What follows belongs to an exercise in optimizing a design on an open flow for small area and a short achievable clock period; a production flow would make more cautious choices. In this exercise RTL edits were held to simulation tests only and were not proved equivalent to the original. Some runs may be left out. An edit can pass the tests and still lose a function that they never use. Power and IR drop assume default switching activity.

File: design.v
`timescale 1ns / 1ps
module IF_ID(clk,rst,adder,condn_flag,imem_addr,imem_rdata,IFD_RS1_Addr_In,IFD_RS2_Addr_In,IFD_NPC,IFD_IR
   );
   input clk;
   input rst;
   input [31:0] adder;
   input condn_flag;
   output [31:0] imem_addr;
   input [31:0] imem_rdata;
   output reg [4:0] IFD_RS1_Addr_In;
   output reg [4:0] IFD_RS2_Addr_In;
   output reg [31:0] IFD_NPC,IFD_IR;
   wire [31:0] IFD_PC;
   assign IFD_PC = (condn_flag==1'b1) ? adder : IFD_NPC;
   assign imem_addr = IFD_PC;
always@(posedge clk) begin
    if(rst) begin
        IFD_NPC <= 32'd0;
        IFD_IR <= 32'hFFFFFFFF;
    end
    else begin
        IFD_IR <= imem_rdata;
        case(imem_rdata[6:2])
    5'b01100,5'b01000,5'b11000: begin  
                IFD_RS1_Addr_In<=imem_rdata[19:15];
                IFD_RS2_Addr_In<=imem_rdata[24:20];
              end
    5'b00000,5'b00100: begin  
                IFD_RS1_Addr_In<=imem_rdata[19:15];
                IFD_RS2_Addr_In<=5'b0;
              end
    default: ;
            endcase
        IFD_NPC<=IFD_PC+4;
    end
end
endmodule
`timescale 1ns / 1ps
module IFD_EX_Register(IFD_NPC,IFD_IR,IFD_RS1_Addr_In,IFD_RS2_Addr_In,IFD_EX_NPC,IFD_EX_IR,IFD_EX_RS1_Addr_In,IFD_EX_RS2_Addr_In
    );
   input [31:0] IFD_NPC;
   input [31:0] IFD_IR;
   input [4:0]  IFD_RS1_Addr_In;
   input [4:0]  IFD_RS2_Addr_In;
   output reg [31:0] IFD_EX_NPC;
   output reg [31:0] IFD_EX_IR;
   output reg [4:0] IFD_EX_RS1_Addr_In;
   output reg [4:0] IFD_EX_RS2_Addr_In;
   always@(*)
   begin
   IFD_EX_NPC = IFD_NPC;
   IFD_EX_IR = IFD_IR;
   IFD_EX_RS1_Addr_In = IFD_RS1_Addr_In;
   IFD_EX_RS2_Addr_In = IFD_RS2_Addr_In;
   end
endmodule
`timescale 1ns / 1ps
module EX(clk,rst,Bypass_Flag,RS1_Out,RS2_Out,writeflag,dest_addr,MWB_Out,IFD_EX_RS1_Addr_In,IFD_EX_RS2_Addr_In,IFD_EX_IR,IFD_EX_NPC,EX_IR,ALU_Out,condn_flag,B_reg,EX_dest_reg,adder
    );
    input clk;
    input rst;
    input writeflag;
    input [1:0] Bypass_Flag;
    input [31:0] IFD_EX_NPC;
    input [31:0] IFD_EX_IR;
    input [31:0] dest_addr;
    input [31:0] MWB_Out;
    input [31:0] RS1_Out;
    input [31:0] RS2_Out;
    input [4:0] IFD_EX_RS1_Addr_In;
    input [4:0] IFD_EX_RS2_Addr_In;
    output reg condn_flag;
    output reg [31:0] EX_IR;
    output reg [31:0] ALU_Out;
    output reg [31:0] adder;
    output [4:0] EX_dest_reg;
    reg signed [31:0] A_reg;
    output reg signed [31:0] B_reg;
    reg signed [31:0] Register[1 : 31];      
    reg signed [31:0] Imm;
    wire [31:0] A,B;
    wire signed [31:0] RS1_Data, RS2_Data;
    assign RS1_Data = (IFD_EX_RS1_Addr_In==5'd0) ? 32'sd0 : Register[IFD_EX_RS1_Addr_In];
    assign RS2_Data = (IFD_EX_RS2_Addr_In==5'd0) ? 32'sd0 : Register[IFD_EX_RS2_Addr_In];
    always@(posedge clk) begin
    case(IFD_EX_IR[6:2])
    5'b01100,5'b01000,5'b11000: begin  
                A_reg<=RS1_Data;
                B_reg<=RS2_Data;
              end
    5'b00000,5'b00100: begin  
                A_reg<=RS1_Data;
              end
    default: ;
    endcase
    end
    always@(posedge clk) begin
        if(condn_flag!=1'b1) begin
        case(IFD_EX_IR[6:2])
        5'b00100,5'b00000,5'b00010:               
                  Imm<={{20{IFD_EX_IR[31]}},IFD_EX_IR[31:20]};
        5'b01000:                          
                  Imm<={{20{IFD_EX_IR[31]}},{IFD_EX_IR[31:25],IFD_EX_IR[11:7]}};
        5'b11000:
                  Imm<={{20{IFD_EX_IR[31]}},{IFD_EX_IR[31]},{IFD_EX_IR[7]},{IFD_EX_IR[30:25]},{IFD_EX_IR[11:8]},1'b0};
        default:  Imm<=32'b0;
        endcase
        end
    end
    always@(posedge clk) begin
        if(rst)
            EX_IR<=32'hFFFFFFFF;
        else if(condn_flag==1'b1)
            EX_IR<=32'hFFFFFFFF;               
        else
            EX_IR<=IFD_EX_IR;
    end
    assign A = (Bypass_Flag[0]==1'b1)?RS1_Out:A_reg;
    assign B = (Bypass_Flag[1]==1'b1)?RS2_Out:B_reg;
    always@(*) begin
    adder = 32'd0;
    case(EX_IR[6:2])
            5'b01100: begin                  
                      condn_flag=1'b0;
                      case(EX_IR[14:12])
                                    3'b111: ALU_Out = A & B;
                                    3'b110: ALU_Out = A | B;
                                    3'b001: ALU_Out = A<< B;
                                    3'b101: ALU_Out = A >>> B;
                                    3'b010: ALU_Out = (A< B)? 1'b1 : 1'b0;
                                    3'b000: begin
                                            if(EX_IR[30])
                                                ALU_Out= A - B;
                                            else
                                                ALU_Out= A + B;
                                            end
                                    default: ALU_Out = 32'd0;
                      endcase
                      end
            5'b00000: begin                
                      condn_flag=1'b0;
                      case(EX_IR[14:12])
                                    3'b000: ALU_Out = A_reg + Imm;
                                    3'b010: ALU_Out = A_reg + Imm;
                                    default: ALU_Out = 32'd0;
                      endcase
                      end
             5'b00100:begin  
                      condn_flag=1'b0;
                      case(EX_IR[14:12])
                                    3'b000: ALU_Out = A_reg + Imm;
                                    3'b010: ALU_Out = (A_reg < Imm) ? 1'b1 : 1'b0;
                                    default: ALU_Out = 32'd0;
                      endcase
                      end
            5'b01000: begin              
                      condn_flag=1'b0;
                      case(EX_IR[14:12])
                                    3'b010:ALU_Out = A_reg + Imm;
                                    default: ALU_Out = 32'd0;
                      endcase
                      end
            5'b11000: begin              
                      ALU_Out = 32'd0;
                      case(EX_IR[14:12])
                                    3'b000:adder = IFD_EX_NPC-4 + Imm;
                                    default: adder = 32'd0;
                      endcase
                      condn_flag=(A_reg==B_reg)?1'b1:1'b0;
                      end
          default: begin
                     condn_flag=1'b0;
                     ALU_Out=32'd0;
                     end
    endcase
    end
    assign EX_dest_reg = EX_IR[11:7];
always@(posedge clk) begin
    if( writeflag==1'b1) begin
        if(dest_addr[4:0]!=5'b00000) begin
            Register[dest_addr[4:0]]<=MWB_Out;
            end
    end
end
endmodule
`timescale 1ns / 1ps
module EX_MWB_Register(clk,rst,ALU_Out,EX_IR,EX_MWB_ALU_Out,EX_MWB_IR,LMD_addr
    );
    input clk;
    input rst;
    input [31:0] ALU_Out;
    input [31:0] EX_IR;
    output reg [31:0] EX_MWB_ALU_Out;
    output reg [31:0] EX_MWB_IR;
    output reg [31:0] LMD_addr;
    always@(posedge clk)
    begin
    EX_MWB_ALU_Out<= ALU_Out;
    if (rst)
        EX_MWB_IR <= 32'hFFFFFFFF;
    else
        EX_MWB_IR <= EX_IR;
    end
    always@(*)begin
    LMD_addr = ALU_Out;
    end
endmodule
`timescale 1ns / 1ps
module MWB(clk,EX_IR,B_reg,LMD_addr,EX_MWB_ALU_Out,EX_MWB_IR,dmem_re,dmem_we,dmem_rdata,writeflag,MWB_Out,dest_addr
    );
input clk;
input [31:0] EX_MWB_ALU_Out;
input [31:0] LMD_addr;
input [31:0] EX_MWB_IR;
input [31:0] EX_IR;
input [31:0] dmem_rdata;
output dmem_re;
output dmem_we;
output reg writeflag;
output reg [31:0] MWB_Out;
output reg [31:0] dest_addr;
input [31:0] B_reg;
reg [31:0] LMD;
assign dmem_we = (EX_IR[6:2]==5'b01000);       
assign dmem_re = (EX_IR[6:2]==5'b00000);       
always@(posedge clk)
begin
LMD<=dmem_re?dmem_rdata:LMD_addr;
end
always@(*) begin
    case(EX_MWB_IR[6:2])
            5'b01100,5'b00100: begin                     
                               MWB_Out=EX_MWB_ALU_Out;
                               dest_addr={27'd0,EX_MWB_IR[11:7]};
                               writeflag=1'b1;
                               end
            5'b00000         : begin                     
                               MWB_Out=LMD;
                               dest_addr={27'd0,EX_MWB_IR[11:7]};
                               writeflag=1'b1;
                               end
            default         :  begin
                               writeflag=1'b0;
                               dest_addr=32'd0;
                               MWB_Out=32'd0;
                               end
    endcase
end
endmodule
`timescale 1ns / 1ps
module CLB(
clk,
EX_IR,
ALU_Out,
EX_dest_reg,
IFD_RS1_Addr_In,
IFD_RS2_Addr_In,
Bypass_Flag,
RS1_Out,
RS2_Out
    );
    input [31:0] EX_IR;
    input clk;
    input [31:0] ALU_Out;
    input [4:0] EX_dest_reg;
    input [4:0] IFD_RS1_Addr_In;
    input [4:0] IFD_RS2_Addr_In;
    output reg [1:0] Bypass_Flag;
    output reg [31:0] RS1_Out;
    output reg [31:0] RS2_Out;
    always@(posedge clk)
    begin
        RS1_Out <= 0;
        Bypass_Flag <= 0;
        RS2_Out <= 0;
	if(EX_IR[6:2] == 5'b00000)  begin
	end
	else begin
    if(EX_dest_reg == IFD_RS1_Addr_In)
        begin
            RS1_Out <= ALU_Out;
            Bypass_Flag[0] <= 1'b1;
        end
    if(EX_dest_reg == IFD_RS2_Addr_In)
        begin
            RS2_Out <= ALU_Out;
            Bypass_Flag[1] <= 1'b1;
        end
	end
    end
endmodule
`timescale 1ns / 1ps
module Riscv(
    input         clk,
    input         rst,
    output [31:0] imem_addr,
    input  [31:0] imem_rdata,
    output [31:0] dmem_addr,
    output        dmem_re,
    output        dmem_we,
    output [31:0] dmem_wdata,
    input  [31:0] dmem_rdata,
    output        wb_we,
    output [4:0]  wb_rd,
    output [31:0] wb_data
);
wire condn_flag;
wire [1:0] Bypass_Flag;
wire [31:0] ALU_Out;
wire [31:0] IFD_NPC;
wire [31:0] IFD_IR;
wire [4:0]  IFD_RS1_Addr_In;
wire [4:0]  IFD_RS2_Addr_In;
wire [31:0] RS1_Out;
wire [31:0] RS2_Out;
wire [4:0]  EX_dest_reg;
wire [31:0] IFD_EX_NPC;
wire [31:0] IFD_EX_IR;
wire [31:0] EX_IR;
wire [4:0]  IFD_EX_RS1_Addr_In;
wire [4:0]  IFD_EX_RS2_Addr_In;
wire [31:0] EX_MWB_ALU_Out;
wire [31:0] MWB_Out;
wire [31:0] EX_MWB_IR;
wire [31:0] B_reg;
wire        writeflag;
wire [31:0] dest_addr;
wire [31:0] LMD_addr;
wire [31:0] adder;
IF_ID if_id(.clk(clk),.rst(rst),.adder(adder),.condn_flag(condn_flag),.imem_addr(imem_addr),.imem_rdata(imem_rdata),.IFD_RS1_Addr_In(IFD_RS1_Addr_In),.IFD_RS2_Addr_In(IFD_RS2_Addr_In),.IFD_NPC(IFD_NPC),.IFD_IR(IFD_IR));
IFD_EX_Register ifd_ex(.IFD_NPC(IFD_NPC),.IFD_IR(IFD_IR),.IFD_RS1_Addr_In(IFD_RS1_Addr_In),.IFD_RS2_Addr_In(IFD_RS2_Addr_In),.IFD_EX_NPC(IFD_EX_NPC),.IFD_EX_IR(IFD_EX_IR),.IFD_EX_RS1_Addr_In(IFD_EX_RS1_Addr_In),.IFD_EX_RS2_Addr_In(IFD_EX_RS2_Addr_In));
EX  ex(.clk(clk),.rst(rst),.Bypass_Flag(Bypass_Flag),.RS1_Out(RS1_Out),.RS2_Out(RS2_Out),.writeflag(writeflag),.dest_addr(dest_addr),.MWB_Out(MWB_Out),.IFD_EX_RS1_Addr_In(IFD_EX_RS1_Addr_In),.IFD_EX_RS2_Addr_In(IFD_EX_RS2_Addr_In),.IFD_EX_IR(IFD_EX_IR),.IFD_EX_NPC(IFD_EX_NPC),.EX_IR(EX_IR),.ALU_Out(ALU_Out),.condn_flag(condn_flag),.B_reg(B_reg),.EX_dest_reg(EX_dest_reg),.adder(adder));
EX_MWB_Register ex_mwb(.clk(clk),.rst(rst),.ALU_Out(ALU_Out),.EX_IR(EX_IR),.EX_MWB_ALU_Out(EX_MWB_ALU_Out),.EX_MWB_IR(EX_MWB_IR),.LMD_addr(LMD_addr));
MWB mwb(.clk(clk),.EX_IR(EX_IR),.B_reg(B_reg),.LMD_addr(LMD_addr),.EX_MWB_ALU_Out(EX_MWB_ALU_Out),.EX_MWB_IR(EX_MWB_IR),.dmem_re(dmem_re),.dmem_we(dmem_we),.dmem_rdata(dmem_rdata),.writeflag(writeflag),.MWB_Out(MWB_Out),.dest_addr(dest_addr));
CLB clb(.clk(clk),.EX_IR(EX_IR),.ALU_Out(ALU_Out),.EX_dest_reg(EX_dest_reg),.IFD_RS1_Addr_In(IFD_RS1_Addr_In),.IFD_RS2_Addr_In(IFD_RS2_Addr_In),.Bypass_Flag(Bypass_Flag),.RS1_Out(RS1_Out),.RS2_Out(RS2_Out));
assign dmem_addr  = LMD_addr;
assign dmem_wdata = B_reg;
assign wb_we      = writeflag;
assign wb_rd      = dest_addr[4:0];
assign wb_data    = MWB_Out;
endmodule
File: run.sh
#!/bin/bash
# synth_recipe.tcl (not shown) runs the flow's synth.tcl, then flattens the netlist and writes it again
# the make line also repeats each setting of config.mk as NAME=value (left out here)
make -C /OpenROAD-flow-scripts/flow DESIGN_CONFIG=/design/flow/config.mk WORK_HOME=/design/flow/orfs CLKGATE_MAP_FILE= SYNTH_SCRIPT=/design/flow/synth_recipe.tcl finish
File: config.mk
export PLATFORM = sky130hd
export DESIGN_NAME = Riscv
export DESIGN_NICKNAME = Riscv
export VERILOG_FILES = /design/flow/design.v
export SDC_FILE = /design/flow/constraint.sdc
export NUM_CORES = 4
export LEC_CHECK = 0
export CAP_MARGIN = 20
export CORE_MARGIN = 2
export CORE_UTILIZATION = 40
export SLEW_MARGIN = 20
File: constraint.sdc
create_clock -name core_clock -period 8.0 [get_ports {clk}]
set_input_delay 1.6000 -clock core_clock [delete_from_list [all_inputs] [get_ports {clk}]]
set_output_delay 1.6000 -clock core_clock [all_outputs]
set_load 0.01 [all_outputs]
==> run_1/io_placement.png <==
Scale: 1 px per um. Pins as bars across the die edge, other pins in grey.
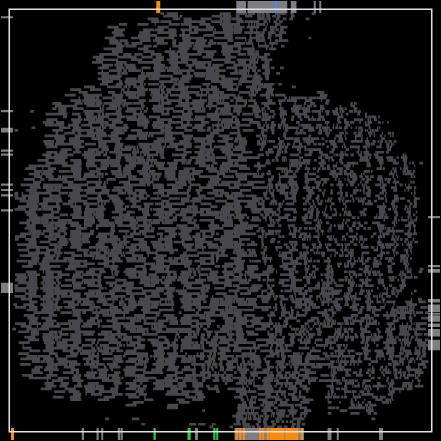
Key: `wb_rd` = green [pins 5, direction output, edge bottom]; `dmem_re` = blue [pins 1, direction output, edge top]; `imem_rdata` = orange [pins 32, direction input, edge 30 bottom, 2 top]

==> run_1/chip.png <==
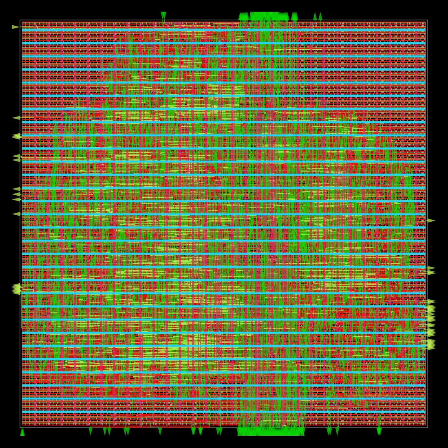
row cnt: 153
Post-Route Utilization: 0.461
Finished Layout Cells: 7,887
die area: 177,000 sq um

==> impl_metrics.ini, run 1 <==
[outcome]
outcome = finished clean

[final_layout]
nets = 5738
syn2layout_area_growth_pct = 14.9
n_all_buffers = 397
antennaDiodeCount = 3
clock_buffers = 179
numSequentialCells = 1290
num-nonclk-inverters = 287
dominant_cells = flip-flops and latches
seq_area_frac = 0.458

[cts]
cts_tree = yes
hold_buffers = 0
cts_num_sinks = 1290
clk_pin_slew_ns = 0.06
htree_levels = 4
cts_buffers = 144
root_buffer = clkbuf_16
cts_buffer_depth = 3

[die]
initial_core_util = 0.402
n_tap_cell = 2325
coreArea_sq_um = 173000

[placement]
place.gp.congestion = 0.966
io_buffers = 199
hpwl_um = 158000
dp_cells = 7626
place_area_sq_um = 75100

[synth]
synthSimpleGateAreaFrac = 0.0692
postSynthAreaPerCell_sq_um = 13.3
synth_area_sq_um = 69600
synthTopCellsByArea = edfxtp_1 (47%), mux4_2 (14%), dfxtp_1 (6.1%)
synth_xor_area_frac = 0.0155
netlist_instances = 5248
syn_nets = 5539
synth_top_family_by_area = multiplexers

[critical_path]
crit_path_start = clb.Bypass_Flag[1]$_SDFF_PP0_
critical_path_class = reg -> out
crit_path_end_kind = primary output
reg2reg_slack_ns = 2.74
crit_buf_inv = 6
slowest_delay_ns = 0.64
worstPathRequired_ns = 6.40
cp-endpoint = dmem_addr[18]
cp_cell_sequence = buf_4 -> mux2i_4 -> buf_4 -> ha_1 -> o21ai_0 -> a31oi_1 -> o41ai_1 -> buf_4 -> o31ai_1 -> buf_4 -> o221ai_1 -> xnor2_1 -> o21ai_0 -> a22oi_1 -> inv_1 -> clkdlybuf4s50_1
critPathMaxFanout = 25
r2r_end = mwb.LMD[18]$_DFF_P_
cp-start-kind = flop
r2r_cells = 16

[global_route]
grt_usage = 0.271
met3_usage = 0.0487
top_usage_layer = met2
grt_pass1_wl_um = 349000

[sta]
finalHoldViolCount = 0
tightest_slew_ns = 1.05
fin_crit_ns = 7.84
fin_crit_sh = 0.980

[pwr]
ir_worst_vdd_uv = 181
p_clk_frac = 0.449
p_comb_frac = 0.062
clk-power_mw = 6.63
p_leak_nw = 25.3

[drt]
dr.pass1.iters = 6
met3_length_um = 20700
ant_nets = 0
wl_per_cell_um = 31.0

[hold_path]
worst_hold_path_type = reg -> reg
==> run_1/placement_by_type.png <==
Scale: 1.5 px per um. Fill, decap, tap and diode cells in grey.
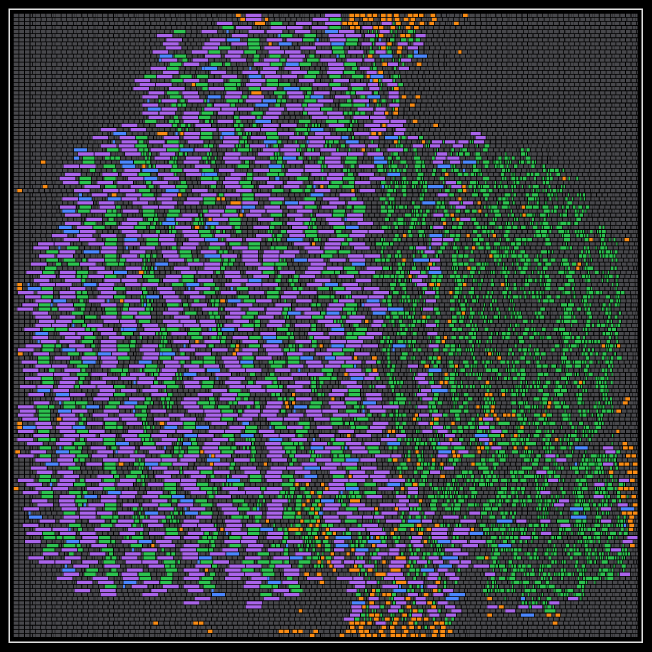
Key: sequential cells = purple [cells 1,290, share of their area 48%]; combinational and other logic = green [cells 3,614, share of their area 42%]; remaining buffers and delay cells = orange [cells 397, share of their area 4.7%]; clock drivers and dummy loads = blue [cells 258, share of their area 6.1%]

==> run_1/power_grid.png <==
Scale: 1 px per um. Pins as bars on the die edge. Tap cells in grey.
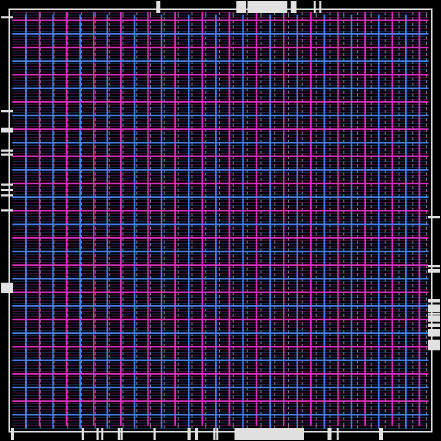

==> run 1 -> run 2 <==
==> design.v (replaced) <==
`timescale 1ns / 1ps
module Riscv(
    input         clk,
    input         rst,
    output [31:0] imem_addr,
    input  [31:0] imem_rdata,
    output [31:0] dmem_addr,
    output        dmem_re,
    output        dmem_we,
    output [31:0] dmem_wdata,
    input  [31:0] dmem_rdata,
    output        wb_we,
    output [4:0]  wb_rd,
    output [31:0] wb_data
);
reg  [31:1] pc;         
reg  [31:2] ir;         
reg  [31:0] xr;         
reg  [31:0] br;         
reg         bf1, bf2;   
reg         ex_r, ex_pass, ex_ld, ex_st, ex_tk, ex_we;
reg  [3:0]  ex_op;      
reg  [4:0]  ex_rd;      
reg  [31:0] wb;         
reg         wb_v;
reg  [4:0]  wb_a;
reg  [31:0] rf [1:31];
wire [31:1] fetch = ex_tk ? xr[31:1] : pc;
assign imem_addr = {fetch, 1'b0};
always @(posedge clk) begin
    pc <= rst ? 31'd0 : fetch + 31'd2;
    ir <= imem_rdata[31:2];
    if (rst) begin
        ir[2]    <= 1'b1;           
        ir[11:7] <= 5'h1f;
    end
end
wire [4:0] op  = ir[6:2];
wire [2:0] f3  = ir[14:12];
wire [4:0] rs1 = ir[19:15];
wire [4:0] rs2 = ir[24:20];
wire d_r = (op == 5'b01100);
wire d_i = (op == 5'b00100);
wire d_l = (op == 5'b00000);
wire d_s = (op == 5'b01000);
wire d_b = (op == 5'b11000);
wire [31:0] v1 = (rs1 == 5'd0) ? 32'd0 : rf[rs1];
wire [31:0] v2 = (rs2 == 5'd0) ? 32'd0 : rf[rs2];
wire [31:0] imm_i = {{20{ir[31]}}, ir[31:20]};
wire [31:0] imm_s = {{20{ir[31]}}, ir[31:25], ir[11:7]};
wire [31:0] imm_b = {{20{ir[31]}}, ir[7], ir[30:25], ir[11:8], 1'b0};
wire [31:0] sum   = v1 + (d_s ? imm_s : imm_i);
wire        slt   = (v1[31] != imm_i[31]) ? v1[31] : (v1[30:0] < imm_i[30:0]);
wire [31:0] tgt   = {pc, 1'b0} + imm_b;
reg [31:0] pre;
always @(*) begin
    pre = 32'd0;
    case (1'b1)
        d_r: pre = v1;
        d_i: if (f3 == 3'b000) pre = sum; else if (f3 == 3'b010) pre = {31'd0, slt};
        d_l: if (f3 == 3'b000 || f3 == 3'b010) pre = sum;
        d_s: if (f3 == 3'b010) pre = sum;
        d_b: if (f3 == 3'b000) pre = tgt;
        default: ;
    endcase
end
wire kill = rst | ex_tk;
always @(posedge clk) begin
    xr      <= pre;
    br      <= v2;
    bf1     <= !ex_ld && (ex_rd == rs1);
    bf2     <= !ex_ld && (ex_rd == rs2);
    ex_op   <= {ir[30], f3};
    ex_r    <= !kill && d_r;
    ex_pass <= !kill && (d_i || d_s);
    ex_ld   <= !kill && d_l;
    ex_st   <= !kill && d_s;
    ex_tk   <= !kill && d_b && (v1 == v2);
    ex_we   <= !kill && (d_r || d_i || d_l);
    ex_rd   <= kill ? 5'h1f : ir[11:7];
end
wire [31:0] a = bf1 ? wb : xr;
wire [31:0] b = bf2 ? wb : br;
wire        big = |b[31:5];
reg [31:0] alu;
always @(*) begin
    case (ex_op[2:0])
        3'b000:  alu = ex_op[3] ? a - b : a + b;
        3'b111:  alu = a & b;
        3'b110:  alu = a | b;
        3'b001:  alu = big ? 32'd0 : a << b[4:0];
        3'b101:  alu = big ? 32'd0 : a >> b[4:0];
        3'b010:  alu = {31'd0, a < b};
        default: alu = 32'd0;
    endcase
end
wire [31:0] exres = ex_r ? alu : (ex_pass ? xr : 32'd0);
assign dmem_addr  = xr;
assign dmem_re    = ex_ld;
assign dmem_we    = ex_st;
assign dmem_wdata = br;
always @(posedge clk) begin
    wb   <= ex_ld ? dmem_rdata : exres;
    wb_v <= !rst && ex_we;
    wb_a <= ex_rd;
end
always @(posedge clk)
    if (wb_v && wb_a != 5'd0)
        rf[wb_a] <= wb;
assign wb_we   = wb_v;
assign wb_rd   = wb_a;
assign wb_data = wb;
endmodule
==> run_2/power_grid.png <==
Scale: 1 px per um. Pins as bars on the die edge. Tap cells in grey.
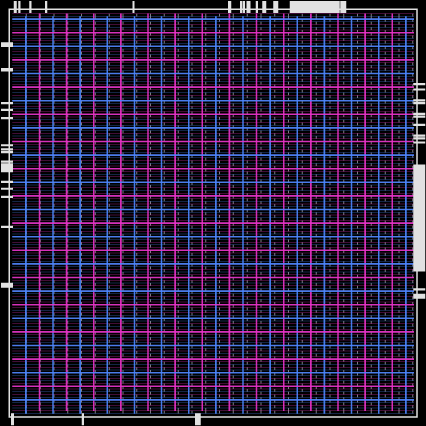
Key: VSS = blue; VDD = magenta
29 straps on met4. 29 straps on met5.

==> run_2/sizes.png <==
Scale: 1.5 px per um.
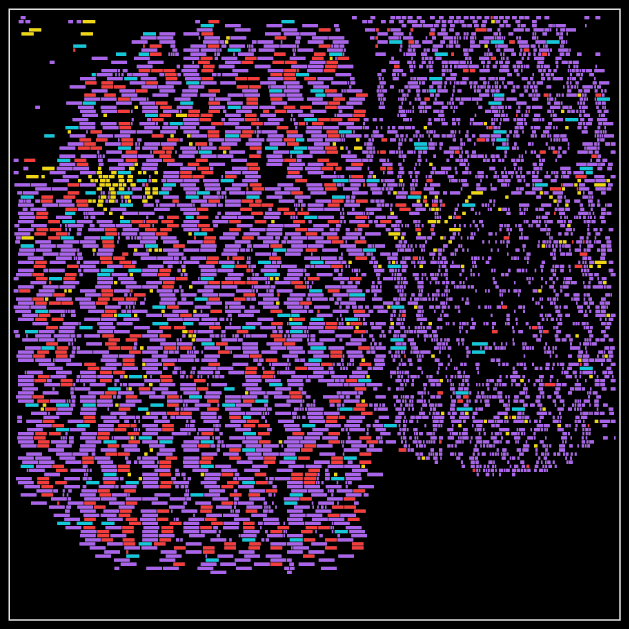
Key: _0 and _1 cells = purple [cells 4,085, share 81%]; _2 cells = red [cells 592, share 12%]; _6 and larger = cyan [cells 165, share 3.3%]; _3 and _4 cells = yellow [cells 210, share 4.2%]

==> impl_metrics.ini, run 2 <==
[cts]
root_buffer = clkbuf_16
cts_setup_buffers = 0
hold_buffers = 0
htree_levels = 4
cts_num_sinks = 1172
clk_pin_slew_ns = 0.06
cts_buffers = 130
cts_buffer_depth = 3
clkLatencyLatePin_ns = 0.81
cts_tree = yes

[critical_path]
critical_path_class = reg -> reg
crit_path_end_kind = flop
cpMaxStageDelayCell = dfxtp_4
cp_cell_sequence = buf_12 -> mux4_2 -> mux4_2 -> a22oi_1 -> inv_2 -> fa_1 -> a21o_1 -> a21oi_1 -> o21a_1 -> o41ai_1 -> a211oi_1 -> o21ai_1 -> a21oi_1 -> nor4_1 -> mux2i_1 -> a31oi_1 -> a221o_1
cp-endpoint = xr[30]$_DFF_P_
r2r_end = xr[30]$_DFF_P_
r2r_cells = 17
reg2reg_slack_ns = 1.54
crit_path_start = ir[15]$_DFF_P_
worstPathRequired_ns = 8.67
crit_buf_inv = 2
critPathMaxFanout = 48
cp-start-kind = flop
slowest_delay_ns = 0.83
cp.arrival_ns = 7.13

[pwr]
ir_worst_vdd_uv = 226
power-top-group = sequential cells
p_clk_frac = 0.415
clk-power_mw = 5.92
p_leak_nw = 25.7
p_comb_frac = 0.117

[synth]
netlist_instances = 4793
syn_nets = 5059
synth_xor_area_frac = 0.0195
synthSimpleGateAreaFrac = 0.0630
postSynthAreaPerCell_sq_um = 13.5
ys.flop_type = edfxtp_1
synth_top_family_by_area = multiplexers
synth_area_sq_um = 64700
yosys-top-cells-count = edfxtp_1 (992), mux4_2 (489), nor2_1 (318), nand2_1 (315), mux2i_1 (303)
synthTopCellsByArea = edfxtp_1 (46%), mux4_2 (17%), dfxtp_1 (5.6%)

[global_route]
gr-usage-met1 = 0.387
grt_usage = 0.288
top_usage_layer = met2
grt_pass1_wl_um = 335000
met3_usage = 0.0637

[sta]
tightest_slew_ns = 1.15
fin_crit_ns = 6.46
finalWorstSetupSlack_ns = 1.54
fin_crit_sh = 0.808
finalHoldViolCount = 0
clock_skew_ns = 0.0642

[placement]
io_buffers = 198
hpwl_um = 160000
place.gp.congestion = 0.995
dp_cells = 6984
place_area_sq_um = 69600

[die]
rows = 147
fp.dieH_um = 406
coreArea_sq_um = 161000
die_area_sq_um = 165000
initial_core_util = 0.403
n_tap_cell = 2160

[drt]
met3_length_um = 23600
dr.pass1.iters = 6
vias_per_cell = 6.34
ant_nets = 0
wl_per_cell_um = 33.3
wl_met1_um = 95000

[final_layout]
seq_area_frac = 0.453
drive_gt1_frac = 0.191
register_area_sq_um = 33400
clock_buffers = 173
final_cells = 7216
utilization = 0.459
syn2layout_area_growth_pct = 13.9
n_all_buffers = 361
num-nonclk-inverters = 182
dominant_cells = flip-flops and latches
numSequentialCells = 1172
nets = 5222
antennaDiodeCount = 4

[hold_path]
worst_hold_path_type = reg -> reg
hold_start = ex_rd[0]$_SDFF_PN1_

[outcome]
outcome = finished clean
==> run_2/io_placement.png <==
Scale: 1 px per um. Pins as bars across the die edge, other pins in grey.
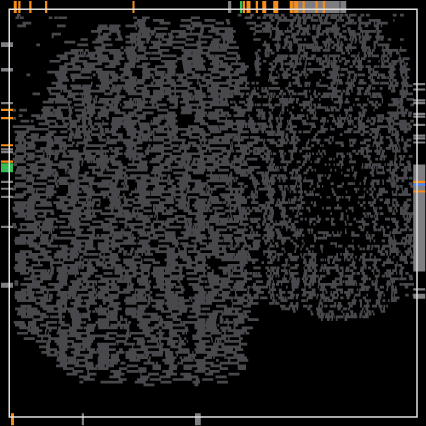

## Run 3: files that changed since run 2, shown whole
==> design.v <==
`timescale 1ns / 1ps
module Riscv(
    input         clk,
    input         rst,
    output [31:0] imem_addr,
    input  [31:0] imem_rdata,
    output [31:0] dmem_addr,
    output        dmem_re,
    output        dmem_we,
    output [31:0] dmem_wdata,
    input  [31:0] dmem_rdata,
    output        wb_we,
    output [4:0]  wb_rd,
    output [31:0] wb_data
);
reg  [31:1] fa;             
reg  [31:20] ir_hi;         
reg  [11:7]  ir_rd;         
reg  [31:0]  v1r, v2r;      
reg          a_fw, a_rf;    
reg          y_fw, y_rf, y_im;   
reg          c_l, c_s, c_b, c_bz, c_we, c_fw;    
reg          c_sub, c_sgn, s_sum, s_lt, s_and, s_or, s_sl, s_sr;
reg  [31:0]  xr;            
reg  [31:0]  br;            
reg          ex_ld, ex_st, ex_tk, ex_we;
reg  [4:0]   ex_rd;
reg  [31:0]  wb;
reg          wb_v;
reg  [4:0]   wb_a;
reg  [32*32-1:32] rf;       
wire kill = rst | ex_tk;
wire [31:0] f = imem_rdata;
wire [4:0]  f_op  = f[6:2];
wire [2:0]  f_f3  = f[14:12];
wire [4:0]  f_rs1 = f[19:15];
wire [4:0]  f_rs2 = f[24:20];
wire f_r = (f_op == 5'b01100);
wire f_i = (f_op == 5'b00100);
wire f_l = (f_op == 5'b00000);
wire f_s = (f_op == 5'b01000);
wire f_b = (f_op == 5'b11000);
wire [4:0] n_rd = kill ? 5'd31 : ir_rd;
wire       n_fw = !kill && c_fw;
wire       n_ld = !kill && c_l;
wire m1 = f_r && !n_ld && (n_rd == f_rs1);
wire m2 = f_r && !n_ld && (n_rd == f_rs2);
wire hit1 = wb_v && (wb_a == f_rs1) && (f_rs1 != 5'd0);
wire hit2 = wb_v && (wb_a == f_rs2) && (f_rs2 != 5'd0);
reg [31:0] rd1, rd2;
integer k;
always @(*) begin
    rd1 = {32{hit1}} & wb;
    rd2 = {32{hit2}} & wb;
    for (k = 1; k < 32; k = k + 1) begin
        rd1 = rd1 | ({32{!hit1 && f_rs1 == k}} & rf[32*k +: 32]);
        rd2 = rd2 | ({32{!hit2 && f_rs2 == k}} & rf[32*k +: 32]);
    end
end
always @(posedge clk) begin
    v1r   <= rd1;
    v2r   <= rd2;
    a_fw  <= m1 && n_fw;
    a_rf  <= !m1;
    y_fw  <= m2 && n_fw;
    y_rf  <= f_r && !m2;
    y_im  <= !f_r;
    ir_hi <= f[31:20];
    ir_rd <= rst ? 5'd31 : f[11:7];
    c_l   <= !rst && f_l;
    c_s   <= !rst && f_s;
    c_b   <= !rst && f_b;
    c_we  <= !rst && (f_r || f_i || f_l);
    c_fw  <= !rst && (f_r || f_i || f_s);
    c_bz  <= (f_f3 == 3'b000);
    c_sub <= f_r && ((f_f3 == 3'b000 && f[30]) || f_f3 == 3'b010) || f_i && f_f3 == 3'b010;
    c_sgn <= f_i;
    s_sum <= (f_r || f_i) && f_f3 == 3'b000 || f_l && (f_f3 == 3'b000 || f_f3 == 3'b010)
             || f_s && f_f3 == 3'b010;
    s_lt  <= (f_r || f_i) && f_f3 == 3'b010;
    s_and <= f_r && f_f3 == 3'b111;
    s_or  <= f_r && f_f3 == 3'b110;
    s_sl  <= f_r && f_f3 == 3'b001;
    s_sr  <= f_r && f_f3 == 3'b101;
    fa    <= rst ? 31'd0 : next_fa;
end
wire [31:0] imm_i = {{20{ir_hi[31]}}, ir_hi[31:20]};
wire [31:0] imm_s = {{20{ir_hi[31]}}, ir_hi[31:25], ir_rd};
wire [31:0] imm_b = {{20{ir_hi[31]}}, ir_rd[7], ir_hi[30:25], ir_rd[11:8], 1'b0};
wire [31:0] imm   = c_s ? imm_s : imm_i;
wire [31:0] a = ({32{a_fw}} & xr) | ({32{a_rf}} & v1r);
wire [31:0] y = ({32{y_fw}} & xr) | ({32{y_rf}} & v2r) | ({32{y_im}} & imm);
wire [31:0] sum = a + (y ^ {32{c_sub}}) + {31'd0, c_sub};
wire        lt  = (a[31] != y[31]) ? (c_sgn ? a[31] : y[31]) : sum[31];
wire        big = |y[31:5];
wire [31:0] a_rev;
genvar g;
generate for (g = 0; g < 32; g = g + 1) begin : rev_a
    assign a_rev[g] = a[31-g];
end endgenerate
wire [31:0] sh_in = s_sl ? a_rev : a;
wire [31:0] sh    = sh_in >> y[4:0];
wire [31:0] sh_rev;
generate for (g = 0; g < 32; g = g + 1) begin : rev_s
    assign sh_rev[g] = sh[31-g];
end endgenerate
wire [31:0] res = ({32{s_sum}} & sum)
                | {31'd0, s_lt & lt}
                | ({32{s_and}} & (a & y))
                | ({32{s_or}}  & (a | y))
                | ({32{s_sl && !big}} & sh_rev)
                | ({32{s_sr && !big}} & sh);
wire        tk_now = !kill && c_b && (v1r == v2r);
wire [31:1] tgt    = c_bz ? (fa + imm_b[31:1]) : 31'd0;
wire [31:1] next_fa = tk_now ? tgt : fa + 31'd2;
always @(posedge clk) begin
    xr    <= res;
    br    <= v2r;
    ex_ld <= !kill && c_l;
    ex_st <= !kill && c_s;
    ex_tk <= tk_now;
    ex_we <= !kill && c_we;
    ex_rd <= ir_rd;
end
assign imem_addr  = {fa, 1'b0};
assign dmem_addr  = xr;
assign dmem_re    = ex_ld;
assign dmem_we    = ex_st;
assign dmem_wdata = br;
always @(posedge clk) begin
    wb   <= ex_ld ? dmem_rdata : xr;
    wb_v <= !rst && ex_we;
    wb_a <= ex_rd;
end
genvar r;
generate for (r = 1; r < 32; r = r + 1) begin : regs
    always @(posedge clk)
        if (wb_v && wb_a == r)
            rf[32*r +: 32] <= wb;
end endgenerate
assign wb_we   = wb_v;
assign wb_rd   = wb_a;
assign wb_data = wb;
endmodule
==> run_3/io_placement.png <==
Scale: 1 px per um. Pins as bars across the die edge, other pins in grey.
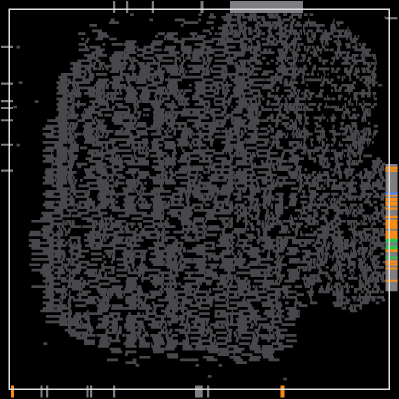
Die Y: 379 um
# port buffers: 198
die width: 379 um

==> impl_metrics.ini, run 3 <==
[pwr]
ir_worst_vdd_uv = 230
p_comb_frac = 0.094
switching_power_mw = 3.73
p_leak_nw = 21.0
power-top-group = sequential cells
p_clk_frac = 0.427
clk-power_mw = 6.33

[die]
rows = 137
die_area_sq_um = 143000
initial_core_util = 0.403
coreArea_sq_um = 139000
n_tap_cell = 1876

[final_layout]
dominant_cells = flip-flops and latches
seq_area_frac = 0.529
numSequentialCells = 1234
n_all_buffers = 382
multi_input_comb_area_sq_um = 20500
antennaDiodeCount = 2
clock_buffers = 178
utilization = 0.470
multi_input_area_share = 0.313
buffer_area_frac = 0.0516
register_area_sq_um = 34600
nets = 4686
final_common_cell = edfxtp_1
num-nonclk-inverters = 56
drive_gt1_frac = 0.125
syn2layout_area_growth_pct = 16.8
final_cells = 6536

[sta]
finalHoldViolCount = 0
finalWorstSetupSlack_ns = 2.29
setup-tns-final_ns = 0
tightest_slew_ns = 1.23
rsz0062_at_grt = no
clock_skew_ns = 0.0602
fin_crit_ns = 5.71
fin_crit_sh = 0.714
slew-limit-headroom = 0.177

[critical_path]
cpMaxStageDelayCell = clkdlybuf4s50_1
r2r_end = xr[28]$_DFF_P_
slowest_delay_ns = 1.06
cp-start-kind = input port
cp_num_cells = 12
r2r_cells = 13
critPathMaxFanout = 23
critical_path_class = in -> reg
cp_cell_sequence = clkdlybuf4s50_1 -> nor4_1 -> nor3_1 -> a21oi_1 -> nor3_4 -> nand3b_2 -> nor2_4 -> buf_4 -> a22o_1 -> a221oi_1 -> nand4_1 -> or3_1
crit_path_end_kind = flop
reg2reg_slack_ns = 2.79
crit_buf_inv = 2
worstPathRequired_ns = 8.67
crit_path_start = imem_rdata[15]
r2r-start = y_im$_DFF_P_
cp-endpoint = v1r[7]$_DFF_P_
cp.arrival_ns = 6.39

[global_route]
grt_pass1_wl_um = 337000
top_usage_layer = met2
grt_usage = 0.335
gr-usage-met1 = 0.429
met3_usage = 0.100
overflow = 0

[cts]
clkLatencyLatePin_ns = 0.81
cts_buffers = 133
clk_pin_slew_ns = 0.06
cts_tree = yes
cts_setup_buffers = 0
cts_buffer_depth = 3
hold_buffers = 0
cts_num_sinks = 1234
htree_levels = 4
root_buffer = clkbuf_16

[synth]
yosys-top-cells-count = edfxtp_1 (992), a22oi_1 (551), a221oi_1 (277), a22o_1 (257), dfxtp_1 (242)
syn_nets = 4461
synth_area_sq_um = 56100
netlist_instances = 4330
postSynthAreaPerCell_sq_um = 13.0
synthSimpleGateAreaFrac = 0.0849
synth_xor_area_frac = 0.0229
synth_top_family_by_area = compound AO/OA/AOI/OAI gates
synth_edf_count = 992
synthTopCellsByArea = edfxtp_1 (53%), dfxtp_1 (8.6%), a22oi_1 (7.4%)
ys.flop_type = edfxtp_1

[hold_path]
worst_hold_path_type = reg -> reg
hold_start = ex_rd[1]$_DFF_P_
hold-path-endpoint = wb_a[1]$_DFF_P_

[placement]
place_area_sq_um = 61100
hpwl_um = 152000
dp_cells = 6295
place.gp.congestion = 0.982

[drt]
wl_per_cell_um = 37.6
wl_met1_um = 88300
vias_per_cell = 7.04
wl_met2_um = 102000
ant_nets = 0
drc = 0
dr.pass1.iters = 9
met3_length_um = 34500

[outcome]
outcome = finished clean
==> run_3/placement_by_type.png <==
Scale: 1.5 px per um. Fill, decap, tap and diode cells in grey.
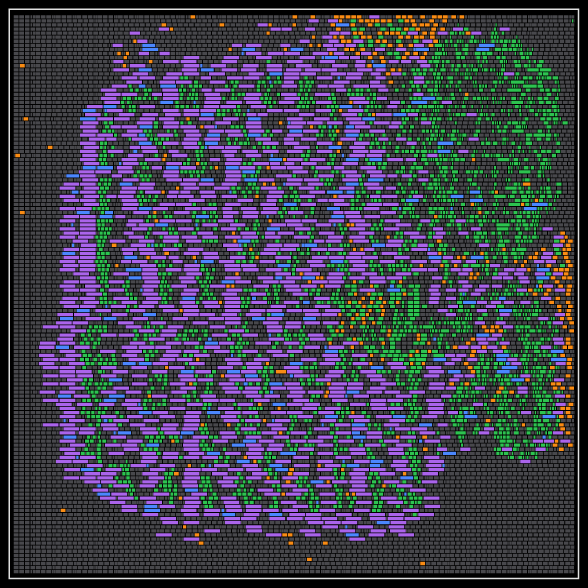
Key: clock drivers and dummy loads = blue [cells 238, share of their area 7.0%]; sequential cells = purple [cells 1,234, share of their area 55%]; combinational and other logic = green [cells 2,804, share of their area 33%]; remaining buffers and delay cells = orange [cells 382, share of their area 5.4%]

==> run_3/sizes.png <==
Scale: 1.5 px per um.
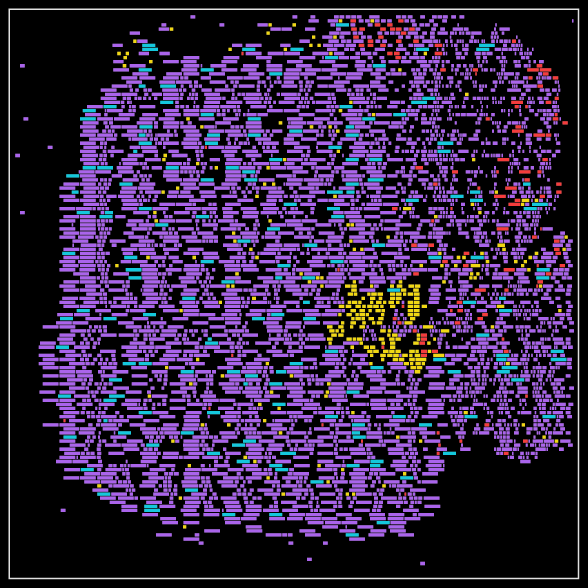

==> run 3 -> run 4 <==
--- a/design.v
+++ b/design.v
@@ -1,2 +1,27 @@
+`timescale 1ns / 1ps
+module add32(a, b, ci, s);
+    input  [31:0] a, b;
+    input         ci;
+    output [31:0] s;
+    wire [31:0] p = a ^ b;
+    wire [31:0] g0 = a & b;
+    wire [31:0] gl [0:5];
+    wire [31:0] pl [0:5];
+    assign gl[0] = {g0[31:1], g0[0] | (p[0] & ci)};
+    assign pl[0] = p;
+    genvar l, i;
+    generate for (l = 0; l < 5; l = l + 1) begin : lvl
+        for (i = 0; i < 32; i = i + 1) begin : bit_
+            if (i >= (1 << l)) begin : op
+                assign gl[l+1][i] = gl[l][i] | (pl[l][i] & gl[l][i - (1 << l)]);
+                assign pl[l+1][i] = pl[l][i] & pl[l][i - (1 << l)];
+            end else begin : pass
+                assign gl[l+1][i] = gl[l][i];
+                assign pl[l+1][i] = pl[l][i];
+            end
+        end
+    end endgenerate
+    assign s = p ^ {gl[5][30:0], ci};
+endmodule
 `timescale 1ns / 1ps
 module Riscv(
@@ -51,14 +76,14 @@
 integer k;
 always @(*) begin
-    rd1 = {32{hit1}} & wb;
-    rd2 = {32{hit2}} & wb;
+    rd1 = 32'd0;
+    rd2 = 32'd0;
     for (k = 1; k < 32; k = k + 1) begin
-        rd1 = rd1 | ({32{!hit1 && f_rs1 == k}} & rf[32*k +: 32]);
-        rd2 = rd2 | ({32{!hit2 && f_rs2 == k}} & rf[32*k +: 32]);
+        rd1 = rd1 | ({32{f_rs1 == k}} & rf[32*k +: 32]);
+        rd2 = rd2 | ({32{f_rs2 == k}} & rf[32*k +: 32]);
     end
 end
 always @(posedge clk) begin
-    v1r   <= rd1;
-    v2r   <= rd2;
+    v1r   <= hit1 ? wb : rd1;
+    v2r   <= hit2 ? wb : rd2;
     a_fw  <= m1 && n_fw;
     a_rf  <= !m1;
@@ -66,5 +91,5 @@
     y_rf  <= f_r && !m2;
     y_im  <= !f_r;
-    ir_hi <= f[31:20];
+    ir_hi <= {f[31:25], f_s ? f[11:7] : f[24:20]};
     ir_rd <= rst ? 5'd31 : f[11:7];
     c_l   <= !rst && f_l;
@@ -85,11 +110,10 @@
     fa    <= rst ? 31'd0 : next_fa;
 end
-wire [31:0] imm_i = {{20{ir_hi[31]}}, ir_hi[31:20]};
-wire [31:0] imm_s = {{20{ir_hi[31]}}, ir_hi[31:25], ir_rd};
+wire [31:0] imm   = {{20{ir_hi[31]}}, ir_hi[31:20]};
 wire [31:0] imm_b = {{20{ir_hi[31]}}, ir_rd[7], ir_hi[30:25], ir_rd[11:8], 1'b0};
-wire [31:0] imm   = c_s ? imm_s : imm_i;
 wire [31:0] a = ({32{a_fw}} & xr) | ({32{a_rf}} & v1r);
 wire [31:0] y = ({32{y_fw}} & xr) | ({32{y_rf}} & v2r) | ({32{y_im}} & imm);
-wire [31:0] sum = a + (y ^ {32{c_sub}}) + {31'd0, c_sub};
+wire [31:0] sum;
+add32 alu_add(.a(a), .b(y ^ {32{c_sub}}), .ci(c_sub), .s(sum));
 wire        lt  = (a[31] != y[31]) ? (c_sgn ? a[31] : y[31]) : sum[31];
 wire        big = |y[31:5];
--- a/config.mk
+++ b/config.mk
@@ -9,3 +9,4 @@
 export CORE_MARGIN = 2
 export CORE_UTILIZATION = 40
+export SETUP_SLACK_MARGIN = 4
 export SLEW_MARGIN = 20
==> run_4/sizes.png <==
Scale: 1.5 px per um.
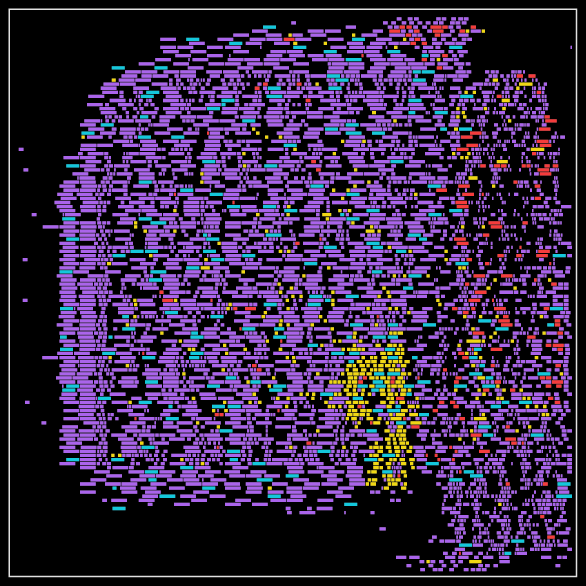
Key: _2 cells = red [cells 170, share 3.5%]; _3 and _4 cells = yellow [cells 429, share 8.9%]; _0 and _1 cells = purple [cells 4,012, share 83%]; _6 and larger = cyan [cells 204, share 4.2%]

==> run_4/placement_by_type.png <==
Scale: 1.5 px per um. Fill, decap, tap and diode cells in grey.
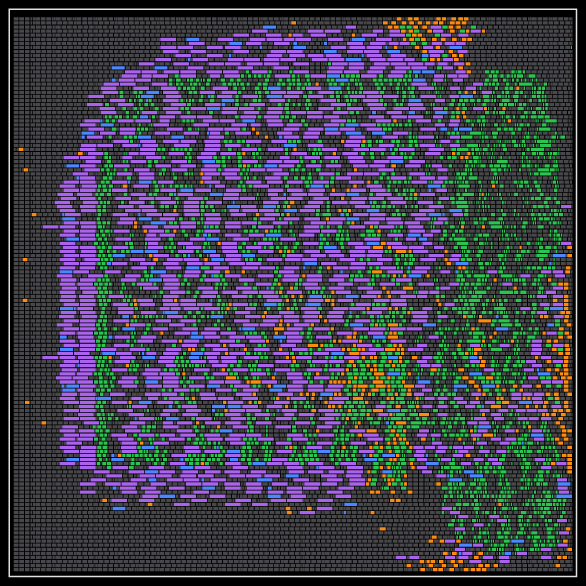
fraction of area in registers: 0.517
row cnt: 136
design area: 67,100 sq um
Post-Route Utilization: 0.487
core footprint: 138,000 sq um

==> impl_metrics.ini, run 4 <==
[drt]
met3_length_um = 51700
wl_per_cell_um = 43.0
vias_per_cell = 7.59
dr.pass1.iters = 17
drc = 0
wl_met1_um = 91300
ant_nets = 0

[critical_path]
reg2reg_slack_ns = 3.79
cp-endpoint = xr[19]$_DFF_P_
crit_path_end_kind = flop
slowest_delay_ns = 0.81
worstPathRequired_ns = 8.68
cp-start-kind = flop
critical_path_class = reg -> reg
r2r_end = xr[19]$_DFF_P_
crit_buf_inv = 0
crit_path_start = v2r[7]$_DFF_P_
r2r-start = v2r[7]$_DFF_P_
r2r_cells = 7
critPathMaxFanout = 8
cp_cell_sequence = a222oi_1 -> nand3_1 -> nor3_1 -> nand3_1 -> nor2_1 -> a221oi_1 -> o2111ai_1

[hold_path]
hold_start = ex_rd[1]$_DFF_P_
worst_hold_path_type = reg -> reg
hold-path-endpoint = wb_a[1]$_DFF_P_

[global_route]
top_usage_layer = met2
grt_usage = 0.386
grt_pass1_wl_um = 378000
overflow = 0

[cts]
cts_buffer_depth = 3
clkLatencyLatePin_ns = 0.80
cts_buffers = 134
cts_setup_buffers = 106
htree_levels = 4
cts_tree = yes
root_buffer = clkbuf_16

[placement]
dp_cells = 6225
io_buffers = 198
place.gp.congestion = 1.01
hpwl_um = 160000
place_area_sq_um = 61000

[pwr]
power-top-group = sequential cells
ir_worst_vdd_uv = 265
p_leak_nw = 21.9
p_comb_frac = 0.099
switching_power_mw = 3.83
clk-power_mw = 6.27

[synth]
syn_nets = 4473
ys.flop_type = edfxtp_1
synthSimpleGateAreaFrac = 0.0832
synthTopCellsByArea = edfxtp_1 (53%), dfxtp_1 (8.7%), a22oi_1 (6.0%)
synth_xor_area_frac = 0.0236
synth_area_sq_um = 55700
postSynthAreaPerCell_sq_um = 12.8
synth_top_family_by_area = compound AO/OA/AOI/OAI gates

[final_layout]
n_all_buffers = 533
clock_buffers = 178
final_cells = 6617
drive_gt1_frac = 0.167
dominant_cells = flip-flops and latches
syn2layout_area_growth_pct = 20.4
num-nonclk-inverters = 54
buffer_area_frac = 0.0727
register_area_sq_um = 34700
numSequentialCells = 1234
nets = 4838
final_common_cell = edfxtp_1
antennaDiodeCount = 8

[die]
die_w_um = 377
initial_core_util = 0.404
n_tap_cell = 1794
fp.dieH_um = 377

[sta]
finalHoldViolCount = 0
fin_crit_sh = 0.526
slew-limit-headroom = 0.227
fin_crit_ns = 4.21
clock_skew_ns = 0.0313
tightest_slew_ns = 1.16
rsz0062_at_grt = yes
finalWorstSetupSlack_ns = 3.79

[outcome]
outcome = finished clean
==> run_4/power_grid.png <==
Scale: 1 px per um. Pins as bars on the die edge. Tap cells in grey.
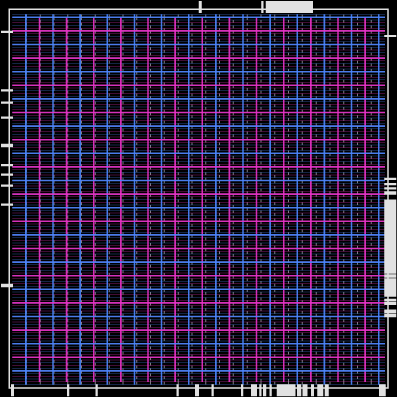

==> run 4 -> run 5 <==
--- a/config.mk
+++ b/config.mk
@@ -9,4 +9,4 @@
 export CORE_MARGIN = 2
 export CORE_UTILIZATION = 40
-export SETUP_SLACK_MARGIN = 4
+export SETUP_SLACK_MARGIN = 5
 export SLEW_MARGIN = 20
==> run_5/power_grid.png <==
Scale: 1 px per um. Pins as bars on the die edge. Tap cells in grey.
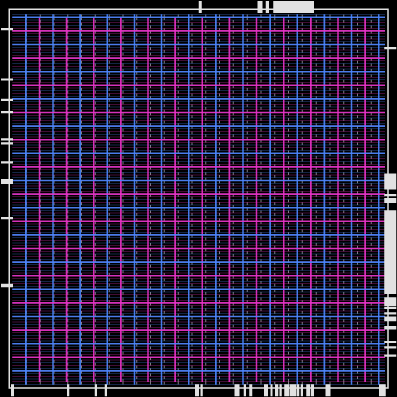
Key: VDD = magenta; VSS = blue
1,794 tap cells. 202 signal pins sit on the boundary. The core has 136 rows. 27 straps on met5. 27 straps on met4.

==> run_5/chip.png <==
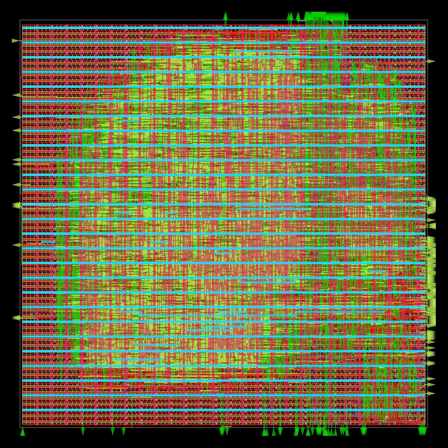
Finished Layout Cells: 6,981
die area: 142,000 sq um
Die Y: 377 um
WL final: 304,000 um

==> impl_metrics.ini, run 5 <==
[outcome]
outcome = finished clean

[sta]
rsz0062_at_grt = yes
tightest_slew_ns = 1.15
fin_crit_ns = 3.95
finalHoldViolCount = 0
clock_skew_ns = 0.0362
slew-limit-headroom = 0.231
fin_crit_sh = 0.493
finalWorstSetupSlack_ns = 4.05

[synth]
netlist_instances = 4342
yosys-top-cells-count = edfxtp_1 (992), a22oi_1 (445), nor2_1 (275), a221oi_1 (261), a22o_1 (252)
synthTopCellsByArea = edfxtp_1 (53%), dfxtp_1 (8.7%), a22oi_1 (6.0%)
synth_edf_count = 992
synth_area_sq_um = 55700
postSynthAreaPerCell_sq_um = 12.8
synthSimpleGateAreaFrac = 0.0832
synth_async_sr_flop_share = 0
synth_xor_area_frac = 0.0236
syn_nets = 4473

[final_layout]
utilization = 0.537
nets = 5195
multi_input_area_share = 0.306
register_area_sq_um = 35000
dominant_cells = flip-flops and latches
n_all_buffers = 892
syn2layout_area_growth_pct = 32.9
numSequentialCells = 1234
design_area_sq_um = 74000
antennaDiodeCount = 16
final_common_cell = edfxtp_1
largest_reg_flops = 992
buffer_area_frac = 0.128
drive_gt1_frac = 0.319
multi_input_comb_area_sq_um = 22700
seq_area_frac = 0.473
num-nonclk-inverters = 54
clock_area_frac = 0.0593
clock_buffers = 172

[drt]
met3_length_um = 57500
drc = 0
vias_per_cell = 7.68
wl_per_cell_um = 43.5
dr.pass1.iters = 15
wl_met2_um = 120000
ant_nets = 0

[global_route]
top_usage_layer = met2
gr-usage-met1 = 0.463
grt_usage = 0.409
met3_usage = 0.227
overflow = 0
grt_antenna_before_repair = 25
grt_pass1_wl_um = 399000

[critical_path]
worstPathRequired_ns = 8.61
cp.arrival_ns = 4.56
cp_num_cells = 13
cp-start-kind = flop
r2r-start = xr[0]$_DFF_P_
r2r_end = xr[20]$_DFF_P_
slowest_delay_ns = 0.44
cp-endpoint = xr[20]$_DFF_P_
crit_path_start = xr[0]$_DFF_P_
r2r_cells = 13
critPathMaxFanout = 3
cpMaxStageDelayCell = a222oi_1
critical_path_class = reg -> reg
crit_path_end_kind = flop
reg2reg_slack_ns = 4.05

[pwr]
ir_worst_vdd_uv = 194
p_clk_frac = 0.409
p_leak_nw = 25.1
p_comb_frac = 0.129
clk-power_mw = 6.27
power-top-group = sequential cells

[cts]
clkLatencyLatePin_ns = 0.78
cts_buffers = 133
cts_setup_buffers = 401
cts_num_sinks = 1234
htree_levels = 4
clk_pin_slew_ns = 0.06
root_buffer = clkbuf_16
cts_buffer_depth = 3

[placement]
dp_cells = 6220
place.gp.congestion = 1.01
place_area_sq_um = 61400
hpwl_um = 163000
io_buffers = 198

[die]
die_w_um = 377
initial_core_util = 0.404
coreArea_sq_um = 138000
rows = 136

[hold_path]
hold_start = ex_rd[1]$_DFF_P_
==> run_5/io_placement.png <==
Scale: 1 px per um. Pins as bars across the die edge, other pins in grey.
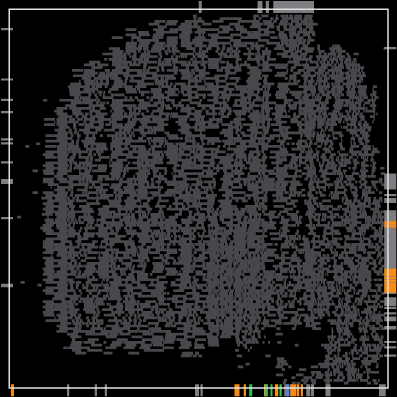

==> run 5 -> run 6 <==
--- a/design.v
+++ b/design.v
@@ -40,9 +40,9 @@
 );
 reg  [31:1] fa;             
-reg  [31:20] ir_hi;         
+reg  [31:25] ir_hi;         
 reg  [11:7]  ir_rd;         
-reg  [31:0]  v1r, v2r;      
-reg          a_fw, a_rf;    
-reg          y_fw, y_rf, y_im;   
+reg  [31:0]  ar;            
+reg  [31:0]  yr;            
+reg  [31:0]  v2r;           
 reg          c_l, c_s, c_b, c_bz, c_we, c_fw;    
 reg          c_sub, c_sgn, s_sum, s_lt, s_and, s_or, s_sl, s_sr;
@@ -56,4 +56,5 @@
 reg  [32*32-1:32] rf;       
 wire kill = rst | ex_tk;
+wire [31:0] res;
 wire [31:0] f = imem_rdata;
 wire [4:0]  f_op  = f[6:2];
@@ -66,4 +67,5 @@
 wire f_s = (f_op == 5'b01000);
 wire f_b = (f_op == 5'b11000);
+wire f_sub = f_r && ((f_f3 == 3'b000 && f[30]) || f_f3 == 3'b010) || f_i && f_f3 == 3'b010;
 wire [4:0] n_rd = kill ? 5'd31 : ir_rd;
 wire       n_fw = !kill && c_fw;
@@ -83,13 +85,19 @@
     end
 end
+wire [31:0] v1 = hit1 ? wb : rd1;
+wire [31:0] v2 = hit2 ? wb : rd2;
+wire [31:0] f_imm = {{20{f[31]}}, f[31:25], f_s ? f[11:7] : f[24:20]};
+wire a_res = m1 && n_fw;
+wire a_reg = !m1;
+wire y_res = m2 && n_fw;
+wire y_reg = f_r && !m2;
+wire y_imm = !f_r;
+wire [31:0] a_nx = ({32{a_res}} & res) | ({32{a_reg}} & v1);
+wire [31:0] y_nx = ({32{y_res}} & res) | ({32{y_reg}} & v2) | ({32{y_imm}} & f_imm);
 always @(posedge clk) begin
-    v1r   <= hit1 ? wb : rd1;
-    v2r   <= hit2 ? wb : rd2;
-    a_fw  <= m1 && n_fw;
-    a_rf  <= !m1;
-    y_fw  <= m2 && n_fw;
-    y_rf  <= f_r && !m2;
-    y_im  <= !f_r;
-    ir_hi <= {f[31:25], f_s ? f[11:7] : f[24:20]};
+    ar    <= a_nx;
+    yr    <= y_nx ^ {32{f_sub}};
+    v2r   <= v2;
+    ir_hi <= f[31:25];
     ir_rd <= rst ? 5'd31 : f[11:7];
     c_l   <= !rst && f_l;
@@ -99,5 +107,5 @@
     c_fw  <= !rst && (f_r || f_i || f_s);
     c_bz  <= (f_f3 == 3'b000);
-    c_sub <= f_r && ((f_f3 == 3'b000 && f[30]) || f_f3 == 3'b010) || f_i && f_f3 == 3'b010;
+    c_sub <= f_sub;
     c_sgn <= f_i;
     s_sum <= (f_r || f_i) && f_f3 == 3'b000 || f_l && (f_f3 == 3'b000 || f_f3 == 3'b010)
@@ -110,11 +118,11 @@
     fa    <= rst ? 31'd0 : next_fa;
 end
-wire [31:0] imm   = {{20{ir_hi[31]}}, ir_hi[31:20]};
 wire [31:0] imm_b = {{20{ir_hi[31]}}, ir_rd[7], ir_hi[30:25], ir_rd[11:8], 1'b0};
-wire [31:0] a = ({32{a_fw}} & xr) | ({32{a_rf}} & v1r);
-wire [31:0] y = ({32{y_fw}} & xr) | ({32{y_rf}} & v2r) | ({32{y_im}} & imm);
+wire [31:0] a = ar;
+wire [31:0] y = yr;         
 wire [31:0] sum;
-add32 alu_add(.a(a), .b(y ^ {32{c_sub}}), .ci(c_sub), .s(sum));
-wire        lt  = (a[31] != y[31]) ? (c_sgn ? a[31] : y[31]) : sum[31];
+add32 alu_add(.a(a), .b(y), .ci(c_sub), .s(sum));
+wire        y31 = y[31] ^ c_sub;
+wire        lt  = (a[31] != y31) ? (c_sgn ? a[31] : y31) : sum[31];
 wire        big = |y[31:5];
 wire [31:0] a_rev;
@@ -129,11 +137,11 @@
     assign sh_rev[g] = sh[31-g];
 end endgenerate
-wire [31:0] res = ({32{s_sum}} & sum)
-                | {31'd0, s_lt & lt}
-                | ({32{s_and}} & (a & y))
-                | ({32{s_or}}  & (a | y))
-                | ({32{s_sl && !big}} & sh_rev)
-                | ({32{s_sr && !big}} & sh);
-wire        tk_now = !kill && c_b && (v1r == v2r);
+assign res = ({32{s_sum}} & sum)
+           | {31'd0, s_lt & lt}
+           | ({32{s_and}} & (a & y))
+           | ({32{s_or}}  & (a | y))
+           | ({32{s_sl && !big}} & sh_rev)
+           | ({32{s_sr && !big}} & sh);
+wire        tk_now = !kill && c_b && (ar == v2r);
 wire [31:1] tgt    = c_bz ? (fa + imm_b[31:1]) : 31'd0;
 wire [31:1] next_fa = tk_now ? tgt : fa + 31'd2;
--- a/config.mk
+++ b/config.mk
@@ -11,2 +11,3 @@
 export SETUP_SLACK_MARGIN = 5
 export SLEW_MARGIN = 20
+export TNS_END_PERCENT = 0
==> run_6/io_placement.png <==
Scale: 1 px per um. Pins as bars across the die edge, other pins in grey.
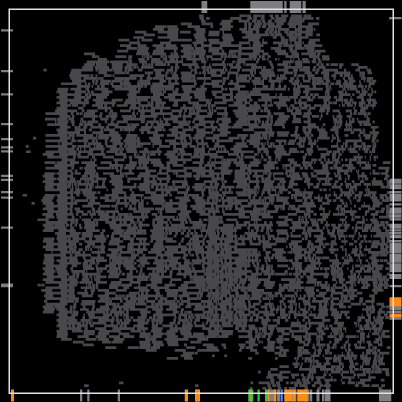
Key: `imem_rdata` = orange [pins 32, direction input, edge 24 bottom, 8 right]; `dmem_re` = blue [pins 1, direction output, edge bottom]; `wb_rd` = green [pins 5, direction output, edge bottom]
All pins by edge: 70 bottom, 66 right, 52 top, 14 left.

==> run_6/sizes.png <==
Scale: 1.5 px per um.
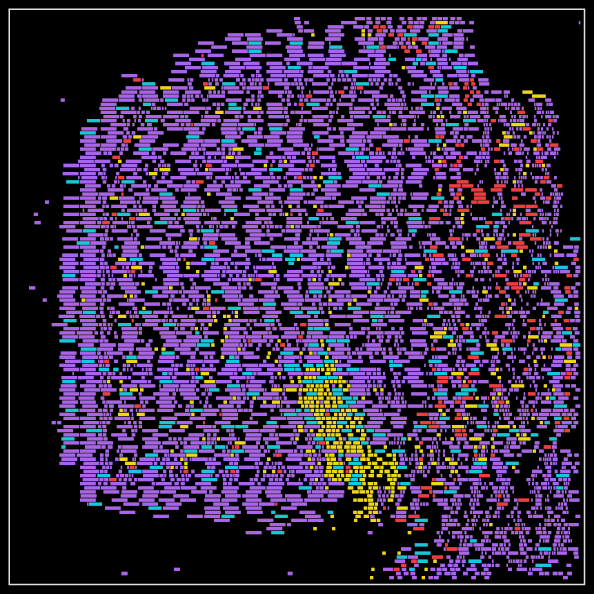
Key: _2 cells = red [cells 255, share 5.0%]; _0 and _1 cells = purple [cells 4,123, share 80%]; _3 and _4 cells = yellow [cells 488, share 9.5%]; _6 and larger = cyan [cells 275, share 5.3%]

==> impl_metrics.ini, run 6 <==
[die]
rows = 138
die_w_um = 382
n_tap_cell = 1890
initial_core_util = 0.404
coreArea_sq_um = 142000

[final_layout]
seq_area_frac = 0.497
dominant_cells = flip-flops and latches
utilization = 0.499
clock_buffers = 174
num-nonclk-inverters = 107
numSequentialCells = 1256
drive_gt1_frac = 0.198
n_all_buffers = 591
syn2layout_area_growth_pct = 23.5
multi_input_comb_area_sq_um = 22500
largest_reg_flops = 992
buffer_area_frac = 0.0847
design_area_sq_um = 70800
final_cells = 7037

[critical_path]
cpMaxStageDelayCell = nor3_2
crit_path_start = imem_rdata[17]
reg2reg_slack_ns = 4.48
critical_path_class = in -> reg
cp.arrival_ns = 4.30
worstPathRequired_ns = 8.68
crit_path_end_kind = flop
cp-start-kind = input port
cp_cell_sequence = clkbuf_4 -> or3b_4 -> nor2_4 -> buf_4 -> buf_12 -> a22o_1 -> a221oi_1 -> nand4_1 -> nor3_2 -> a21oi_1 -> a22o_1
cp_num_cells = 11
r2r_cells = 8
slowest_delay_ns = 0.52
r2r-start = s_sl$_DFF_P_

[drt]
drt-total-wl_um = 287000
wl_per_cell_um = 40.8
vias_per_cell = 7.27
wl_met1_um = 93400
drc = 0
wl_met2_um = 116000
ant_nets = 0

[cts]
hold_buffers = 0
cts_buffer_depth = 3
clkLatencyLatePin_ns = 0.81
htree_levels = 4
cts_buffers = 132
cts_tree = yes
cts_setup_buffers = 133
root_buffer = clkbuf_16

[pwr]
clk-power_mw = 6.28
power-top-group = sequential cells
p_leak_nw = 24.1

[synth]
synthTopCellsByArea = edfxtp_1 (52%), dfxtp_1 (9.2%), a22oi_1 (8.5%)
yosys-top-cells-count = edfxtp_1 (992), a22oi_1 (650), nand2_1 (305), nor2_1 (273), clkbuf_1 (268)
syn_nets = 4784
netlist_instances = 4620
postSynthAreaPerCell_sq_um = 12.4
synth_xor_area_frac = 0.0234
synth_edf_count = 992
synthSimpleGateAreaFrac = 0.0896
synth_top_family_by_area = compound AO/OA/AOI/OAI gates
synth_area_sq_um = 57300

[placement]
place.gp.congestion = 0.991
dp_cells = 6605
hpwl_um = 162000

[sta]
fin_crit_sh = 0.453
slew-limit-headroom = 0.171
finalWorstSetupSlack_ns = 4.38
setup-tns-final_ns = 0
finalHoldViolCount = 0
fin_crit_ns = 3.62

[hold_path]
hold_start = ex_rd[1]$_DFF_P_
hold-path-endpoint = wb_a[1]$_DFF_P_

[outcome]
outcome = finished clean

[global_route]
grt_pass1_wl_um = 383000
gr-usage-met1 = 0.444
grt_usage = 0.378
grt_antenna_before_repair = 14
overflow = 0
==> run_6/chip.png <==
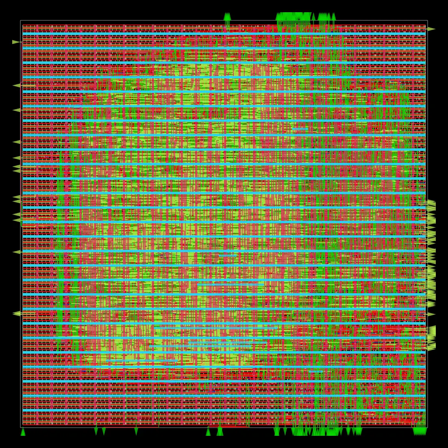

==> run 6 -> run 7 <==
--- a/design.v
+++ b/design.v
@@ -73,6 +73,4 @@
 wire m1 = f_r && !n_ld && (n_rd == f_rs1);
 wire m2 = f_r && !n_ld && (n_rd == f_rs2);
-wire hit1 = wb_v && (wb_a == f_rs1) && (f_rs1 != 5'd0);
-wire hit2 = wb_v && (wb_a == f_rs2) && (f_rs2 != 5'd0);
 reg [31:0] rd1, rd2;
 integer k;
@@ -85,6 +83,6 @@
     end
 end
-wire [31:0] v1 = hit1 ? wb : rd1;
-wire [31:0] v2 = hit2 ? wb : rd2;
+wire [31:0] v1 = rd1;
+wire [31:0] v2 = rd2;
 wire [31:0] f_imm = {{20{f[31]}}, f[31:25], f_s ? f[11:7] : f[24:20]};
 wire a_res = m1 && n_fw;
@@ -160,7 +158,9 @@
 assign dmem_we    = ex_st;
 assign dmem_wdata = br;
+wire [31:0] wdata = ex_ld ? dmem_rdata : xr;
+wire        wen   = !rst && ex_we;
 always @(posedge clk) begin
-    wb   <= ex_ld ? dmem_rdata : xr;
-    wb_v <= !rst && ex_we;
+    wb   <= wdata;
+    wb_v <= wen;
     wb_a <= ex_rd;
 end
@@ -168,6 +168,6 @@
 generate for (r = 1; r < 32; r = r + 1) begin : regs
     always @(posedge clk)
-        if (wb_v && wb_a == r)
-            rf[32*r +: 32] <= wb;
+        if (wen && ex_rd == r)
+            rf[32*r +: 32] <= wdata;
 end endgenerate
 assign wb_we   = wb_v;
--- a/config.mk
+++ b/config.mk
@@ -9,5 +9,9 @@
 export CORE_MARGIN = 2
 export CORE_UTILIZATION = 40
+export CTS_BUF_LIST = sky130_fd_sc_hd__clkbuf_16
+export CTS_CLUSTER_DIAMETER = 100
+export CTS_CLUSTER_SIZE = 24
 export SETUP_SLACK_MARGIN = 5
 export SLEW_MARGIN = 20
+export SYNTH_HIERARCHICAL = 1
 export TNS_END_PERCENT = 0
==> run_7/chip.png <==
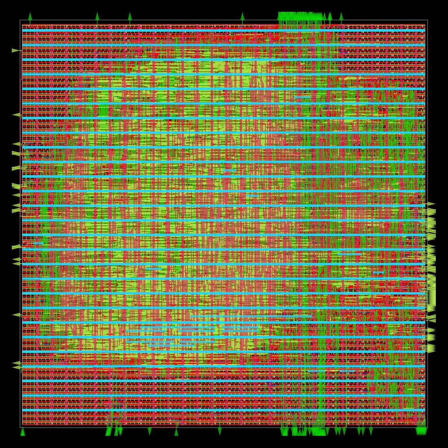
Finished Layout Cells: 6,620
die width: 380 um
design area: 65,900 sq um

==> impl_metrics.ini, run 7 <==
[global_route]
met3_usage = 0.179
top_usage_layer = met2
grt_pass1_wl_um = 381000

[synth]
synth_xor_area_frac = 0.0228
synthSimpleGateAreaFrac = 0.0861
synthTopCellsByArea = edfxtp_1 (53%), dfxtp_1 (9.4%), a22oi_1 (8.4%)
yosys-top-cells-count = edfxtp_1 (992), a22oi_1 (628), dfxtp_1 (264), nand2_1 (255), nor2_1 (231)
synth_async_sr_flop_share = 0

[hold_path]
hold_start = v2r[10]$_DFF_P_

[cts]
cts_buffer_depth = 3
hold_buffers = 0
cts_num_sinks = 1256
clk_pin_slew_ns = 0.10
cts_buffers = 68
cts_tree = yes
clkLatencyLatePin_ns = 0.74

[final_layout]
nets = 4805
buffer_area_frac = 0.0724
clock_buffers = 69
drive_gt1_frac = 0.154
multi_input_area_share = 0.325
utilization = 0.472
multi_input_comb_area_sq_um = 21500
register_area_sq_um = 35100
antennaDiodeCount = 30

[critical_path]
slowest_delay_ns = 0.92
cp-endpoint = yr[0]$_DFF_P_
cp_cell_sequence = buf_2 -> nor2b_4 -> and2_2 -> a22oi_1 -> nand4_1 -> nor3_1 -> nand2_1 -> nand2_1 -> o211ai_1 -> xor2_1
critPathMaxFanout = 15
cp-start-kind = input port
crit_path_end_kind = flop
cp_num_cells = 10
r2r_cells = 11

[sta]
tightest_slew_ns = 1.15
setup-tns-final_ns = 0
clock_skew_ns = 0.0474

[pwr]
p_comb_frac = 0.145
p_leak_nw = 21.8

[outcome]
outcome = finished clean

[die]
n_tap_cell = 1876
initial_core_util = 0.404
die_area_sq_um = 144000

[placement]
place_area_sq_um = 61600
io_buffers = 198

[drt]
drt-total-wl_um = 286000
drc = 0
wl_per_cell_um = 43.2
==> run_7/io_placement.png <==
Scale: 1 px per um. Pins as bars across the die edge, other pins in grey.
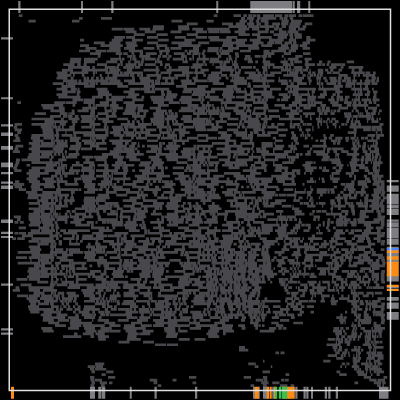
Key: `dmem_re` = blue [pins 1, direction output, edge right]; `wb_rd` = green [pins 5, direction output, edge bottom]; `imem_rdata` = orange [pins 32, direction input, edge 16 bottom, 16 right]

==> run_7/placement_by_type.png <==
Scale: 1.5 px per um. Fill, decap, tap and diode cells in grey.
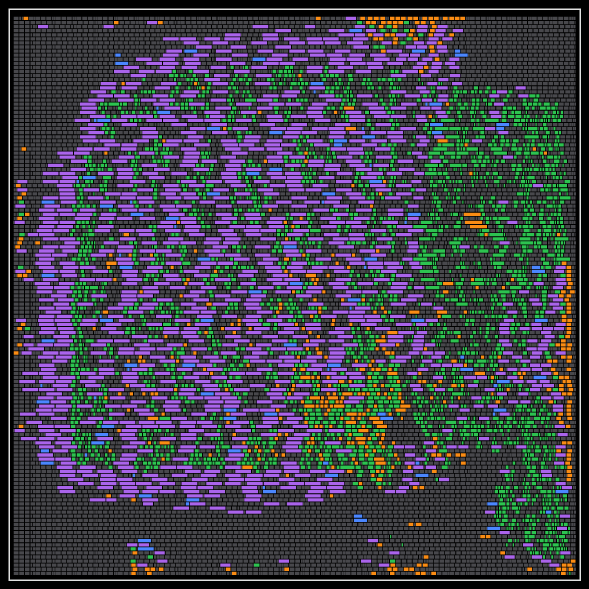

==> run 7 -> run 8 <==
--- a/config.mk
+++ b/config.mk
@@ -14,4 +14,3 @@
 export SETUP_SLACK_MARGIN = 5
 export SLEW_MARGIN = 20
-export SYNTH_HIERARCHICAL = 1
 export TNS_END_PERCENT = 0
==> run_8/placement_by_type.png <==
Scale: 1.5 px per um. Fill, decap, tap and diode cells in grey.
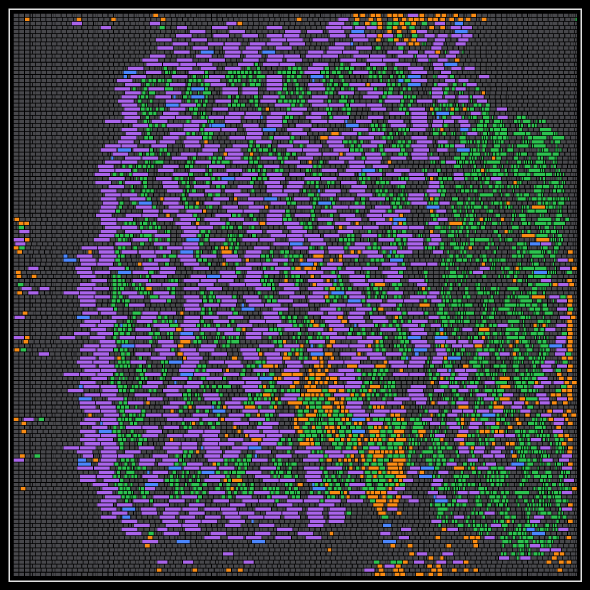
Key: combinational and other logic = green [cells 2,908, share of their area 34%]; remaining buffers and delay cells = orange [cells 533, share of their area 8.3%]; sequential cells = purple [cells 1,256, share of their area 54%]; clock drivers and dummy loads = blue [cells 114, share of their area 3.2%]

==> run_8/power_grid.png <==
Scale: 1 px per um. Pins as bars on the die edge. Tap cells in grey.
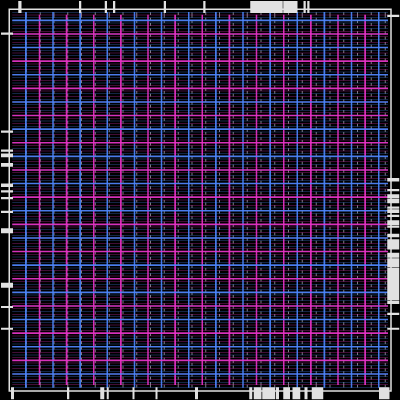
Key: VDD = magenta; VSS = blue
The core has 138 rows. 139 met1 rails follow the rows. 202 signal pins sit on the boundary. 27 straps on met5. 1,890 tap cells.

==> impl_metrics.ini, run 8 <==
[outcome]
outcome = finished clean

[pwr]
switching_power_mw = 3.65
p_clk_frac = 0.302
p_comb_frac = 0.141
clk-power_mw = 3.94
power-top-group = sequential cells
p_leak_nw = 22.2

[synth]
synthTopCellsByArea = edfxtp_1 (53%), dfxtp_1 (9.3%), a22oi_1 (8.0%)
synth_edf_count = 992
synth_async_sr_flop_share = 0
postSynthAreaPerCell_sq_um = 12.7
netlist_instances = 4449
ys.flop_type = edfxtp_1
syn_nets = 4613

[critical_path]
cp_num_cells = 10
r2r_end = yr[28]$_DFF_P_
r2r_cells = 12
crit_path_end_kind = flop
crit_buf_inv = 3
cp.arrival_ns = 4.27
cp-start-kind = input port
critical_path_class = in -> reg
worstPathRequired_ns = 8.63
cp_cell_sequence = clkbuf_4 -> nand3b_1 -> buf_4 -> nor2_4 -> buf_4 -> a22o_1 -> a221oi_1 -> nand4_1 -> nor3_4 -> o21ai_0
crit_path_start = imem_rdata[18]
cp-endpoint = ar[4]$_DFF_P_
cpMaxStageDelayCell = buf_4
critPathMaxFanout = 24

[final_layout]
dominant_cells = flip-flops and latches
utilization = 0.474
register_area_sq_um = 35100
multi_input_comb_area_sq_um = 21600
numSequentialCells = 1256
syn2layout_area_growth_pct = 18.1
n_all_buffers = 533
multi_input_area_share = 0.323
largest_reg_flops = 992
clock_buffers = 70
final_common_cell = edfxtp_1
buffer_area_frac = 0.0804
design_area_sq_um = 66900

[placement]
io_buffers = 198
hpwl_um = 164000
place_area_sq_um = 61800

[global_route]
top_usage_layer = met2
gr-usage-met1 = 0.443
grt_pass1_wl_um = 369000
met3_usage = 0.166
grt_antenna_before_repair = 19
grt_usage = 0.366

[sta]
slew-limit-headroom = 0.239
tightest_slew_ns = 1.14
fin_crit_ns = 3.64
rsz0062_at_grt = yes
setup-tns-final_ns = 0
fin_crit_sh = 0.455

[cts]
cts_buffers = 67
cts_setup_buffers = 101
htree_levels = 3
cts_tree = yes
hold_buffers = 0
cts_num_sinks = 1256
clk_pin_slew_ns = 0.10

[die]
rows = 138
die_w_um = 380
initial_core_util = 0.401
fp.dieH_um = 380
n_tap_cell = 1890

[hold_path]
hold_start = v2r[18]$_DFF_P_
hold-path-endpoint = br[18]$_DFF_P_

[drt]
drc = 0
drt-total-wl_um = 278000
vias_per_cell = 7.26
met3_length_um = 47500
==> run_8/io_placement.png <==
Scale: 1 px per um. Pins as bars across the die edge, other pins in grey.
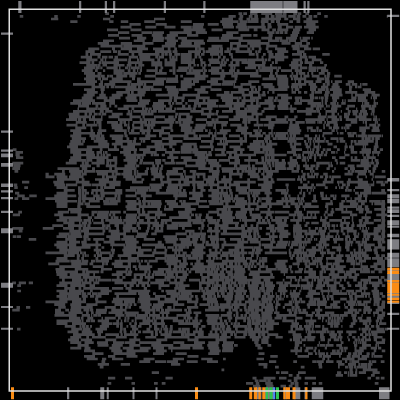

==> run 8 -> run 9 <==
--- a/design.v
+++ b/design.v
@@ -5,8 +5,7 @@
     output [31:0] s;
     wire [31:0] p = a ^ b;
-    wire [31:0] g0 = a & b;
     wire [31:0] gl [0:5];
     wire [31:0] pl [0:5];
-    assign gl[0] = {g0[31:1], g0[0] | (p[0] & ci)};
+    assign gl[0] = a & b;
     assign pl[0] = p;
     genvar l, i;
@@ -22,5 +21,6 @@
         end
     end endgenerate
-    assign s = p ^ {gl[5][30:0], ci};
+    wire [31:0] c = gl[5] | (pl[5] & {32{ci}});
+    assign s = p ^ {c[30:0], ci};
 endmodule
 `timescale 1ns / 1ps
--- a/config.mk
+++ b/config.mk
@@ -14,3 +14,4 @@
 export SETUP_SLACK_MARGIN = 5
 export SLEW_MARGIN = 20
+export SYNTH_HIERARCHICAL = 1
 export TNS_END_PERCENT = 0
==> run_9/io_placement.png <==
Scale: 1 px per um. Pins as bars across the die edge, other pins in grey.
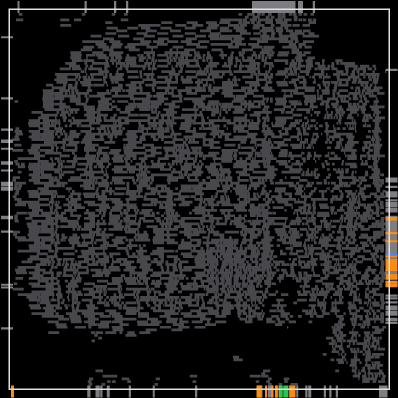
Key: `wb_rd` = green [pins 5, direction output, edge bottom]; `imem_rdata` = orange [pins 32, direction input, edge 19 right, 13 bottom]; `dmem_re` = blue [pins 1, direction output, edge right]
All pins by edge: 79 right, 52 top, 51 bottom, 20 left.

==> impl_metrics.ini, run 9 <==
[outcome]
outcome = finished clean

[cts]
root_buffer = clkbuf_16
cts_buffer_depth = 3
cts_tree = yes
cts_buffers = 68
hold_buffers = 0
htree_levels = 3
cts_num_sinks = 1256
clkLatencyLatePin_ns = 0.74
clk_pin_slew_ns = 0.11

[sta]
clock_skew_ns = 0.0632
tightest_slew_ns = 1.32
rsz0062_at_grt = yes
fin_crit_ns = 4.02
finalWorstSetupSlack_ns = 3.98
slew-limit-headroom = 0.120
finalHoldViolCount = 0
setup-tns-final_ns = 0
fin_crit_sh = 0.503

[drt]
ant_nets = 0
drt-total-wl_um = 283000
vias_per_cell = 7.42
dr.pass1.iters = 13
wl_met2_um = 115000
vias = 48748
drc = 0
met3_length_um = 49600
wl_per_cell_um = 43.0

[die]
die_area_sq_um = 143000
initial_core_util = 0.402
coreArea_sq_um = 139000
fp.dieH_um = 378
die_w_um = 378
rows = 137
n_tap_cell = 1876

[pwr]
powerSeq_mw = 7.27
p_total_mw = 13.1
p_leak_nw = 21.8
power-top-group = sequential cells
p_sw_frac = 0.280
p_clk_frac = 0.302
switching_power_mw = 3.67
p_comb_frac = 0.143
ir_worst_vdd_uv = 147
clk-power_mw = 3.97

[final_layout]
clock_area_frac = 0.0318
numSequentialCells = 1256
dominant_cells = flip-flops and latches
antennaDiodeCount = 32
register_area_sq_um = 35100
n_all_buffers = 488
num-nonclk-inverters = 29
multi_input_area_share = 0.324
fillers = 12350
nets = 4741
buffer_area_frac = 0.0724
syn2layout_area_growth_pct = 17.4
seq_area_frac = 0.533
final_common_cell = edfxtp_1
multi_input_comb_area_sq_um = 21300
largest_reg_flops = 992
utilization = 0.473
clock_buffers = 70

[critical_path]
crit_buf_inv = 1
reg2reg_slack_ns = 4.27
r2r-start = yr[11]$_DFF_P_
r2r_end = ar[12]$_DFF_P_
cp_num_cells = 10
worstPathRequired_ns = 8.67
cpMaxStageDelayCell = and2_2
crit_path_end_kind = flop
cp-start-kind = input port
cp.arrival_ns = 4.69
critPathMaxFanout = 17
crit_path_start = imem_rdata[23]
slowest_delay_ns = 0.98
cp_cell_sequence = buf_4 -> nor3b_4 -> and2_2 -> a22oi_1 -> nand4_1 -> nor3_1 -> nand2_1 -> nand2_1 -> o211ai_1 -> xor2_1
cp-endpoint = yr[0]$_DFF_P_
r2r_cells = 9
critical_path_class = in -> reg

[hold_path]
hold_start = ex_rd[1]$_DFF_P_
worst_hold_path_type = reg -> reg
hold-path-endpoint = wb_a[1]$_DFF_P_

[synth]
synth_edf_count = 992
synth_compound_area_frac = 0.198
synth_async_sr_flop_share = 0
synthTopCellsByArea = edfxtp_1 (53%), dfxtp_1 (9.4%), a22oi_1 (8.4%)
synth.top_cell.area_share = 0.531
netlist_instances = 4331
synth-seq-area-share = 0.625
yosys-top-cells-count = edfxtp_1 (992), a22oi_1 (628), dfxtp_1 (264), nand2_1 (246), nor2_1 (225)
synth_fa_ha_area_frac = 0.0145
ys.flop_type = edfxtp_1
synthSimpleGateAreaFrac = 0.0838

[placement]
place_area_sq_um = 61300
preCtsSetupSlack_ns = 2.03
io_buffers = 198
dp_cells = 6275
hpwl_um = 164000

[global_route]
gr-usage-met1 = 0.466
top_usage_layer = met2
overflow = 0
grt_pass1_wl_um = 377000
met3_usage = 0.186
grt_antenna_before_repair = 24
grt_usage = 0.385
==> run_9/chip.png <==
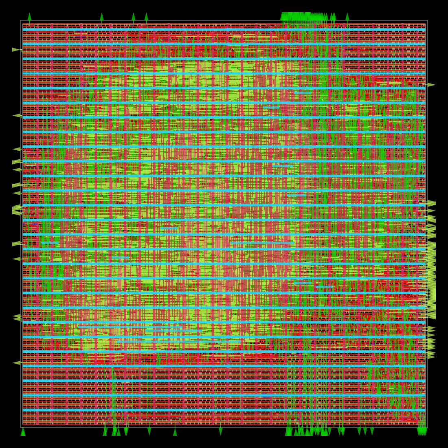
Finished Layout Cells: 6,572
Ports: 202

==> run_9/placement_by_type.png <==
Scale: 1.5 px per um. Fill, decap, tap and diode cells in grey.
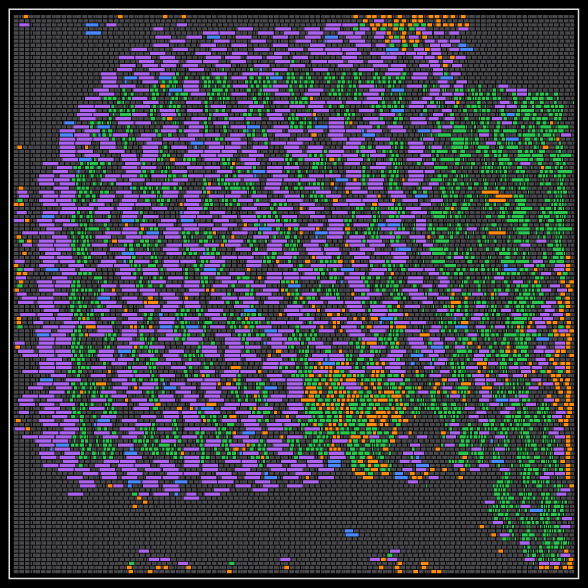

==> run 9 -> run 10 <==
--- a/design.v
+++ b/design.v
@@ -95,5 +95,5 @@
 always @(posedge clk) begin
     ar    <= a_nx;
-    yr    <= y_nx ^ {32{f_sub}};
+    yr    <= y_nx;
     v2r   <= v2;
     ir_hi <= f[31:25];
@@ -118,9 +118,8 @@
 wire [31:0] imm_b = {{20{ir_hi[31]}}, ir_rd[7], ir_hi[30:25], ir_rd[11:8], 1'b0};
 wire [31:0] a = ar;
-wire [31:0] y = yr;         
+wire [31:0] y = yr;
 wire [31:0] sum;
-add32 alu_add(.a(a), .b(y), .ci(c_sub), .s(sum));
-wire        y31 = y[31] ^ c_sub;
-wire        lt  = (a[31] != y31) ? (c_sgn ? a[31] : y31) : sum[31];
+add32 alu_add(.a(a), .b(y ^ {32{c_sub}}), .ci(c_sub), .s(sum));
+wire        lt  = (a[31] != y[31]) ? (c_sgn ? a[31] : y[31]) : sum[31];
 wire        big = |y[31:5];
 wire [31:0] a_rev;
==> run_10/placement_by_type.png <==
Scale: 1.5 px per um. Fill, decap, tap and diode cells in grey.
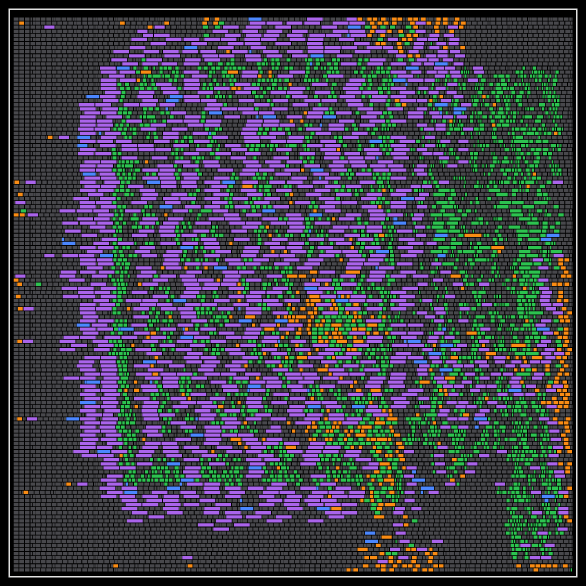
Key: sequential cells = purple [cells 1,256, share of their area 56%]; combinational and other logic = green [cells 2,684, share of their area 33%]; clock drivers and dummy loads = blue [cells 112, share of their area 3.2%]; remaining buffers and delay cells = orange [cells 487, share of their area 7.7%]

==> run_10/io_placement.png <==
Scale: 1 px per um. Pins as bars across the die edge, other pins in grey.
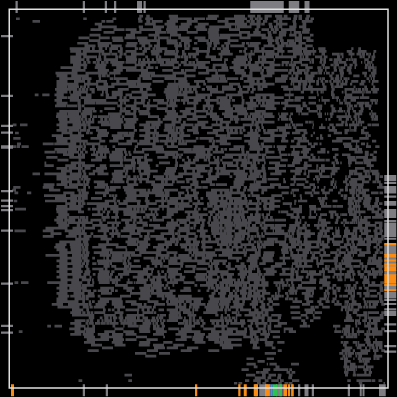
Key: `dmem_re` = blue [pins 1, direction output, edge bottom]; `wb_rd` = green [pins 5, direction output, edge bottom]; `imem_rdata` = orange [pins 32, direction input, edge 16 bottom, 16 right]
All pins by edge: 81 right, 56 top, 51 bottom, 14 left.

==> impl_metrics.ini, run 10 <==
[cts]
htree_levels = 3
clkLatencyLatePin_ns = 0.71

[die]
rows = 136

[critical_path]
crit_path_start = imem_rdata[21]
r2r_cells = 7
crit_buf_inv = 4
crit_path_end_kind = flop
r2r-start = yr[9]$_DFF_P_
critical_path_class = in -> reg
worstPathRequired_ns = 8.63
cpMaxStageDelayCell = nor2_4
cp-endpoint = yr[17]$_DFF_P_

[sta]
tightest_slew_ns = 1.16
clock_skew_ns = 0.0523
setup-tns-final_ns = 0
fin_crit_sh = 0.505

[final_layout]
n_all_buffers = 487
seq_area_frac = 0.538
dominant_cells = flip-flops and latches
multi_input_comb_area_sq_um = 20800
largest_reg_flops = 992
design_area_sq_um = 65200
utilization = 0.473
fillers = 12061
syn2layout_area_growth_pct = 16.9
num-nonclk-inverters = 33
nets = 4628

[drt]
met3_length_um = 48200
dr.pass1.iters = 13
drc = 0
vias_per_cell = 7.54
drt-total-wl_um = 279000
wl_met2_um = 113000

[synth]
synth_fa_ha_area_frac = 0.0151
ys.flop_type = edfxtp_1
synth.top_cell.area_share = 0.534
synthSimpleGateAreaFrac = 0.0819
synth_xor_area_frac = 0.0234
synth_top_family_by_area = compound AO/OA/AOI/OAI gates
synthTopCellsByArea = edfxtp_1 (53%), dfxtp_1 (9.5%), a22oi_1 (6.2%)
synth-seq-area-share = 0.629

[outcome]
outcome = finished clean

[global_route]
overflow = 0
met3_usage = 0.164
gr-usage-met1 = 0.457
grt_antenna_before_repair = 20

[pwr]
p_leak_nw = 21.2
clk-power_mw = 3.88

[hold_path]
hold_start = v2r[14]$_DFF_P_
==> run_10/power_grid.png <==
Scale: 1 px per um. Pins as bars on the die edge. Tap cells in grey.
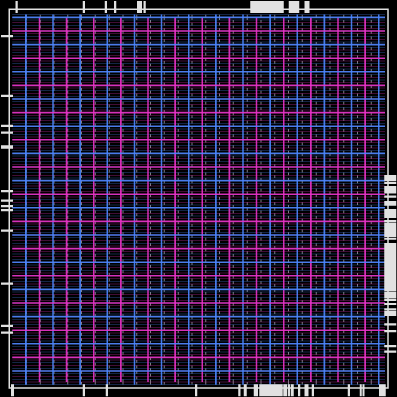

==> run 10 -> run 11 <==
--- a/config.mk
+++ b/config.mk
@@ -15,3 +15,3 @@
 export SLEW_MARGIN = 20
 export SYNTH_HIERARCHICAL = 1
-export TNS_END_PERCENT = 0
+export TNS_END_PERCENT = 20
==> run_11/power_grid.png <==
Scale: 1 px per um. Pins as bars on the die edge. Tap cells in grey.
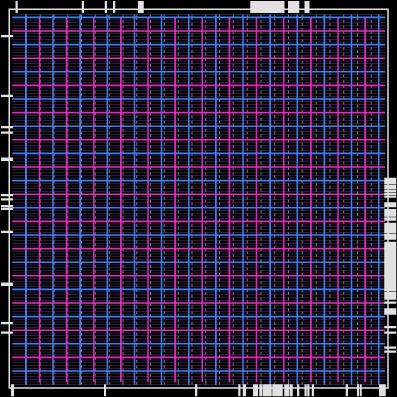
Key: VDD = magenta; VSS = blue
137 met1 rails follow the rows. 27 straps on met4. The core has 136 rows. 27 straps on met5.

==> impl_metrics.ini, run 11 <==
[outcome]
outcome = finished clean

[cts]
clkLatencyLatePin_ns = 0.80
htree_levels = 2
clk_pin_slew_ns = 0.10
cts_setup_buffers = 283

[synth]
synth.top_cell.area_share = 0.534
synthSimpleGateAreaFrac = 0.0819
synth_xor_area_frac = 0.0234
synth_edf_count = 992
synth_area_sq_um = 55700
syn_nets = 4359
postSynthAreaPerCell_sq_um = 13.2
synth-seq-area-share = 0.629
ys.flop_type = edfxtp_1

[final_layout]
numSequentialCells = 1256
multi_input_area_share = 0.316
n_all_buffers = 739
fillers = 11582
clock_buffers = 63
dominant_cells = flip-flops and latches
num-nonclk-inverters = 34

[hold_path]
hold-path-endpoint = br[16]$_DFF_P_
hold_start = v2r[16]$_DFF_P_

[placement]
preCtsSetupSlack_ns = 2.26
place_area_sq_um = 61000
hpwl_um = 163000
dp_cells = 6094

[drt]
vias_per_cell = 7.63
drt-total-wl_um = 294000
dr.pass1.iters = 17

[global_route]
grt_antenna_before_repair = 31
grt_pass1_wl_um = 384000
gr-usage-met1 = 0.462

[die]
coreArea_sq_um = 138000
n_tap_cell = 1794
die_w_um = 377
initial_core_util = 0.404

[critical_path]
r2r-start = ar[9]$_DFF_P_
crit_path_end_kind = flop
crit_path_start = ar[9]$_DFF_P_
reg2reg_slack_ns = 4.15

[pwr]
power-top-group = sequential cells
p_total_mw = 13.3

[sta]
slew-limit-headroom = 0.218
finalWorstSetupSlack_ns = 4.15
==> run_11/placement_by_type.png <==
Scale: 1.5 px per um. Fill, decap, tap and diode cells in grey.
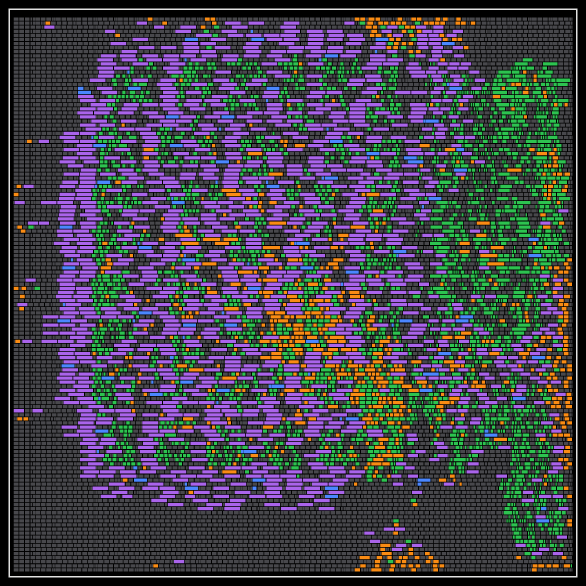
design area: 69,800 sq um
Post-Route Utilization: 0.506
fraction of area in registers: 0.504

==> run_11/sizes.png <==
Scale: 1.5 px per um.
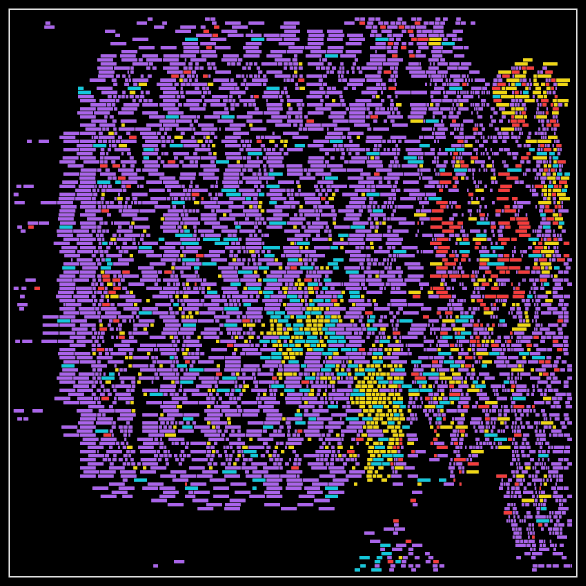

==> run 11 -> run 12 <==
--- a/design.v
+++ b/design.v
@@ -5,7 +5,8 @@
     output [31:0] s;
     wire [31:0] p = a ^ b;
+    wire [31:0] g0 = a & b;
     wire [31:0] gl [0:5];
     wire [31:0] pl [0:5];
-    assign gl[0] = a & b;
+    assign gl[0] = {g0[31:1], g0[0] | (p[0] & ci)};
     assign pl[0] = p;
     genvar l, i;
@@ -21,6 +22,5 @@
         end
     end endgenerate
-    wire [31:0] c = gl[5] | (pl[5] & {32{ci}});
-    assign s = p ^ {c[30:0], ci};
+    assign s = p ^ {gl[5][30:0], ci};
 endmodule
 `timescale 1ns / 1ps
--- a/config.mk
+++ b/config.mk
@@ -14,4 +14,3 @@
 export SETUP_SLACK_MARGIN = 5
 export SLEW_MARGIN = 20
-export SYNTH_HIERARCHICAL = 1
-export TNS_END_PERCENT = 20
+export TNS_END_PERCENT = 0
==> run_12/sizes.png <==
Scale: 1.5 px per um.
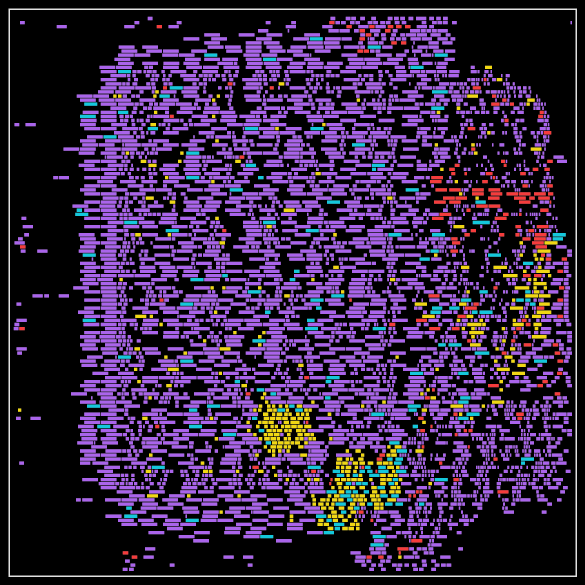
Key: _0 and _1 cells = purple [cells 3,811, share 84%]; _6 and larger = cyan [cells 157, share 3.5%]; _3 and _4 cells = yellow [cells 385, share 8.5%]; _2 cells = red [cells 175, share 3.9%]

==> impl_metrics.ini, run 12 <==
[sta]
tightest_slew_ns = 1.25
slew-limit-headroom = 0.164
fin_crit_ns = 3.69
fin_crit_sh = 0.461
rsz0062_at_grt = yes
finalHoldViolCount = 0
clock_skew_ns = 0.0291
finalWorstSetupSlack_ns = 4.31
setup-tns-final_ns = 0

[final_layout]
clock_buffers = 62
final_common_cell = edfxtp_1
antennaDiodeCount = 10
numSequentialCells = 1256
drive_gt1_frac = 0.158
design_area_sq_um = 65100
utilization = 0.472
multi_input_area_share = 0.321
buffer_area_frac = 0.0735
clock_area_frac = 0.0289
syn2layout_area_growth_pct = 16.9
n_all_buffers = 489
register_area_sq_um = 35100
dominant_cells = flip-flops and latches
largest_reg_flops = 992

[synth]
synth_top_family_by_area = compound AO/OA/AOI/OAI gates
synthTopCellsByArea = edfxtp_1 (54%), dfxtp_1 (9.5%), a22oi_1 (6.1%)
syn_nets = 4344
synth_edf_count = 992
synthSimpleGateAreaFrac = 0.0759
synth.top_cell.area_share = 0.535
synth_warnings = 2
synth_compound_area_frac = 0.205
synth_xor_area_frac = 0.0233
synth-seq-area-share = 0.630
ys.flop_type = edfxtp_1
yosys-top-cells-count = edfxtp_1 (992), a22oi_1 (455), dfxtp_1 (264), clkbuf_1 (243), a221oi_1 (242)
synth_fa_ha_area_frac = 0.0153
postSynthAreaPerCell_sq_um = 13.2
synth_async_sr_flop_share = 0

[cts]
clk_pin_slew_ns = 0.10
cts_buffers = 61
root_buffer = clkbuf_16
htree_levels = 2
clkLatencyLatePin_ns = 0.76
cts_tree = yes
hold_buffers = 0
cts_buffer_depth = 3

[pwr]
p_leak_nw = 21.3
p_total_mw = 12.9
clk-power_mw = 3.74
ir_worst_vdd_uv = 202
powerSeq_mw = 7.28
switching_power_mw = 3.57
power-top-group = sequential cells

[critical_path]
cp_num_cells = 11
crit_path_start = imem_rdata[15]
cp_cell_sequence = clkdlybuf4s15_2 -> or2_4 -> buf_4 -> nor2_4 -> buf_6 -> a22o_1 -> a221oi_1 -> nand4_1 -> o21ai_0 -> buf_4 -> o21ai_0
cpMaxStageDelayCell = nor2_4
crit_path_end_kind = flop
critPathMaxFanout = 23
cp-start-kind = input port
critical_path_class = in -> reg
cp.arrival_ns = 4.35
worstPathRequired_ns = 8.67
r2r-start = ar[4]$_DFF_P_
reg2reg_slack_ns = 4.38
cp-endpoint = ar[21]$_DFF_P_
r2r_cells = 11
r2r_end = yr[29]$_DFF_P_
crit_buf_inv = 4

[placement]
preCtsSetupSlack_ns = 2.28
dp_cells = 6046
hpwl_um = 158000
place.gp.congestion = 0.997
place_area_sq_um = 60500
io_buffers = 198

[global_route]
grt_antenna_before_repair = 20
grt_usage = 0.380
gr-usage-met1 = 0.443
top_usage_layer = met2

[hold_path]
worst_hold_path_type = reg -> reg
hold_start = v2r[27]$_DFF_P_
hold-path-endpoint = br[27]$_DFF_P_

[die]
rows = 136
n_tap_cell = 1794
io_pins = 202
coreArea_sq_um = 138000
initial_core_util = 0.404

[drt]
vias = 47258
dr.pass1.iters = 14
drc = 0
met3_length_um = 45400
vias_per_cell = 7.46
wl_per_cell_um = 44.1

[outcome]
outcome = finished clean
==> run_12/chip.png <==
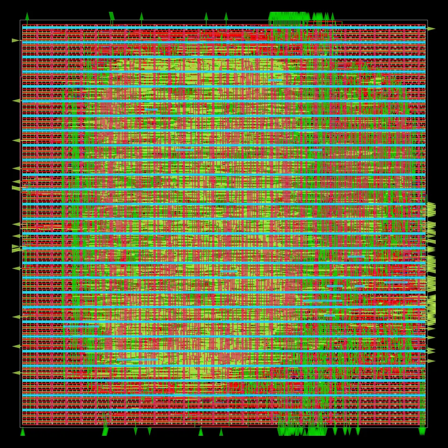
die width: 377 um
WL final: 279,000 um
Finished Layout Cells: 6,332
die area: 142,000 sq um


==> layout pictures side by side <==
Cells coloured by class.
Scale: 1.5 px per um. Fill, decap, tap and diode cells in grey.
(a)
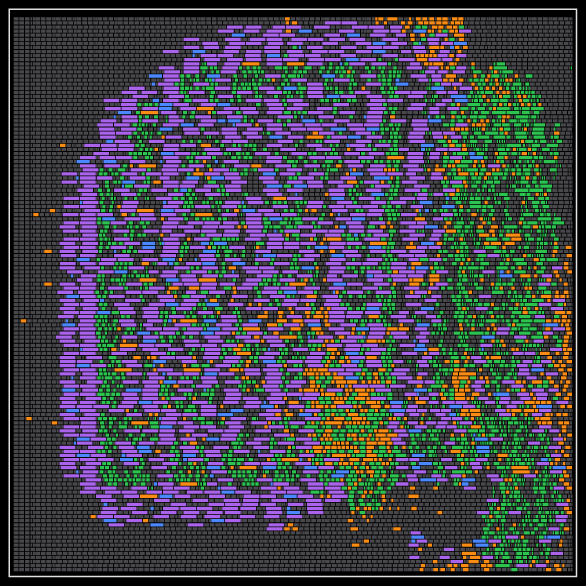
(b)
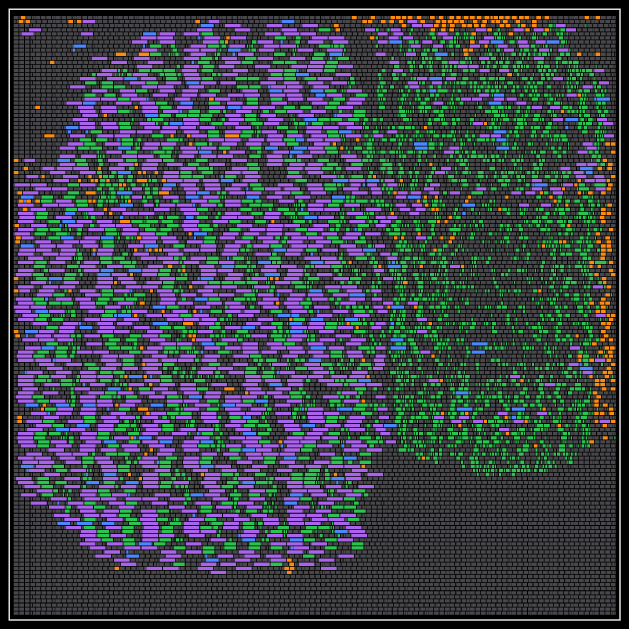
(c)
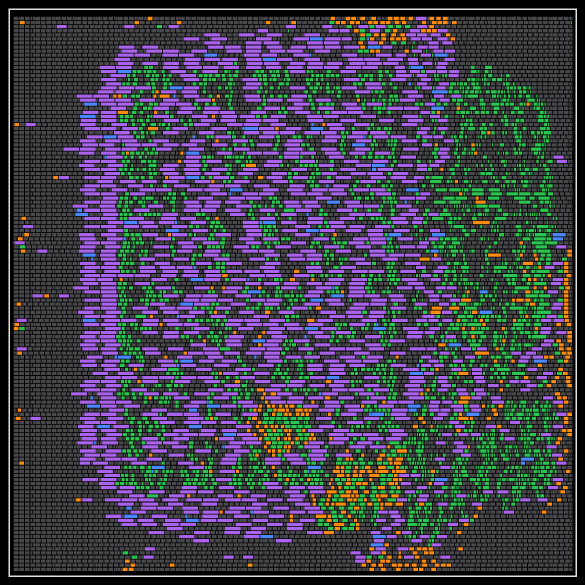
Of these, largest die: (b)
For run 5, see (a).
For run 12, see (c).
For run 2, see (b).

Key to (b):
Key: combinational and other logic = green [cells 3,291, share of their area 42%]; remaining buffers and delay cells = orange [cells 361, share of their area 4.7%]; sequential cells = purple [cells 1,172, share of their area 47%]; clock drivers and dummy loads = blue [cells 228, share of their area 5.8%]

[separate check: timing with driven ports]
The flow's constraints put no driver on any port. The routed layouts listed below were extracted and timed again, unchanged, in two steps. Step 1: set_driving_cell puts a clkbuf_16 on clk and a buf_2 on each other input, an assumption about the parent block. Step 2 adds t to the input delays and takes it off the output delays; t is the mean of the earliest and latest rising clock arrival at the registers after step 1. Input paths then give back, and output paths get back, about the clock's delay inside the block. a / b / c = ideal / step 1 / step 2; a / b = the first two.
| run | t (ns) | slack for setup (ns) | slew at the worst register clock pin (ns) |
|---|---|---|---|
| run 1 | 0.851 | 0.164 / 0.077 / 0.929 | 0.06 / 0.06 |
| run 2 | 0.856 | 1.538 / 1.538 / 1.538 | 0.08 / 0.08 |
| run 3 | 0.853 | 2.287 / 2.276 / 1.423 | 0.07 / 0.07 |
| run 4 | 0.875 | 3.792 / 3.792 / 3.000 | 0.07 / 0.07 |
| run 5 | 0.847 | 4.053 / 4.053 / 3.912 | 0.07 / 0.07 |
| run 6 | 0.872 | 4.376 / 4.378 / 3.506 | 0.07 / 0.07 |
| run 7 | 0.793 | 3.931 / 3.942 / 3.149 | 0.11 / 0.11 |
| run 8 | 0.776 | 4.362 / 4.364 / 3.588 | 0.11 / 0.11 |
| run 9 | 0.786 | 3.979 / 3.959 / 3.173 | 0.11 / 0.11 |
| run 10 | 0.762 | 3.961 / 3.989 / 3.243 | 0.11 / 0.11 |
| run 11 | 0.847 | 4.151 / 4.151 / 3.674 | 0.11 / 0.11 |
| run 12 | 0.825 | 4.311 / 4.293 / 3.468 | 0.11 / 0.11 |
After both steps setup and hold are still met in every run listed. For run 6, which loses most, drivers alone change the setup slack by +0.002 ns; drivers and shift together by -0.870 ns.
